This is an optimization exercise on Yosys and OpenROAD, whose aim is small area, a short achievable clock period and few clock cycles per item, not a production implementation. At most, simulation tests tie the RTL to the original design; equivalence was not proved. Not every run is shown, and edits may drop behaviour that the tests do not exercise. Function not checked in run 1: the RTL went through the layout flow alone.

==> flow/design.v, too long to show whole: its modules and the start of the top module <==
// module vector_multiplier: 3861 lines
// module CacheBuffer: 35 lines
// module AXIoutput: 46 lines
// module PLcontroller: 113 lines
// module TopModule: 64 lines
module TopModule #(
    parameter BITWIDTH = 16,
    parameter MATSIZE  = 8
  )(
    input  logic rstn,
    input  logic [BITWIDTH-1:0] i_data,
    input  logic i_valid,
    output logic i_ready,
    output logic o_valid,
    input  logic o_ready,
    output logic [BITWIDTH-1:0] o_data,
    input  logic Clk,
    output logic o_intr
  );
  // ...
==> flow/flow/run.sh <==
#!/bin/bash
set -euo pipefail
bash standard.sh SETUP_SLACK_MARGIN=6.6 finish > standard.log 2>&1
==> flow/standard.sh <==
#!/bin/bash
# synth_recipe.tcl (not shown) runs the flow's synth.tcl, then flattens the netlist and writes it again
# the make line also repeats each setting of config.mk as NAME=value (left out here)
make -C /OpenROAD-flow-scripts/flow DESIGN_CONFIG=/design/flow/config.mk WORK_HOME=/design/flow/orfs CLKGATE_MAP_FILE= SYNTH_SCRIPT=/design/flow/synth_recipe.tcl "${@:-finish}"
==> flow/config.mk <==
export PLATFORM = sky130hd
export DESIGN_NAME = TopModule
export DESIGN_NICKNAME = TopModule
export VERILOG_FILES = /design/flow/design.v
export SDC_FILE = /design/flow/constraint.sdc
export NUM_CORES = 4
export LEC_CHECK = 0
export ABC_AREA = 1
export CAP_MARGIN = 20
export CORE_MARGIN = 2
export CORE_UTILIZATION = 60
export PLACE_DENSITY = 0.7
export SETUP_SLACK_MARGIN = 5
export SLEW_MARGIN = 20
==> flow/constraint.sdc <==
create_clock -name core_clock -period 10.0 [get_ports {Clk}]
set_input_delay 2.0000 -clock core_clock [delete_from_list [all_inputs] [get_ports {Clk}]]
set_output_delay 2.0000 -clock core_clock [all_outputs]
set_load 0.01 [all_outputs]
### Placement by cell class, run 1

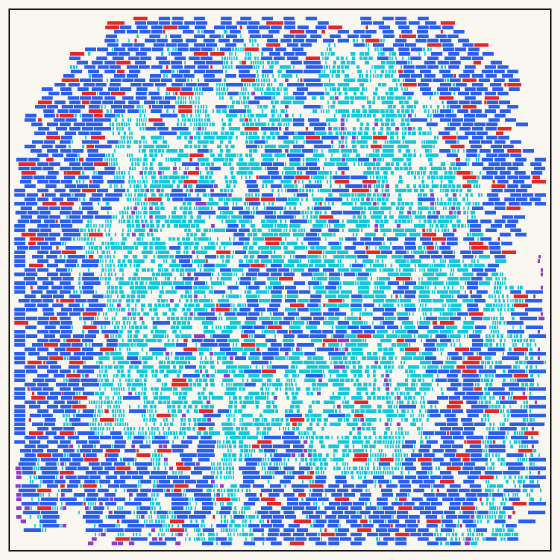
| colour | class | cells |
|---|---|---|
| red | clock drivers and dummy loads | 285 |
| blue | flops | 1643 |
| cyan | combinational and other logic | 4135 |
| purple | other buffers and delay cells | 176 |
flip-flop and latch share of the layout cell area: 0.4852
standard-cell row count: 120
core outline area: 107200 sq um
Layout Utilization: 0.6795

### Metal 4, run 1

Supply wires on this layer in grey.
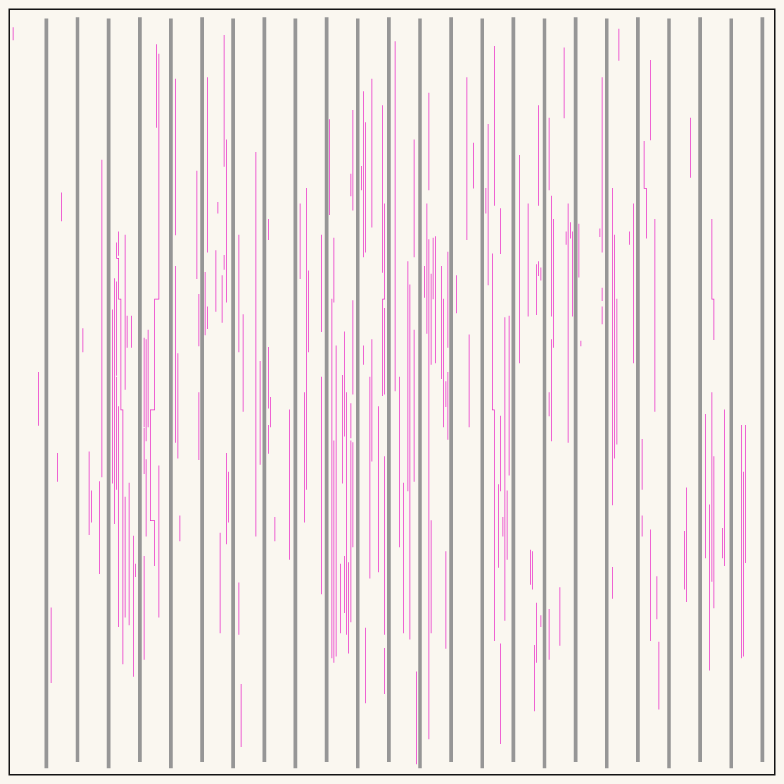
nets with wire on the layer: 156
share of all routed wire: 5.5%
total detailed-routing wirelength: 175300 microns
total via count in the routed design: 42510

### Met3 routing, run 1

Scale bar: 100 microns.
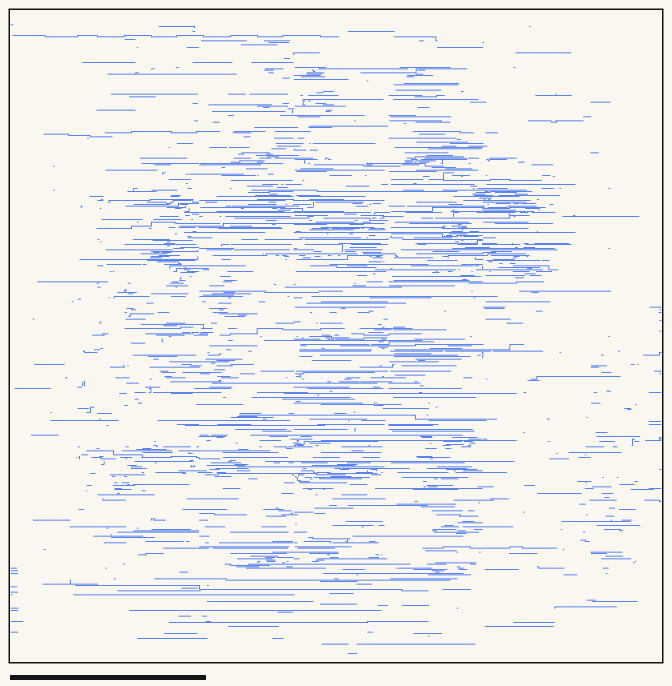
main direction: horizontal
wire length on this layer: 17700 microns
GR Util met3: 0.06529

==> parameters.txt, run 1 <==
Parameter                              Value

Placement
  Pre-CTS WS    6.199 ns
  Post-detailed-placement half-perimeter wirelength    129000 microns
  Port-buffer cells    38
  Placer Congestion    1.013

Route
  Antenna Violating Nets Remaining    0
  Detailed-router iteration count before antenna repair    10
  Number of remaining DRC errors    0
  Detailed-route wire length per cell    22.87 microns
  Routed via count divided by cell count    5.546
  Iter 0 DRT Violations    4928

Global routing
  Via count of the first global-routing pass    41060
  Global router's overall resource usage    0.3175
  Initial antenna violation count    13
  Pin count of the biggest net entering global routing    71
  Sum of overflow across all layers after global routing    0

Synthesis
  Number of enable-type register cells in the synthesized netlist    244
  Ys async rst share    0
  Mean post-synth cell area    10.88 sq um
  Portion of synthesized cell area occupied by the leading cell type    0.4312
  Number of unique standard cell types used by synthesis    47
  Yosys synthesis warning count    4
  Synthesized-area fraction occupied by ao, oa, aoi and oai cells    0.07807
  Top area cells in the synthesized netlist    dfxtp_1, fa_1, edfxtp_1, xor2_1, nand2_1
  Main combinational cell family by area after synthesis    adder cells
  Portion of netlist area occupied by mux cells    0
  Sequential cell area fraction in the yosys report    0.5440
  Adder-cell area share of the yosys netlist    0.1552
  Xor and xnor area share after synthesis    0.07535
  Register bit total from synthesis    1643
  Cell taking the most area after synthesis    dfxtp_1
  Post-Syn Nets    6505
  Synthesized instance count    5971
  Most used flip-flop cell after synthesis    dfxtp_1
  Synthesized-area fraction occupied by and/or/nand/nor cells    0.08005

Setup path
  Worst R2R Setup Slack    6.60 ns
  Worst endpoint data arrival time    4.03 ns
  Category of the worst setup path capture point    register
  R2r worst-path depth    10
  Maximum net fanout on the critical path    9
  CP Launch Type    register
  Worst path required time    10.63 ns
  Critical path class    reg -> reg

CTS
  Clock insertion delay at the later pin of the skew report    0.81 ns
  CTS tree    done
  CTS sink cnt    1643
  CTS max path bufs    3
  Clock buffers created by TritonCTS    154
  Total number of H-tree levels    4
  Clock tree root buffer cell    clkbuf_16
  Clock slew seen by the registers of the worst setup and hold paths    0.06 ns

STA
  Top achievable clock speed    294.2 MHz
  Final Cycle Share    0.3399
  Post-route setup slack    6.601 ns
  Number of failing hold endpoints at the final stage    0
  Relative slew slack    0.3054
  Clock skew after layout    0.04957 ns
  Final-layout setup total negative slack    0 ns
  Final max-slew violation count    0
  Finish-stage setup viols    0
  Setup repair after global routing missed its margin    true
  Worst Max-Slew Pin Slew    1.039 ns
  Time the final worst path needs with I/O delays and setup    3.399 ns

Floorplan
  Width of the die    333.0 microns
  Initial standard-cell utilization of the core    0.6059
  Die Ht    333.0 microns
  Overall die area    110900 sq um
  Num ports    39

Final layout
  # nets final    6644
  Syn-to-layout area delta    12.14%
  Final instance area    72840 sq um
  Number of flip-flops under the largest register name    1024
  Most common cell after layout, fill and taps aside    dfxtp_1
  Most frequent cells in the layout    dfxtp_1, nand2_1, inv_1
  Layout cells sized above 1    0.09040

Worst hold path
  Class of the tightest hold or removal check    reg -> reg
  Cell depth of the worst min-delay path    0

Status
  Run status  no timing/DRC/antenna violations

Flow run
  Max_cap viols    0
-- run 1: repair_timing --
action / in CTS / in global routing
cloned: 0 / 3
gates resized for setup: 110 / 80
setup endpoints to repair: 164 / 83
buffers inserted: 55 / 52
hold buffers: 0 / 0
pin swaps: 0 / 11
-- run 1: worst max-delay path, cell delays in order (launching register included) --
cell        delay, ns
edfxtp_1         0.46
buf_4            0.18
nand2_1          0.06
and2_1           0.19
clkinvlp_4       0.20
o22ai_1          0.20
xor2_1           0.21
fa_1             0.49
fa_1             0.58
inv_1            0.15
fa_1             0.51
-- run 1: layout make-up --
cell class	count	area, sq um
Sequential cell	1643	35340
Fill cell	7978	34360
Multi-Input combinational cell	3213	25460
Clock buffer	225	4586
Inverter	920	3566
Tap cell	1403	1755
Timing Repair Buffer	176	1385
Clock inverter	60	685.7
Antenna cell	22	55.05
Timing Repair inverter	2	12.51
-- run 1: metal layers --
metal	global-route usage	routed length, microns	vias up
met3	0.06529	17750	436
met2	0.4691	75500	2284
met1	0.4474	72420	20460
met5	0	17	-
li1	-	-	19330
met4	0.1595	9600	2
-- run 1: logic make-up after synthesis --
logic type	Yosys count
buffers and inverters	1116
adder cells (fa/ha/maj)	514
AND/OR/NAND/NOR	1275
AO/OA/AOI/OAI	865
flip-flops	1643
XOR/XNOR	558
-- run 1: synthesized netlist by cell type, types with 37 or more instances --
library cell,instances
xor2_1,511
a21oi_1,40
o22ai_1,488
o21ai_0,288
xnor2_1,46
nand2_1,892
fa_1,486
inv_1,852
clkinv_1,37
dfxtp_1,1399
clkbuf_1,134
edfxtp_1,244
nand3_1,188
nor2_1,126
-- run 1: stage by stage --
stage	utilization	std cells	hold slack, ns
detailed placement	0.6198	7247	0.3121
global placement	0.6198	7247	0.3095
floorplan	-	5971	0.3096
global route	0.6790	7642	0.3158
CTS	0.6734	7587	0.3088
finish	0.6795	7664	0.3182
### Signal wires by layer, run 1

Scale bar: 100 microns. Only two layers are drawn.
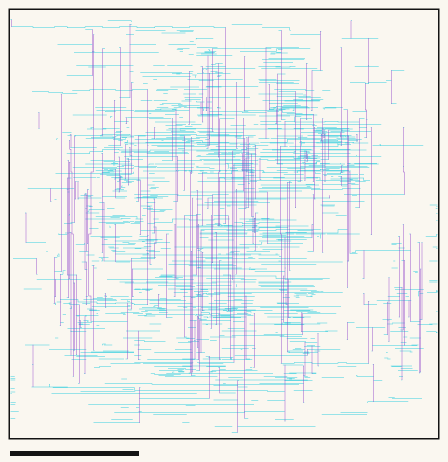

--- run 2 (diff from run 1) ---
--- a/flow/design.v
+++ b/flow/design.v
@@ -3967,7 +3967,6 @@
     logic isA;
     logic [AW-1:0] hi;
     logic [AW-1:0] lo;
-    logic [AW-1:0] ph;
   } tag_t;
   logic [AW-1:0] ph;
   logic ph0;                        
@@ -3985,7 +3984,7 @@
   logic accept, commit, colfree, wr, hfree, release_cr;
   logic [CW-1:0] resv_c;            
   tag_t h_t_n;
-  assign w_t     = {w[2*AW], w[2*AW-1:AW], w[AW-1:0], AW'(w[AW-1:0] + 1'b1)};
+  assign w_t     = w;
   assign accept  = i_valid && i_ready;
   assign commit  = cr_act && ph == nextph && room;
   assign colfree = !cr_act || h_t.lo < nextcol || (h_t.lo == nextcol && room);
@@ -4029,7 +4028,7 @@
     end else begin
       ph   <= ph + 1'b1;
       ph0  <= ph == AW'(MATSIZE-1);
-      phok <= ph + 1'b1 == h_t_n.ph;
+      phok <= ph == h_t_n.lo;
       if (hfree) h_v <= s_v || i_valid;
       s_v     <= !hfree && (s_v || accept);
       i_ready <= hfree || !(s_v || accept);
==> flow/flow/run.sh (replaced) <==
#!/bin/bash
set -euo pipefail
bash standard.sh SETUP_SLACK_MARGIN=6.8 CTS_CLUSTER_SIZE=20 CTS_CLUSTER_DIAMETER=100 finish > standard.log 2>&1
### Signal wires by layer, run 2

Scale bar: 100 microns. Only two layers are drawn.
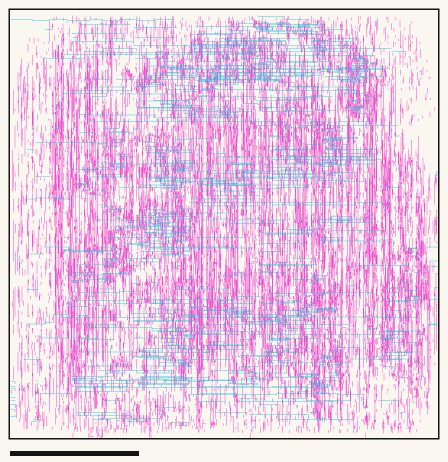
| colour | layer | wire length |
|---|---|---|
| cyan | metal 3 | 17700 microns |
| magenta | metal 2 | 80.8 mm |
detailed-route wire length per cell: 24.16 microns
global router's overall resource usage: 0.3284
total detailed-routing wirelength: 184500 microns
total via count in the routed design: 42690

### Met3 routing, run 2

Scale bar: 100 microns.
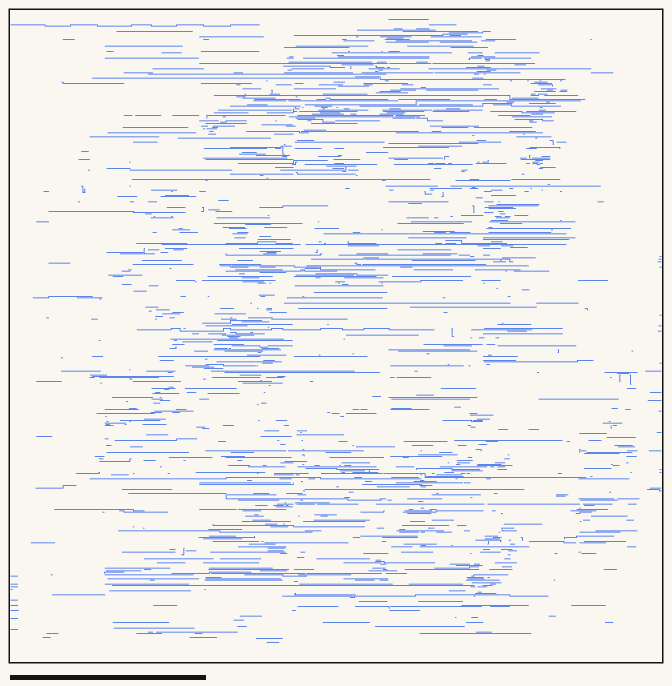
main direction: horizontal
wire length on this layer: 17700 microns
GR Util met3: 0.05941

### Placement by cell class, run 2

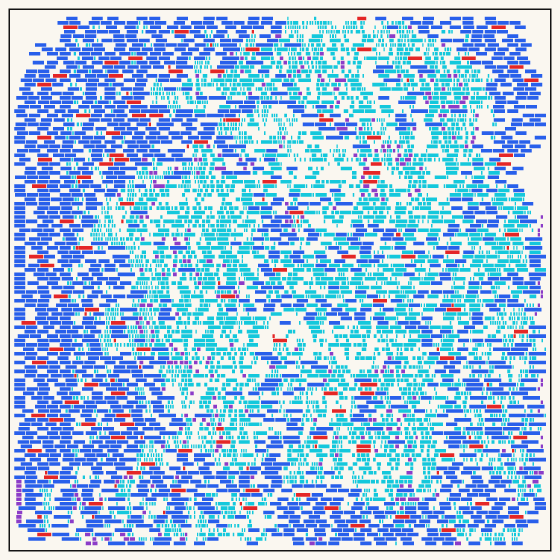
| colour | class | cells |
|---|---|---|
| blue | flops | 1637 |
| purple | other buffers and delay cells | 274 |
| red | clock drivers and dummy loads | 143 |
| cyan | combinational and other logic | 4155 |

### Cell placement, run 2

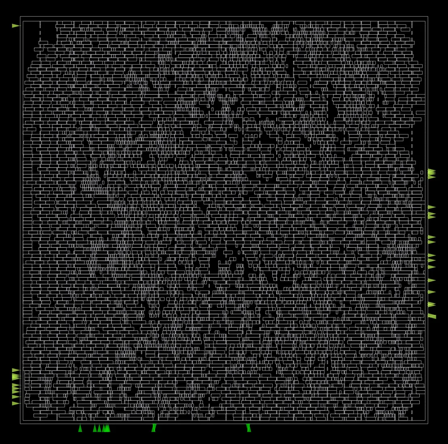
Final Instance Count excl. Fillers: 7635
flip-flop and latch share of the layout cell area: 0.4855
tap cells: 1403
count of flip-flops and latches: 1637

==> parameters.txt, run 2 <==
Parameter                              Value

Synthesis
  Portion of synthesized cell area occupied by the leading cell type    0.4313
  Number of enable-type register cells in the synthesized netlist    238
  Number of unique standard cell types used by synthesis    50
  Post-Syn Nets    6508
  Synthesized cell area    64940 sq um
  Register bit total from synthesis    1637
  Cell taking the most area after synthesis    dfxtp_1
  Mean post-synth cell area    10.87 sq um
  Ys async rst share    0
  Most frequent cells after synthesis    dfxtp_1, nand2_1, inv_1
  Sequential cell area fraction in the yosys report    0.5413
  Synthesized instance count    5974
  Top area cells in the synthesized netlist    dfxtp_1, fa_1, edfxtp_1, xor2_1, nand2_1
  Most used flip-flop cell after synthesis    dfxtp_1
  Yosys synthesis warning count    4
  Library cell with the highest instance count after synthesis    dfxtp_1

STA
  Finish-stage setup viols    0
  Final Cycle Share    0.3311
  Hold Slack    0.3012 ns
  Worst Max-Slew Pin Slew    1.046 ns
  Setup repair after global routing missed its margin    true
  Relative slew slack    0.3018
  Clock skew after layout    0.03841 ns
  Top achievable clock speed    302.0 MHz
  Final max-slew violation count    0
  Number of failing hold endpoints at the final stage    0
  Final-layout setup total negative slack    0 ns
  Time the final worst path needs with I/O delays and setup    3.311 ns

Floorplan
  Standard-cell row count    120
  Overall die area    110900 sq um
  Num ports    39
  Width of the die    333.0 microns
  Core outline area    107200 sq um
  Die Ht    333.0 microns
  Initial standard-cell utilization of the core    0.6058

Route
  Iter 0 DRT Violations    5026
  Number of remaining DRC errors    0
  Routed via count divided by cell count    5.592
  Antenna Violating Nets Remaining    0
  Detailed-router iteration count before antenna repair    6

CTS
  Clock tree root buffer cell    clkbuf_16
  Setup Buffers After CTS    126
  Clock buffers created by TritonCTS    93
  Number of buffers inserted by hold repair at cts    0
  CTS sink cnt    1637
  Total number of H-tree levels    3
  CTS tree    done
  Clock slew seen by the registers of the worst setup and hold paths    0.10 ns
  Clock insertion delay at the later pin of the skew report    0.72 ns
  CTS max path bufs    3
  Cts repair resizes    214

Setup path
  R2r worst-path depth    11
  Worst path required time    10.63 ns
  Worst R2R Setup Slack    6.69 ns
  Maximum net fanout on the critical path    7
  Category of the worst setup path capture point    register
  Critical path class    reg -> reg
  Worst endpoint data arrival time    3.94 ns
  CP Launch Type    register

Placement
  Placer Congestion    0.9925
  Post-detailed-placement half-perimeter wirelength    138000 microns
  Port-buffer cells    38
  Number of instances in the placed design    7247

Final layout
  Most common cell after layout, fill and taps aside    dfxtp_1
  Fill cells    8220
  Number of flip-flops under the largest register name    1024
  Most frequent cells in the layout    dfxtp_1, nand2_1, inv_1
  # nets final    6695
  Syn-to-layout area delta    11.55%
  Layout Utilization    0.6758
  Layout cells sized above 1    0.1306

Global routing
  Pin count of the biggest net entering global routing    53
  First-pass GRT wire length    264600 microns
  Via count of the first global-routing pass    40070
  Sum of overflow across all layers after global routing    0
  Initial antenna violation count    13

Status
  Run status  no timing/DRC/antenna violations

Worst hold path
  Class of the tightest hold or removal check    reg -> reg
  Cell depth of the worst min-delay path    0

Flow run
  Max_cap viols    0
Testbench counts for the RTL of run 2, summed over its fixed seeds: cycles 3,168, items 1,536.
-- run 2: changes by cell type after synthesis, moves of 5 or more --
cell      delta
o21ai_0      -8
xor2_1      -11
buf_6       +20
or2_2        -6
o211ai_1     -6
nand2_2      +8
buf_4       -16
o21ai_2      +7
nand2_1     +18
clkbuf_1     -5
inv_2        +6
o21ai_1     -11
edfxtp_1     -6
-- run 2: area by class of cell --
cell class / instances / area, sq um / share of cell area
multi-input combinational: 3227 / 26790 / 0.3698
antenna: 23 / 57.56 / 0.0007945
clock inverter: 9 / 136.4 / 0.001883
timing repair buffer: 274 / 2233 / 0.03083
timing repair inverter: 2 / 11.26 / 0.0001554
tap: 1403 / 1755 / 0.02423
clock buffer: 134 / 2576 / 0.03556
sequential: 1637 / 35170 / 0.4855
inverter: 926 / 3716 / 0.05130
-- run 2: routing by layer --
| metal | GRT usage | wire length, microns | part of all wire | up-vias |
|---|---|---|---|---|
| li1 | - | - | - | 19310 |
| met1 | 0.4802 | 78140 | 0.42 | 20910 |
| met2 | 0.4893 | 80780 | 0.44 | 2136 |
| met3 | 0.05941 | 17680 | 0.096 | 345 |
| met4 | 0.1242 | 7872 | 0.043 | 0 |
| met5 | 0 | 0 | 0 | - |
-- run 2: kinds of logic after synthesis --
family | after synthesis | share of synthesized area
flops | 1637 | 0.5413
simple gates | 1310 | 0.08346
buf+inv | 1120 | 0.06932
compound gates | 844 | 0.07666
xor+xnor | 549 | 0.07404
fa+ha+maj | 514 | 0.1552
-- run 2: worst max-delay path, cell delays in order (launching register included) --
cell and delay [ns]:
edfxtp_1 0.48, buf_6 0.17, nand2_4 0.05, and2_4 0.18, clkinvlp_4 0.24, buf_6 0.20, o22ai_4 0.13, xor2_2 0.19
fa_1 0.46, fa_2 0.54, inv_2 0.06, fa_2 0.53
-- run 2: stage by stage --
| step | instance area, sq um | setup WS, ns |
|---|---|---|
| 3_3_place_gp | 66340 | 6.047 |
| 6_report | 72440 | 6.689 |
| 4_1_cts | 70380 | 6.655 |
| 5_1_grt | 72390 | 6.629 |
| 2_1_floorplan | 64980 | 6.752 |
| 3_5_place_dp | 66340 | 6.169 |
### Metal 4, run 2

Supply wires on this layer in grey.
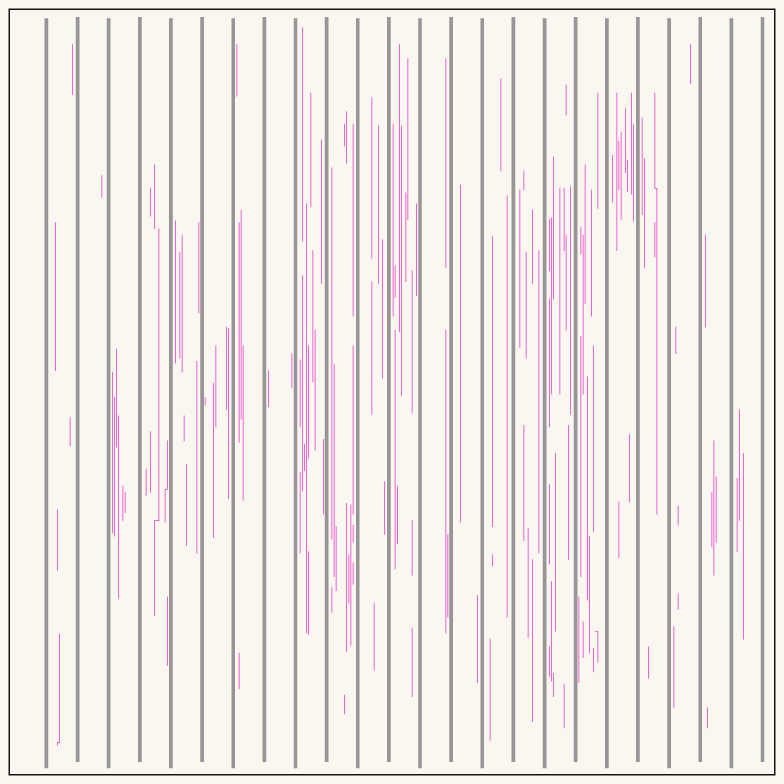

--- run 3 (diff from run 2) ---
==> flow/flow/run.sh (replaced) <==
#!/bin/bash
set -euo pipefail
bash standard.sh SETUP_SLACK_MARGIN=6.6 CTS_CLUSTER_SIZE=24 CTS_CLUSTER_DIAMETER=100 finish > standard.log 2>&1
### Metal 4, run 3

Supply wires on this layer in grey.
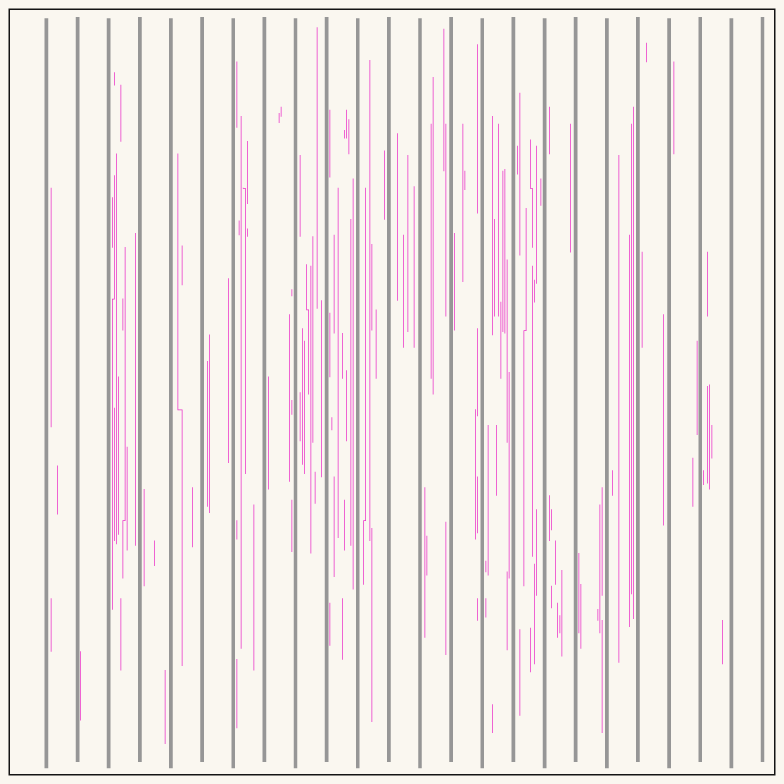
share of all routed wire: 4.9%
wire length on this layer: 8470 microns
longest straight run: 232 microns
nets with wire on the layer: 106

### Met3 routing, run 3

Scale bar: 100 microns.
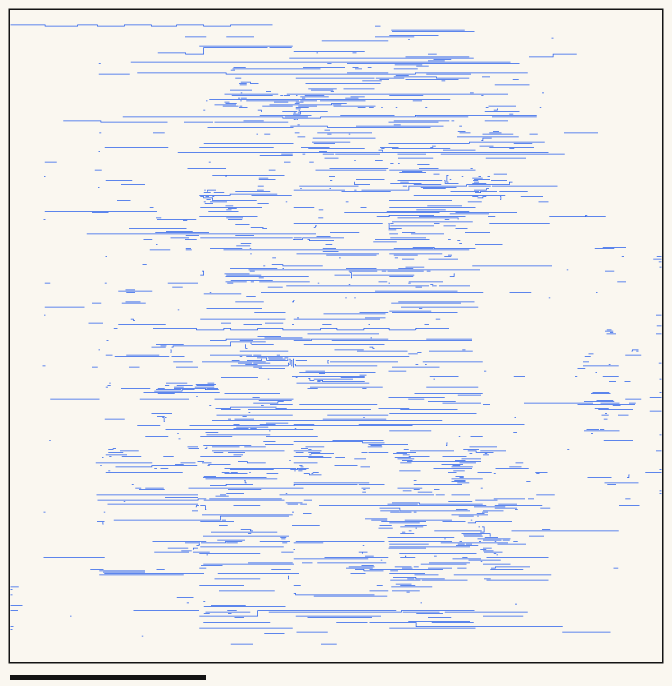
longest straight run: 194 microns
main direction: horizontal
wire length on this layer: 16300 microns
nets with wire on the layer: 724

==> parameters.txt, run 3 <==
Parameter                              Value

Global routing
  Sum of overflow across all layers after global routing    0
  Via count of the first global-routing pass    39050
  First-pass GRT wire length    251500 microns
  Initial antenna violation count    14
  Pin count of the biggest net entering global routing    54

Synthesis
  Most used flip-flop cell after synthesis    dfxtp_1
  Synthesized cell area    64940 sq um
  Library cell with the highest instance count after synthesis    dfxtp_1
  Synthesized instance count    5974
  Cell taking the most area after synthesis    dfxtp_1
  Mean post-synth cell area    10.87 sq um
  Post-Syn Nets    6508
  Number of enable-type register cells in the synthesized netlist    238
  Yosys synthesis warning count    4
  Sequential cell area fraction in the yosys report    0.5413
  Portion of synthesized cell area occupied by the leading cell type    0.4313
  Number of unique standard cell types used by synthesis    50

Floorplan
  Num ports    39
  Die Ht    333.0 microns
  Core outline area    107200 sq um
  Overall die area    110900 sq um
  Standard-cell row count    120

Final layout
  Number of flip-flops under the largest register name    1024
  Fill cells    8389
  # nets final    6585
  Most common cell after layout, fill and taps aside    dfxtp_1
  Final instance area    70020 sq um
  Layout cells sized above 1    0.07145
  Final Instance Count excl. Fillers    7499
  Syn-to-layout area delta    7.816%

Route
  Number of remaining DRC errors    0
  Met3 wire len    16320 microns
  Wire length on met1    73450 microns
  Detailed-router iteration count before antenna repair    6
  Iter 0 DRT Violations    5366

Setup path
  Maximum net fanout on the critical path    1
  Cells along the critical path    dlygate4sd2_1
  Category of the worst setup path capture point    output port
  Worst endpoint data arrival time    1.37 ns
  Kind of cell adding the most delay to the critical path    flip-flops
  Stage delay of the slowest cell on the critical path    0.37 ns
  R2r worst-path depth    12
  Critical path class    reg -> out
  Cell with the largest stage delay on the worst path    edfxtp_1

STA
  Time the final worst path needs with I/O delays and setup    3.367 ns
  Setup repair after global routing missed its margin    true
  Clock skew after layout    0.04163 ns
  Final Cycle Share    0.3367
  Final-layout setup total negative slack    0 ns
  Relative slew slack    0.3375
  Number of failing hold endpoints at the final stage    0
  Finish-stage setup viols    0
  Worst Max-Slew Pin Slew    0.9914 ns

Worst hold path
  Class of the tightest hold or removal check    reg -> reg
  Cell depth of the worst min-delay path    0

CTS
  CTS sink cnt    1637
  Clock buffers created by TritonCTS    80
  Clock tree root buffer cell    clkbuf_16
  CTS tree    done
  Total number of H-tree levels    3
  CTS max path bufs    3

Placement
  Placer Congestion    1.012
  Area post-placement    66300 sq um
  Post-detailed-placement half-perimeter wirelength    130800 microns
  Number of instances in the placed design    7244
  Port-buffer cells    38

Status
  Run status  no timing/DRC/antenna violations
### Signal wires by layer, run 3

Scale bar: 100 microns. Only two layers are drawn.
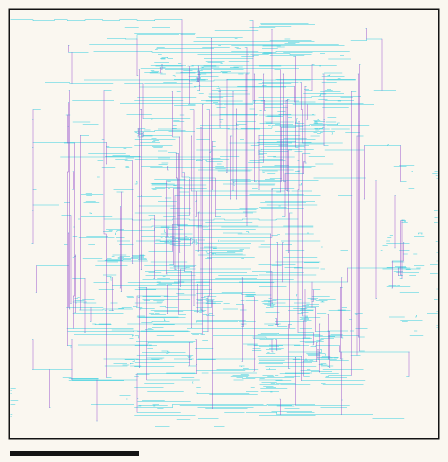
| colour | layer | wire length |
|---|---|---|
| cyan | metal 3 | 16300 microns |
| purple | metal 4 | 8470 microns |
total via count in the routed design: 41510
total detailed-routing wirelength: 172900 microns
global router's overall resource usage: 0.3107

### Placement by cell class, run 3

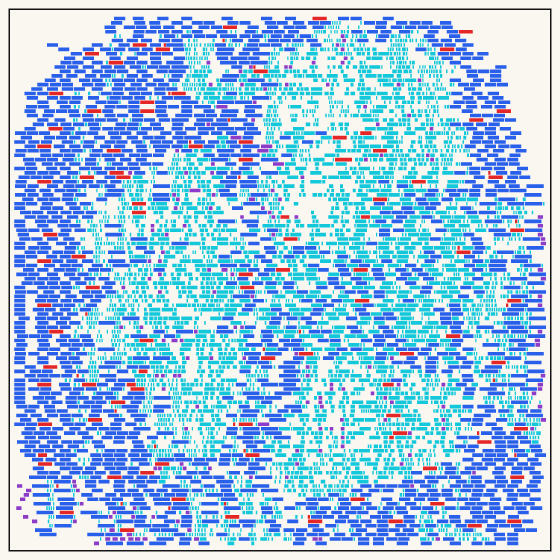
| colour | class | cells |
|---|---|---|
| red | clock drivers and dummy loads | 119 |
| cyan | combinational and other logic | 4147 |
| purple | other buffers and delay cells | 185 |
| blue | flops | 1637 |
flip-flop and latch share of the layout cell area: 0.5022
Layout Utilization: 0.6531

## run 3: layout make-up
cell class,count,area [sq um],area share
timing repair buffer,185,1569,0.02241
tap,1403,1755,0.02507
sequential,1637,35160,0.5022
timing repair inverter,2,12.51,0.0001787
clock inverter,9,160.2,0.002287
antenna,8,20.02,0.0002859
multi-input combinational,3219,25520,0.3645
inverter,926,3638,0.05196
clock buffer,110,2178,0.03111
## run 3: stage by stage
stage / setup slack [ns] / hold slack, ns
after floorplan: 6.645 / 0.3096
after global placement: 5.709 / 0.3095
after detailed placement: 5.700 / 0.3121
after CTS: 6.601 / 0.3090
after global routing: 6.567 / 0.3139
final: 6.633 / 0.3040
## run 3: cells by family after synthesis
family          after synthesis  synth area share
compound gates              844           0.07666
fa+ha+maj                   514            0.1552
buf+inv                    1120           0.06932
simple gates               1310           0.08346
flops                      1637            0.5413
xor+xnor                    549           0.07404
## run 3: repair_timing
| action | CTS | global route |
|---|---|---|
| endpoints found under the setup margin | 267 | 84 |
| gates resized for setup | 71 | 76 |
| cloned | 1 | 3 |
| buffers inserted | 61 | 63 |
| pin swaps | 2 | 9 |
## run 3: per-layer routing
layer / track usage / vias to the layer above
met5: 0 / -
met3: 0.04979 / 334
li1: - / 19030
met2: 0.4591 / 2033
met1: 0.4547 / 20110
met4: 0.1368 / 2
### Cell placement, run 3

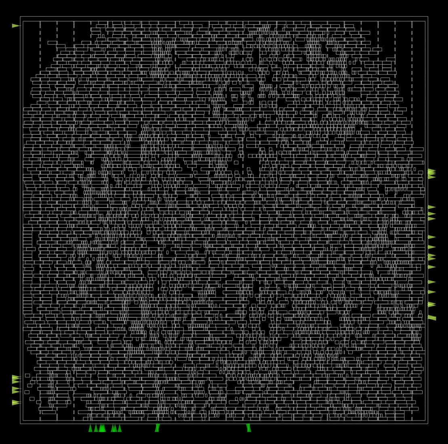

--- run 4 (diff from run 3) ---
--- a/flow/design.v
+++ b/flow/design.v
@@ -3948,10 +3948,8 @@
   )(
     input  logic clk,
     input  logic rstn,
-    input  logic [BITWIDTH-1:0] i_data,
     input  logic i_valid,
     output logic i_ready,
-    output logic [BITWIDTH-1:0] word,
     output logic WriteB,
     output logic [$clog2(MATSIZE)-1:0] RowB,
     output logic WriteA,
@@ -3963,17 +3961,8 @@
   );
   localparam AW = $clog2(MATSIZE);
   localparam CW = $clog2(DEPTH+1);
-  typedef struct packed {
-    logic isA;
-    logic [AW-1:0] hi;
-    logic [AW-1:0] lo;
-  } tag_t;
   logic [AW-1:0] ph;
   logic ph0;                        
-  logic h_v, s_v;                   
-  tag_t h_t, s_t, w_t;
-  logic [BITWIDTH-1:0] s_d;
-  logic phok;                       
   logic [2*AW:0] w;                 
   logic fr_pend, cr_act;
   logic [AW-1:0] nextcol, nextph;   
@@ -3981,39 +3970,63 @@
   logic room;                       
   logic [LAT-1:0] vpipe;
   logic [2*AW-1:0] ocnt;
-  logic accept, commit, colfree, wr, hfree, release_cr;
+  logic accept, commit, release_cr, idle;
+  logic [AW-1:0] lo;
   logic [CW-1:0] resv_c;            
-  tag_t h_t_n;
-  assign w_t     = w;
+  logic fr_pend_n, cr_act_n;
+  logic [AW-1:0] nextcol_n, nextph_n;
+  logic [2*AW:0] w_inc;
+  logic [AW-1:0] ph_inc;
+  assign lo      = w[AW-1:0];
+  assign idle    = w == '0 && !cr_act && !fr_pend;
   assign accept  = i_valid && i_ready;
   assign commit  = cr_act && ph == nextph && room;
-  assign colfree = !cr_act || h_t.lo < nextcol || (h_t.lo == nextcol && room);
-  assign WriteB  = h_v && phok && !fr_pend && !h_t.isA && colfree;
-  assign WriteA  = h_v && phok && !fr_pend && h_t.isA;
-  assign wr      = WriteB || WriteA;
-  assign hfree   = !h_v || wr;
-  assign RowB    = h_t.hi;
-  assign LoadDirect = WriteA && h_t.lo == AW'(MATSIZE-1);
+  assign WriteB  = accept && !w[2*AW];
+  assign WriteA  = accept && w[2*AW];
+  assign RowB    = w[2*AW-1:AW];
+  assign LoadDirect = WriteA && lo == AW'(MATSIZE-1);
   assign release_cr = !cr_act || (nextph == '0 && room);
   assign LoadCR  = ph0 && (LoadDirect || fr_pend) && release_cr;
   assign push    = vpipe[LAT-1];
   assign resv_c  = resv + CW'(commit);
-  assign h_t_n   = !hfree ? h_t : s_v ? s_t : w_t;
-  always_ff @(posedge clk) begin
-    if (hfree) begin
-      word <= s_v ? s_d : i_data;
-      h_t  <= h_t_n;
-    end
-    if (!hfree && accept) begin
-      s_d <= i_data;
-      s_t <= w_t;
+  assign w_inc   = w + 1'b1;
+  assign ph_inc  = ph + 1'b1;
+  always_comb begin
+    fr_pend_n = fr_pend;
+    cr_act_n  = cr_act;
+    nextcol_n = nextcol;
+    nextph_n  = nextph;
+    if (LoadCR) begin
+      fr_pend_n = 1'b0;
+      cr_act_n  = 1'b1;
+      nextcol_n = '0;
+      nextph_n  = AW'(1);
+    end else begin
+      if (LoadDirect) fr_pend_n = 1'b1;
+      if (commit) begin
+        nextcol_n = nextcol + 1'b1;
+        nextph_n  = nextph + 1'b1;
+        if (nextcol == AW'(MATSIZE-1)) cr_act_n = 1'b0;
+      end
     end
+  end
+  function automatic logic ready_next(input logic acc, input logic pp);
+    logic [2*AW:0] wn;
+    logic [AW-1:0] phn, lon;
+    logic roomn, colfree, idlen;
+    wn    = acc ? w_inc : w;
+    phn   = (acc && idle) ? AW'(2) : ph_inc;
+    lon   = wn[AW-1:0];
+    roomn = pp ? resv_c <= CW'(DEPTH) : resv_c < CW'(DEPTH);
+    idlen = wn == '0 && !cr_act_n && !fr_pend_n;
+    colfree = !cr_act_n || lon < nextcol_n || (lon == nextcol_n && roomn);
+    ready_next = idlen ||
+                 (phn == lon + 1'b1 && !fr_pend_n && (wn[2*AW] || colfree));
+  endfunction
+  always_ff @(posedge clk) begin
     if (!rstn) begin
       ph      <= '0;
       ph0     <= 1'b0;
-      phok    <= 1'b0;
-      h_v     <= 1'b0;
-      s_v     <= 1'b0;
       i_ready <= 1'b1;
       w       <= '0;
       fr_pend <= 1'b0;
@@ -4026,24 +4039,19 @@
       ocnt    <= '0;
       o_intr  <= 1'b0;
     end else begin
-      ph   <= ph + 1'b1;
-      ph0  <= ph == AW'(MATSIZE-1);
-      phok <= ph == h_t_n.lo;
-      if (hfree) h_v <= s_v || i_valid;
-      s_v     <= !hfree && (s_v || accept);
-      i_ready <= hfree || !(s_v || accept);
-      if (accept) w <= w + 1'b1;
-      if (LoadCR) fr_pend <= 1'b0;
-      else if (LoadDirect) fr_pend <= 1'b1;
-      if (LoadCR) begin
-        cr_act  <= 1'b1;
-        nextcol <= '0;
-        nextph  <= AW'(1);
-      end else if (commit) begin
-        nextcol <= nextcol + 1'b1;
-        nextph  <= nextph + 1'b1;
-        if (nextcol == AW'(MATSIZE-1)) cr_act <= 1'b0;
-      end
+      ph  <= (accept && idle) ? AW'(2) : ph_inc;
+      ph0 <= (accept && idle) ? 1'b0 : ph == AW'(MATSIZE-1);
+      case ({accept, pop})
+        2'b00: i_ready <= ready_next(1'b0, 1'b0);
+        2'b01: i_ready <= ready_next(1'b0, 1'b1);
+        2'b10: i_ready <= ready_next(1'b1, 1'b0);
+        default: i_ready <= ready_next(1'b1, 1'b1);
+      endcase
+      if (accept) w <= w_inc;
+      fr_pend <= fr_pend_n;
+      cr_act  <= cr_act_n;
+      nextcol <= nextcol_n;
+      nextph  <= nextph_n;
       resv  <= pop ? resv_c - 1'b1 : resv_c;
       room  <= pop ? resv_c <= CW'(DEPTH) : resv_c < CW'(DEPTH);
       vpipe <= {vpipe, commit};
@@ -4068,17 +4076,15 @@
   );
   localparam AW  = $clog2(MATSIZE);
   localparam LAT = 2;    
-  logic [BITWIDTH-1:0] word, product;
+  logic [BITWIDTH-1:0] product;
   logic WriteB, WriteA, LoadCR, LoadDirect, push, pop;
   logic [AW-1:0] RowB;
   logic [MATSIZE-1:0][BITWIDTH-1:0] rowA, colB;
   PLcontroller #(.BITWIDTH(BITWIDTH), .MATSIZE(MATSIZE), .LAT(LAT)) controller (
     .clk(Clk),
     .rstn(rstn),
-    .i_data(i_data),
     .i_valid(i_valid),
     .i_ready(i_ready),
-    .word(word),
     .WriteB(WriteB),
     .RowB(RowB),
     .WriteA(WriteA),
@@ -4090,7 +4096,7 @@
   );
   CacheBuffer #(.BITWIDTH(BITWIDTH), .MATSIZE(MATSIZE)) CacheUnit (
     .Clk(Clk),
-    .dataIn(word),
+    .dataIn(i_data),
     .WriteB(WriteB),
     .RowB(RowB),
     .WriteA(WriteA),
--- a/flow/config.mk
+++ b/flow/config.mk
@@ -8,7 +8,7 @@
 export ABC_AREA = 1
 export CAP_MARGIN = 20
 export CORE_MARGIN = 2
-export CORE_UTILIZATION = 60
-export PLACE_DENSITY = 0.7
+export CORE_UTILIZATION = 70
+export PLACE_DENSITY = 0.78
 export SETUP_SLACK_MARGIN = 5
 export SLEW_MARGIN = 20
### Cell placement, run 4

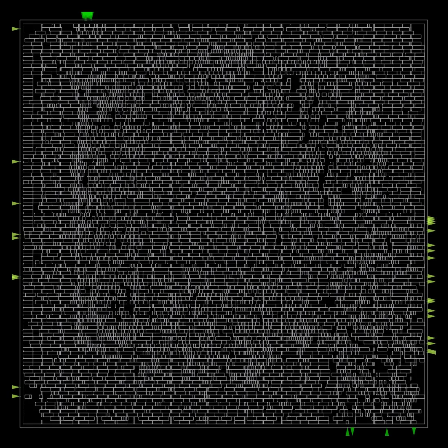
standard-cell row count: 110
core outline area: 89870 sq um
Layout Utilization: 0.7600
tap cells: 1176

### Signal wires by layer, run 4

Scale bar: 100 microns. Only two layers are drawn.
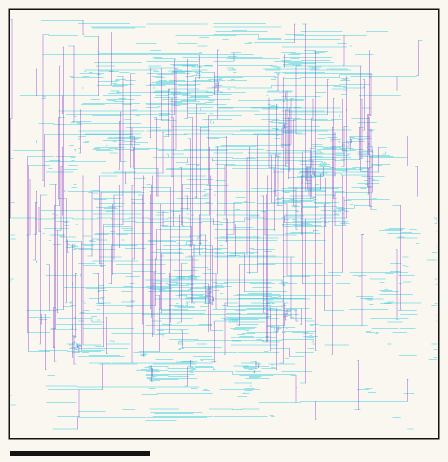
| colour | layer | wire length |
|---|---|---|
| purple | metal 4 | 10200 microns |
| cyan | metal 3 | 16700 microns |

### Placement by cell class, run 4

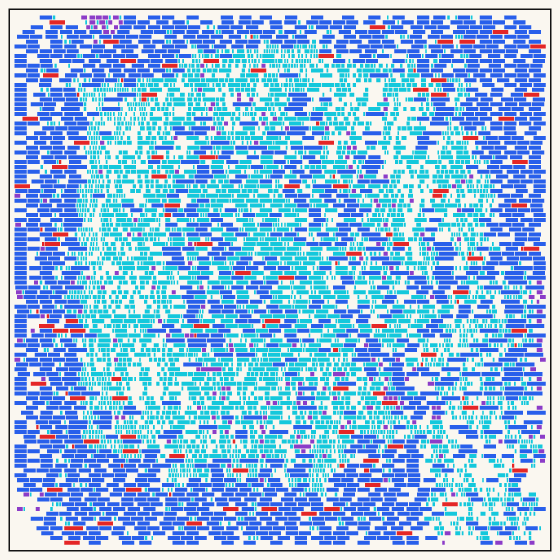
| colour | class | cells |
|---|---|---|
| red | clock drivers and dummy loads | 120 |
| purple | other buffers and delay cells | 201 |
| blue | flops | 1588 |
| cyan | combinational and other logic | 4090 |
final instance area: 68310 sq um
flip-flop and latch share of the layout cell area: 0.4936

### Metal 4, run 4

Supply wires on this layer in grey.
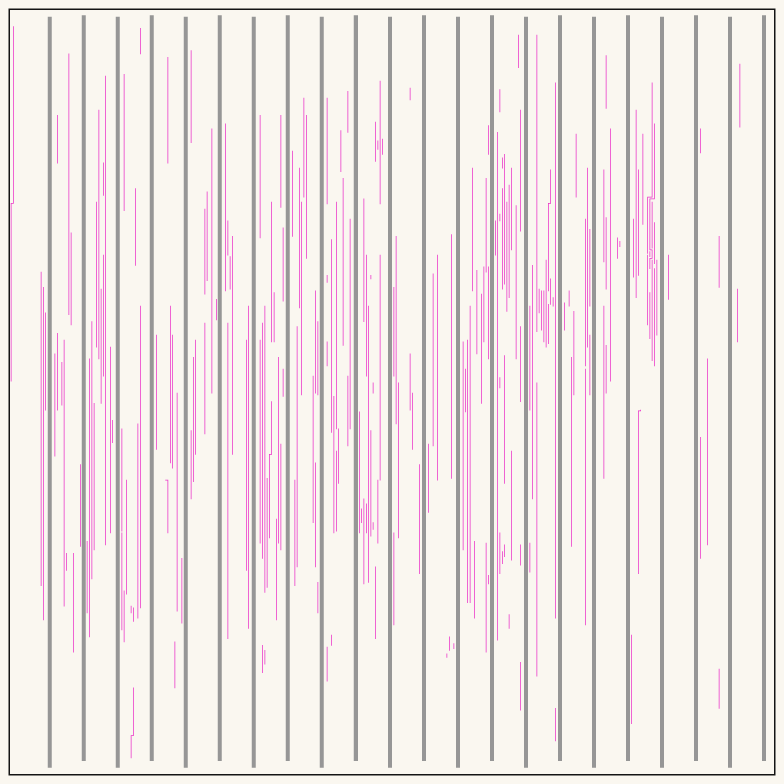
main direction: vertical
share of all routed wire: 6.1%
wire length on this layer: 10200 microns
longest straight run: 214 microns
total via count in the routed design: 41920
total detailed-routing wirelength: 169100 microns

==> parameters.txt, run 4 <==
Parameter                              Value

Synthesis
  Yosys synthesis warning count    4
  Portion of synthesized cell area occupied by the leading cell type    0.4412
  Mean post-synth cell area    10.78 sq um
  Most used flip-flop cell after synthesis    dfxtp_1
  Sequential cell area fraction in the yosys report    0.5322
  Number of enable-type register cells in the synthesized netlist    192
  Top area cells in the synthesized netlist    dfxtp_1, fa_1, edfxtp_1, xor2_1, inv_1
  Ys async rst share    0
  Synthesized cell area    63350 sq um
  Register bit total from synthesis    1588
  Number of unique standard cell types used by synthesis    54
  Synthesized instance count    5874
  Post-Syn Nets    6412
  Library cell with the highest instance count after synthesis    dfxtp_1
  Most frequent cells after synthesis    dfxtp_1, inv_1, nand2_1
  Cell taking the most area after synthesis    dfxtp_1

CTS
  Number of buffers inserted by hold repair at cts    0
  Clock insertion delay at the later pin of the skew report    0.71 ns
  CTS tree    done
  Clock slew seen by the registers of the worst setup and hold paths    0.11 ns
  CTS max path bufs    3
  Total number of H-tree levels    3
  Clock buffers created by TritonCTS    78
  Clock tree root buffer cell    clkbuf_16
  CTS sink cnt    1588

Route
  Iter 0 DRT Violations    5227
  Number of remaining DRC errors    0
  Routed via count divided by cell count    5.818
  Antenna Violating Nets Remaining    0
  Detailed-route wire length per cell    23.47 microns
  Detailed-router iteration count before antenna repair    7

Global routing
  Pin count of the biggest net entering global routing    55
  Global router's overall resource usage    0.3636
  First-pass GRT wire length    249300 microns
  Initial antenna violation count    12
  Sum of overflow across all layers after global routing    0
  Via count of the first global-routing pass    39990

Worst hold path
  Cell depth of the worst min-delay path    0
  Class of the tightest hold or removal check    reg -> reg

Setup path
  Worst R2R Setup Slack    6.63 ns
  Category of the worst setup path capture point    output port
  Kind of cell adding the most delay to the critical path    flip-flops
  Stages on worst setup path    1
  Stage delay of the slowest cell on the critical path    0.37 ns
  Critical path class    reg -> out
  Buffers and inverters on the worst path    1
  Maximum net fanout on the critical path    1
  Worst path required time    8.00 ns
  Worst endpoint data arrival time    1.38 ns
  CP Launch Type    register
  Cells along the critical path    dlygate4sd2_1
  Cell with the largest stage delay on the worst path    edfxtp_1
  R2r worst-path depth    11

Final layout
  Number of flip-flops under the largest register name    1024
  Fill cells    5962
  # nets final    6497
  Final Instance Count excl. Fillers    7205
  Most common cell after layout, fill and taps aside    dfxtp_1
  Most frequent cells in the layout    dfxtp_1, inv_1, nand2_1
  Layout cells sized above 1    0.07235
  Syn-to-layout area delta    7.828%

Floorplan
  Width of the die    304.8 microns
  Die Ht    304.8 microns
  Overall die area    92920 sq um
  Initial standard-cell utilization of the core    0.7048
  Num ports    39

STA
  Final Cycle Share    0.3376
  Setup repair after global routing missed its margin    true
  Time the final worst path needs with I/O delays and setup    3.376 ns
  Relative slew slack    0.3785
  Number of failing hold endpoints at the final stage    0
  Final max-slew violation count    0
  Top achievable clock speed    296.2 MHz
  Final-layout setup total negative slack    0 ns
  Clock skew after layout    0.03771 ns
  Finish-stage setup viols    0
  Worst Max-Slew Pin Slew    0.9288 ns

Placement
  Placer Congestion    1.003
  Number of instances in the placed design    6916
  Port-buffer cells    38
  Post-detailed-placement half-perimeter wirelength    121300 microns

Flow run
  Max_cap viols    0

Status
  Run status  no timing/DRC/antenna violations
Testbench counts for the RTL of run 4, summed over its fixed seeds: cycles 3,160, items 1,536.
-- run 4: changes by cell type after synthesis, moves of 10 or more --
cell and delta:
xor2_1 +10, nand2_1 -68, o21a_1 +17, buf_6 -14, buf_4 +12, o22ai_1 -12
nand3_1 -23, edfxtp_1 -46
-- run 4: kinds of logic after synthesis --
family / after synthesis / share of synthesized area
AOI/OAI and AO/OA: 861 / 0.08082
DFF: 1588 / 0.5322
and+or+nand+nor: 1234 / 0.08025
adders and majority gates: 518 / 0.1599
xor gates and xnor gates: 560 / 0.07754
buffers and inverters: 1113 / 0.06929
-- run 4: routing by layer --
layer  global-route usage  share of wire  up-vias
li1                     -              -    18740
met1               0.4969           0.40    20310
met2               0.5493           0.45     2368
met3              0.07545          0.099      499
met4               0.1984          0.061        2
met5                    0        0.00010        -
-- run 4: final cells by class --
class / count / area, sq um / share of cell area
clock inverter: 15 / 197.7 / 0.002894
sequential: 1588 / 33720 / 0.4936
multi-input combinational: 3176 / 25540 / 0.3739
timing repair inverter: 2 / 12.51 / 0.0001832
tap: 1176 / 1471 / 0.02154
clock buffer: 105 / 2074 / 0.03037
timing repair buffer: 201 / 1664 / 0.02436
antenna: 30 / 75.07 / 0.001099
inverter: 912 / 3553 / 0.05202
-- run 4: timing repair --
action	4_1_cts	5_1_grt
endpoints found under the hold margin	0	0
cloned	5	1
setup buffers	54	79
gates resized for setup	82	71
pin swaps	3	12
setup endpoints to repair	348	102
-- run 4: metrics by stage --
stage               worst slack, ns  hold WS (ns)  cell area [sq um]    util
finish                        6.624        0.3141              68310  0.7600
global route                  6.530        0.3195              68230  0.7592
CTS                           6.605        0.3156              67420  0.7502
detailed placement            4.189        0.3121              64500  0.7177
global placement              4.253        0.3095              64500  0.7177
floorplan                     5.074        0.3096              63380       -
### Met3 routing, run 4

Scale bar: 100 microns.
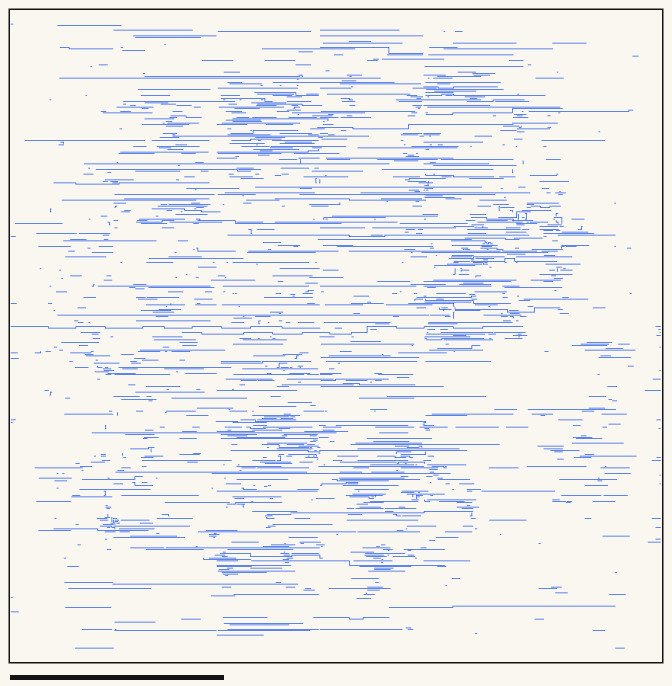

--- run 5 (diff from run 4) ---
--- a/flow/config.mk
+++ b/flow/config.mk
@@ -8,7 +8,7 @@
 export ABC_AREA = 1
 export CAP_MARGIN = 20
 export CORE_MARGIN = 2
-export CORE_UTILIZATION = 70
-export PLACE_DENSITY = 0.78
+export CORE_UTILIZATION = 60
+export PLACE_DENSITY = 0.7
 export SETUP_SLACK_MARGIN = 5
 export SLEW_MARGIN = 20
### Met3 routing, run 5

Scale bar: 100 microns.
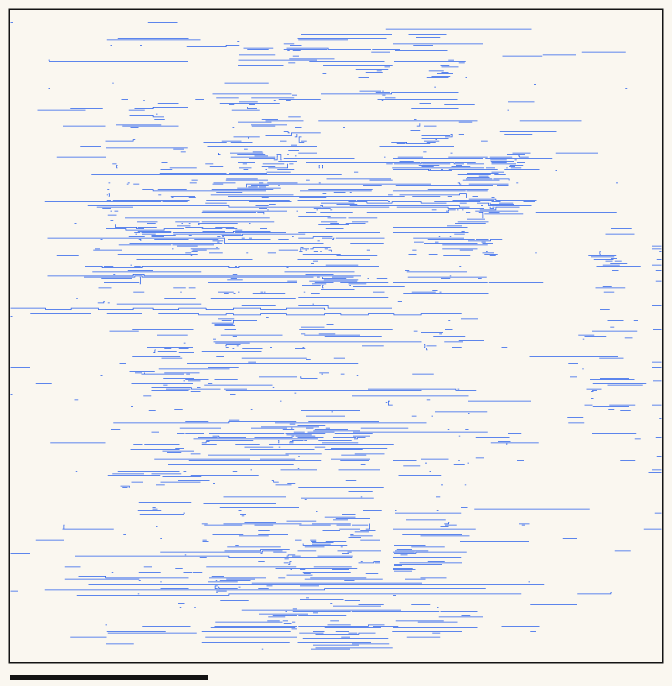
longest straight run: 230 microns
share of all routed wire: 9.2%

### Placement by cell class, run 5

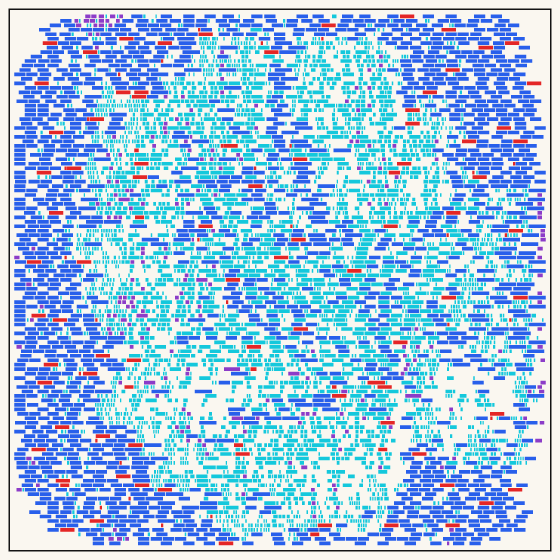
| colour | class | cells |
|---|---|---|
| purple | other buffers and delay cells | 229 |
| cyan | combinational and other logic | 4090 |
| red | clock drivers and dummy loads | 120 |
| blue | flops | 1588 |

### Cell placement, run 5

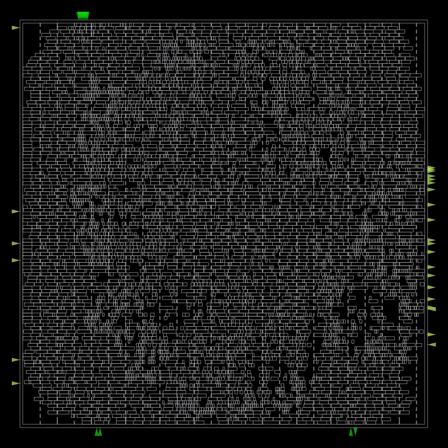
tap cells: 1391
Fill cells: 8245
Layout Utilization: 0.6576
flip-flop and latch share of the layout cell area: 0.4884

### Metal 4, run 5

Supply wires on this layer in grey.
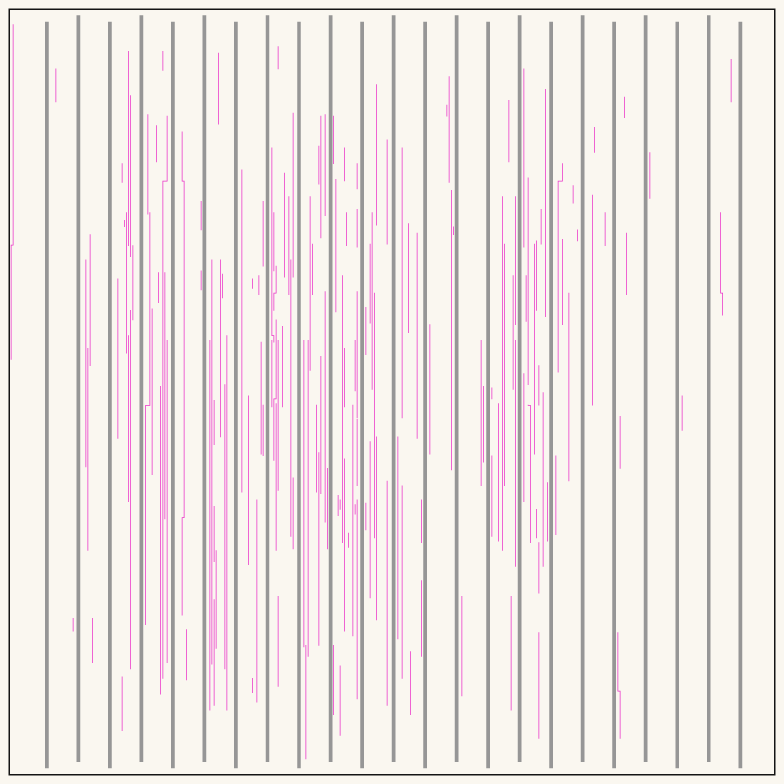
share of all routed wire: 5.2%
main direction: vertical

==> parameters.txt, run 5 <==
Parameter                              Value

STA
  Worst Max-Slew Pin Slew    1.067 ns
  Number of failing hold endpoints at the final stage    0
  Top achievable clock speed    296.3 MHz
  Clock skew after layout    0.03970 ns
  Finish-stage setup viols    0
  Post-route setup slack    6.625 ns
  Time the final worst path needs with I/O delays and setup    3.375 ns
  Setup repair after global routing missed its margin    true

Synthesis
  Most frequent cells after synthesis    dfxtp_1, inv_1, nand2_1
  Mean post-synth cell area    10.78 sq um
  Synthesized instance count    5874
  Top area cells in the synthesized netlist    dfxtp_1, fa_1, edfxtp_1, xor2_1, inv_1
  Ys async rst share    0
  Yosys synthesis warning count    4
  Register bit total from synthesis    1588
  Adder-cell area share of the yosys netlist    0.1599
  Xor and xnor area share after synthesis    0.07754
  Most used flip-flop cell after synthesis    dfxtp_1
  Synthesized-area fraction occupied by ao, oa, aoi and oai cells    0.08082
  Portion of netlist area occupied by mux cells    0
  Post-Syn Nets    6412
  Main combinational cell family by area after synthesis    adder cells
  Cell taking the most area after synthesis    dfxtp_1

Placement
  Pre-CTS WS    4.205 ns
  Post-detailed-placement half-perimeter wirelength    130400 microns
  Port-buffer cells    38

Setup path
  Category of the worst setup path capture point    register
  Worst path required time    10.58 ns
  Worst endpoint data arrival time    3.96 ns
  Cell with the largest stage delay on the worst path    fa_2
  Critical path class    reg -> reg
  Maximum net fanout on the critical path    10
  CP Launch Type    register
  R2r worst-path depth    11
  Worst R2R Setup Slack    6.62 ns

Final layout
  Final instance area    69030 sq um
  # nets final    6525
  Layout cells sized above 1    0.08545
  Number of flip-flops under the largest register name    1024
  Most common cell after layout, fill and taps aside    dfxtp_1
  Syn-to-layout area delta    8.975%

Worst hold path
  Cell depth of the worst min-delay path    0
  Class of the tightest hold or removal check    reg -> reg

CTS
  Number of buffers inserted by hold repair at cts    0
  CTS max path bufs    3
  Clock slew seen by the registers of the worst setup and hold paths    0.11 ns
  Clock buffers created by TritonCTS    78
  Clock insertion delay at the later pin of the skew report    0.71 ns
  CTS tree    done

Global routing
  Via count of the first global-routing pass    39220
  First-pass GRT wire length    257500 microns
  Sum of overflow across all layers after global routing    0
  Pin count of the biggest net entering global routing    66

Floorplan
  Die Ht    328.9 microns
  Initial standard-cell utilization of the core    0.6035
  Width of the die    328.9 microns

Route
  Iter 0 DRT Violations    4796

Status
  Run status  no timing/DRC/antenna violations
-- run 5: cell counts after synthesis --
Identical to the previous run, type by type.
-- run 5: timing repair --
item / in CTS / in global routing
buffers inserted: 71 / 89
pin swaps: 7 / 42
endpoints found under the setup margin: 331 / 223
gates cloned: 4 / 2
hold endpoints to repair: 0 / 0
resized for setup: 106 / 110
-- run 5: metrics by stage --
step                std cells
finish                   7425
global route             7418
CTS                      7327
detailed placement       7132
global placement         7132
floorplan                5874
-- run 5: cells by family (layout without fill, tap and decap cells) --
| logic type | count (synthesis) | after routing |
|---|---|---|
| AOI/OAI and AO/OA | 861 | 861 |
| xor gates and xnor gates | 560 | 560 |
| adders and majority gates | 518 | 518 |
| buffers and inverters | 1113 | 1262 |
| DFF | 1588 | 1588 |
| other | 0 | 7 |
| and+or+nand+nor | 1234 | 1238 |
-- run 5: final cells by class --
class	instances	area (sq um)
flip-flops and latches	1588	33720
repair inverters	1	7.507
multi-input cells	3177	25760
inverters	912	3582
repair buffers	229	1916
clock buffers	108	2107
well taps	1391	1740
diodes	7	17.52
fillers	8245	35940
clock inverters	12	180.2
-- run 5: routing by layer --
metal  global-route usage  up-vias  part of all wire
li1                     -    18760                 -
met1               0.4641    20210              0.42
met2               0.4953     1997              0.44
met3              0.06034      360             0.092
met4               0.1513        0             0.052
met5                    0        -                 0
-- run 5: worst max-delay path, delay by kind of cell, from the launching register on --
| family | cells | cell delay, ns |
|---|---|---|
| AO/OA/AOI/OAI | 1 | 0.18 |
| adder cells (fa/ha/maj) | 3 | 1.64 |
| buffers and inverters | 4 | 0.54 |
| XOR/XNOR | 1 | 0.29 |
| flip-flops | 1 | 0.39 |
| AND/OR/NAND/NOR | 2 | 0.20 |
### Signal wires by layer, run 5

Scale bar: 100 microns. Only two layers are drawn.
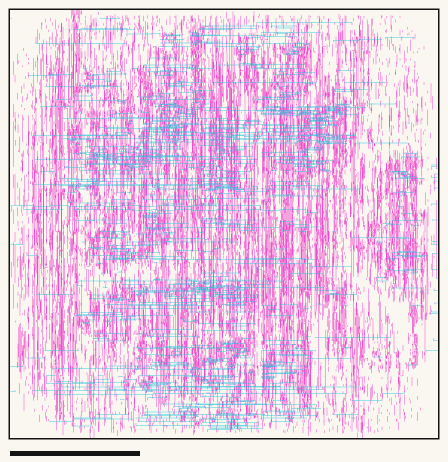

--- run 6 (diff from run 5) ---
==> flow/flow/run.sh (replaced) <==
#!/bin/bash
set -euo pipefail
bash standard.sh SETUP_SLACK_MARGIN=6.85 CTS_CLUSTER_SIZE=24 CTS_CLUSTER_DIAMETER=100 "BUFFER_PORTS_ARGS=-buffer_cell sky130_fd_sc_hd__buf_2" finish > standard.log 2>&1
### Signal wires by layer, run 6

Scale bar: 100 microns. Only two layers are drawn.
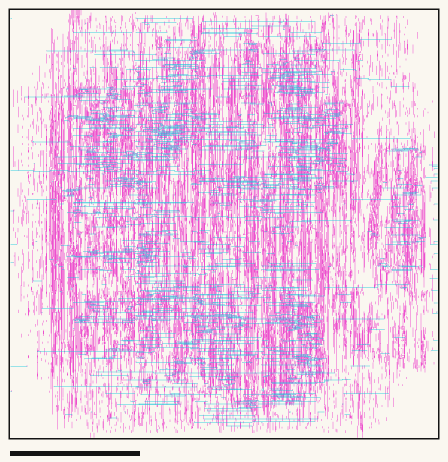
| colour | layer | wire length |
|---|---|---|
| cyan | metal 3 | 16000 microns |
| magenta | metal 2 | 78.1 mm |

### Placement by cell class, run 6

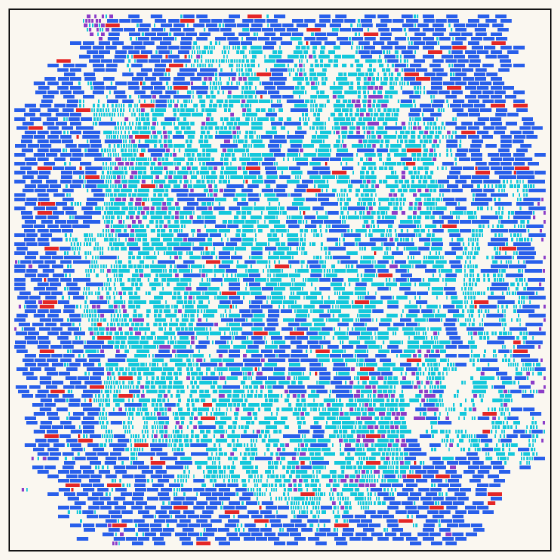
| colour | class | cells |
|---|---|---|
| purple | other buffers and delay cells | 359 |
| red | clock drivers and dummy loads | 117 |
| cyan | combinational and other logic | 4100 |
| blue | flops | 1588 |
Layout Utilization: 0.6840
standard-cell row count: 119
core outline area: 105000 sq um
final instance area: 71800 sq um
flip-flop and latch share of the layout cell area: 0.4698

==> parameters.txt, run 6 <==
Parameter                              Value

Global routing
  Initial antenna violation count    14
  Sum of overflow across all layers after global routing    0
  Global router's overall resource usage    0.3190

Route
  Detailed-router iteration count before antenna repair    8
  Antenna Violating Nets Remaining    0
  Metal2 WL    78120 microns
  Iter 0 DRT Violations    5111

STA
  Clock skew after layout    0.03711 ns
  Worst Max-Slew Pin Slew    0.9781 ns
  Relative slew slack    0.3455
  Time the final worst path needs with I/O delays and setup    3.416 ns
  Top achievable clock speed    292.7 MHz
  Final max-slew violation count    0
  Final Cycle Share    0.3416

Floorplan
  Overall die area    108200 sq um
  Num ports    39
  Initial standard-cell utilization of the core    0.6035
  Width of the die    328.9 microns

Synthesis
  Number of enable-type register cells in the synthesized netlist    192
  Most frequent cells after synthesis    dfxtp_1, inv_1, nand2_1
  Synthesized instance count    5874
  Sequential cell area fraction in the yosys report    0.5322
  Post-Syn Nets    6412
  Register bit total from synthesis    1588
  Portion of synthesized cell area occupied by the leading cell type    0.4412

Final layout
  Most common cell after layout, fill and taps aside    dfxtp_1
  Syn-to-layout area delta    13.34%
  # nets final    6664

CTS
  Clock tree root buffer cell    clkbuf_16
  Clock slew seen by the registers of the worst setup and hold paths    0.10 ns
  CTS max path bufs    3
  CTS sink cnt    1588
  CTS tree    done

Setup path
  Worst endpoint data arrival time    4.00 ns
  Worst R2R Setup Slack    6.58 ns
  Category of the worst setup path capture point    register
  Worst path required time    10.58 ns

Placement
  Post-detailed-placement half-perimeter wirelength    123400 microns

Worst hold path
  Cell depth of the worst min-delay path    0

Status
  Run status  no timing/DRC/antenna violations
### Met3 routing, run 6

Scale bar: 100 microns.
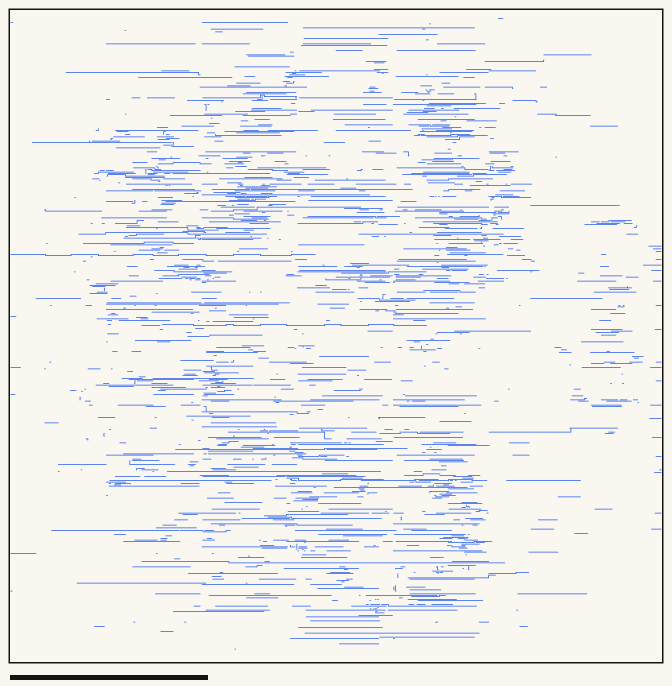
nets with wire on the layer: 765
longest straight run: 139 microns
total detailed-routing wirelength: 175600 microns
total via count in the routed design: 42280
GR Util met3: 0.04613

### Metal 4, run 6

Supply wires on this layer in grey.
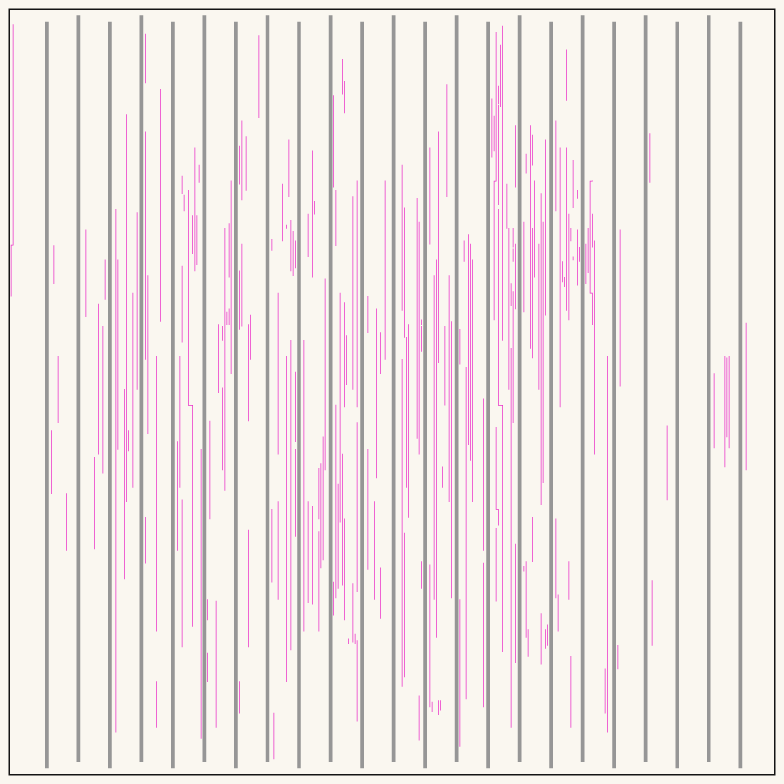
wire length on this layer: 10400 microns
share of all routed wire: 5.9%
nets with wire on the layer: 171
longest straight run: 225 microns
main direction: vertical

==> run 6: critical path: stages, from the launching register on <==
cell and delay [ns]:
edfxtp_1 0.49, buf_6 0.17, buf_4 0.13, o21ai_4 0.19
nand2_8 0.13, buf_6 0.16, o22ai_1 0.25, xor2_1 0.29
fa_1 0.50, fa_2 0.56, fa_2 0.42
==> run 6: final cells by class <==
class | count | area (sq um) | share of cell area
clock buffers | 108 | 2116 | 0.02947
diodes | 12 | 30.03 | 0.0004182
inverters | 912 | 3610 | 0.05028
clock inverters | 9 | 95.09 | 0.001324
repair inverters | 4 | 23.77 | 0.0003311
multi-input cells | 3184 | 27570 | 0.3840
repair buffers | 359 | 2884 | 0.04017
well taps | 1391 | 1740 | 0.02424
flip-flops and latches | 1588 | 33730 | 0.4698
==> run 6: per-stage QoR <==
stage / setup slack [ns] / std cells
final: 6.584 / 7567
after detailed placement: 4.259 / 7129
after global routing: 6.543 / 7556
after global placement: 4.372 / 7129
after CTS: 6.733 / 7461
after floorplan: 5.074 / 5874
==> run 6: kinds of logic (layout without fill, tap and decap cells) <==
| logic type | Yosys count | count (layout) | synth area share |
|---|---|---|---|
| AO/OA/AOI/OAI | 861 | 861 | 0.08082 |
| XOR/XNOR | 560 | 560 | 0.07754 |
| adder cells (fa/ha/maj) | 518 | 518 | 0.1599 |
| buffers and inverters | 1113 | 1392 | 0.06929 |
| flip-flops | 1588 | 1588 | 0.5322 |
| other | 0 | 12 | 0 |
| AND/OR/NAND/NOR | 1234 | 1245 | 0.08025 |
==> run 6: timing repair <==
action,4_1_cts,5_1_grt
gates cloned,10,6
buffers inserted,205,88
resized for setup,264,414
setup endpoints to repair,331,217
pin swaps,105,233
==> run 6: metal layers <==
layer / GRT usage / vias to the layer above
met2: 0.4842 / 2224
li1: - / 19040
met1: 0.4506 / 20560
met5: 0 / -
met4: 0.1608 / 0
met3: 0.04613 / 465
### Cell placement, run 6

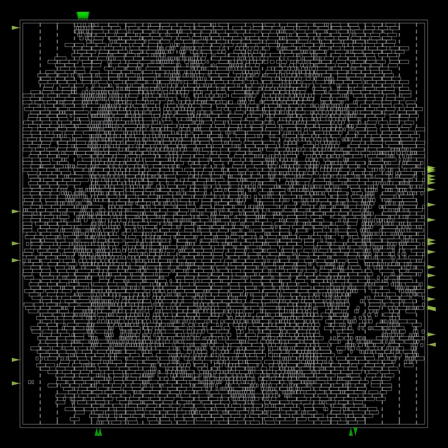

--- run 7 (diff from run 6) ---
==> flow/flow/run.sh (replaced) <==
#!/bin/bash
set -euo pipefail
bash standard.sh SETUP_SLACK_MARGIN=6.7 CTS_CLUSTER_SIZE=24 CTS_CLUSTER_DIAMETER=100 "BUFFER_PORTS_ARGS=-buffer_cell sky130_fd_sc_hd__buf_2" finish > standard.log 2>&1
### Cell placement, run 7

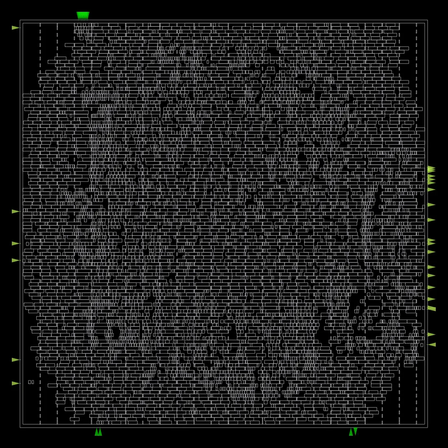
flip-flop and latch share of the layout cell area: 0.4876
Fill cells: 8178
count of flip-flops and latches: 1588
Layout Utilization: 0.6588
Final Instance Count excl. Fillers: 7461

### Signal wires by layer, run 7

Scale bar: 100 microns. Only two layers are drawn.
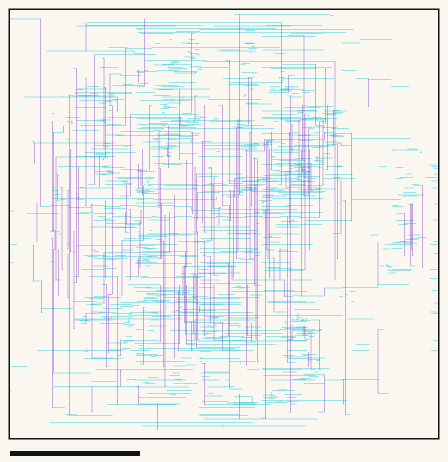
| colour | layer | wire length |
|---|---|---|
| purple | metal 4 | 10000 microns |
| cyan | metal 3 | 15500 microns |
detailed-route wire length per cell: 22.77 microns
total detailed-routing wirelength: 169900 microns
global router's overall resource usage: 0.3138
total via count in the routed design: 41320

### Met3 routing, run 7

Scale bar: 100 microns.
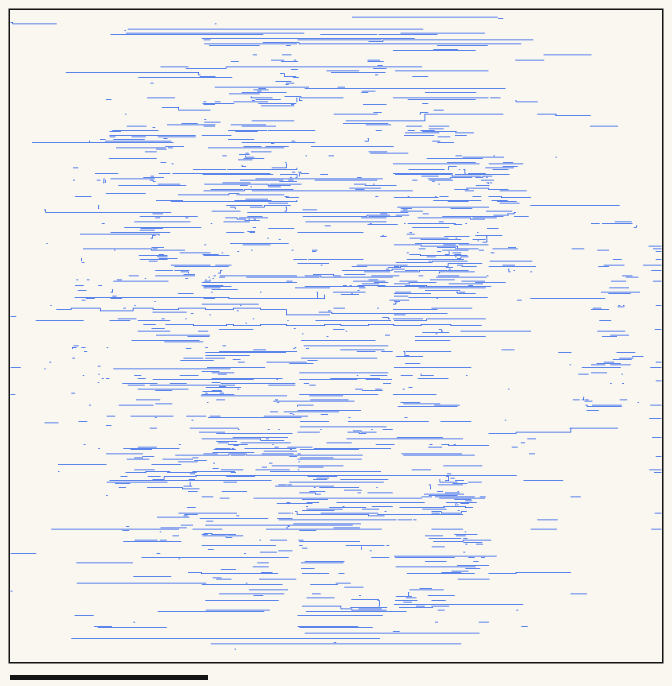
nets with wire on the layer: 701
share of all routed wire: 9.1%

### Metal 4, run 7

Supply wires on this layer in grey.
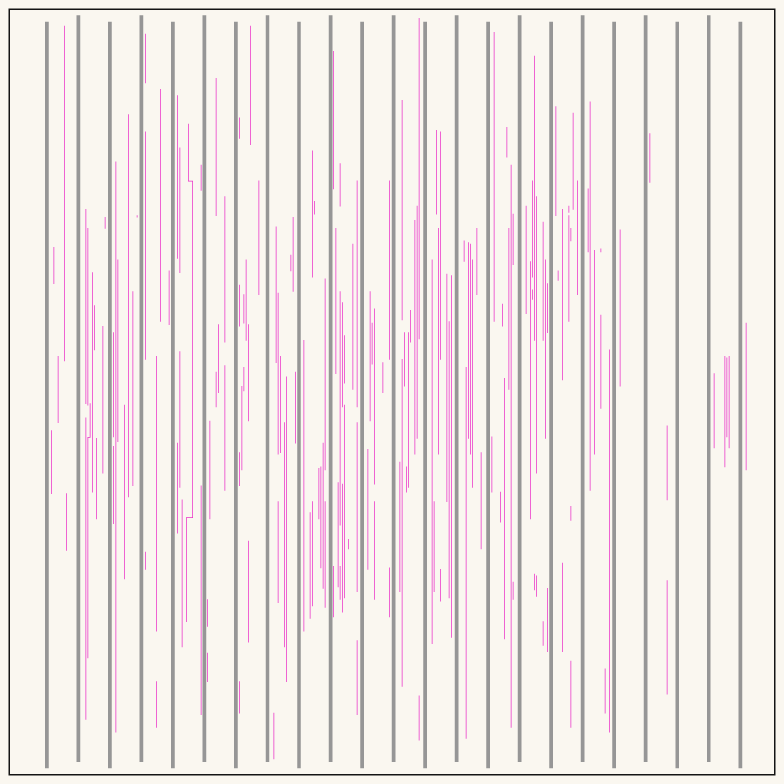
main direction: vertical
nets with wire on the layer: 137

==> parameters.txt, run 7 <==
Parameter                              Value

STA
  Final-layout setup total negative slack    0 ns
  Final max-slew violation count    0
  Clock skew after layout    0.03325 ns
  Setup repair after global routing missed its margin    true
  Relative slew slack    0.3496
  Finish-stage setup viols    0

Floorplan
  Num ports    39
  Standard-cell row count    119
  Overall die area    108200 sq um
  Initial standard-cell utilization of the core    0.6035
  Core outline area    105000 sq um

CTS
  CTS max path bufs    3
  Clock buffers created by TritonCTS    77

Global routing
  GR Layer Usage met1    0.4450
  Pin count of the biggest net entering global routing    56
  Global routing met2 resource utilization    0.4724
  Initial antenna violation count    15

Synthesis
  Adder-cell area share of the yosys netlist    0.1599
  Xor and xnor area share after synthesis    0.07754
  Synthesized-area fraction occupied by and/or/nand/nor cells    0.08025
  Cell taking the most area after synthesis    dfxtp_1
  Synthesized instance count    5874
  Number of enable-type register cells in the synthesized netlist    192
  Sequential cell area fraction in the yosys report    0.5322
  Ys async rst share    0
  Most used flip-flop cell after synthesis    dfxtp_1
  Library cell with the highest instance count after synthesis    dfxtp_1

Setup path
  Cells along the critical path    buf_4 -> nand2_1 -> inv_1 -> nor2_4 -> inv_2 -> o22ai_2 -> xor2_2 -> fa_2 -> fa_2 -> inv_1 -> fa_1
  CP Launch Type    register
  Worst path required time    10.59 ns

Placement
  Pre-CTS WS    4.259 ns
  Port-buffer cells    38
  Placer Congestion    0.9643

Route
  Iter 0 DRT Violations    4750
  Antenna Violating Nets Remaining    0
  Number of remaining DRC errors    0
  Routed via count divided by cell count    5.538

Final layout
  Most frequent cells in the layout    dfxtp_1, inv_1, nand2_1
  Most common cell after layout, fill and taps aside    dfxtp_1

Status
  Run status  no timing/DRC/antenna violations
==> run 7: changes by cell type in the layout (fill, tap and decap cells not counted), moves of 50 or more <==
cell,delta
inv_1,+57
fa_1,+69
o22ai_1,+74
fa_2,-69
buf_4,-59
o22ai_2,-50
==> run 7: layout make-up <==
| class | instances | area (sq um) | share of cell area |
|---|---|---|---|
| antenna | 9 | 22.52 | 0.0003257 |
| tap | 1391 | 1740 | 0.02517 |
| timing repair buffer | 261 | 1984 | 0.02869 |
| clock inverter | 9 | 95.09 | 0.001375 |
| inverter | 912 | 3573 | 0.05167 |
| multi-input combinational | 3179 | 25880 | 0.3742 |
| timing repair inverter | 4 | 23.77 | 0.0003437 |
| clock buffer | 108 | 2116 | 0.03059 |
| sequential | 1588 | 33720 | 0.4876 |
==> run 7: worst max-delay path, delay by kind of cell, from the launching register on <==
family	cells	cell delay (ns)
buf+inv	4	0.48
xor+xnor	1	0.21
simple gates	2	0.25
flops	1	0.47
compound gates	1	0.20
fa+ha+maj	3	1.62
==> run 7: through the flow <==
stage / area [sq um] / util / hold WS, ns / instances
final: 69160 / 0.6588 / 0.3177 / 7461
after global routing: 69140 / 0.6587 / 0.3298 / 7454
after CTS: 67980 / 0.6477 / 0.3182 / 7361
after detailed placement: 64560 / 0.6151 / 0.3121 / 7129
after global placement: 64560 / 0.6151 / 0.3096 / 7129
after floorplan: 63380 / - / 0.3096 / 5874
==> run 7: what timing repair did <==
| action | CTS | global route |
|---|---|---|
| buffers inserted | 110 | 86 |
| endpoints found under the setup margin | 288 | 102 |
| resized for setup | 97 | 114 |
| pin swaps | 10 | 51 |
| gates cloned | 5 | 5 |
==> run 7: routing by layer <==
layer	wire, microns	up-vias
li1	-	18850
met1	70160	20140
met2	74170	1946
met3	15480	383
met4	10020	6
met5	65	-

afterwards: timing with drivers on the ports:
Ports are ideal in the flow. The routed layouts listed here were re-timed in OpenROAD.
Step 1 (the two cells are an assumption about what drives the block):
set clk [get_ports {Clk}]
set_driving_cell -lib_cell sky130_fd_sc_hd__clkbuf_16 $clk
set_driving_cell -lib_cell sky130_fd_sc_hd__buf_2 [delete_from_list [all_inputs] $clk]
Step 2 also shifts input and output timing later by t, the mid clock arrival at the registers, as if the neighbouring blocks saw the same clock.
a / b / c = no drivers / after step 1 / after step 2; a / b = the first two.
run	t (ns)	setup WS [ns]	pins driven straight from the clock port
run 1	0.857	6.601 / 6.548 / 6.182	1
run 2	0.772	6.689 / 6.628 / 6.359	1
run 3	0.764	6.633 / 6.561 / 6.117	1
run 4	0.768	6.624 / 6.553 / 5.996	1
run 5	0.764	6.625 / 6.571 / 5.972	1
run 6	0.762	6.584 / 6.584 / 6.191	1
run 7	0.765	6.678 / 6.678 / 6.041	1
After both steps setup and hold are still met in every run listed. The setup slack of run 5, which loses most, moves by -0.054 ns with the drivers and by -0.653 ns with both steps.
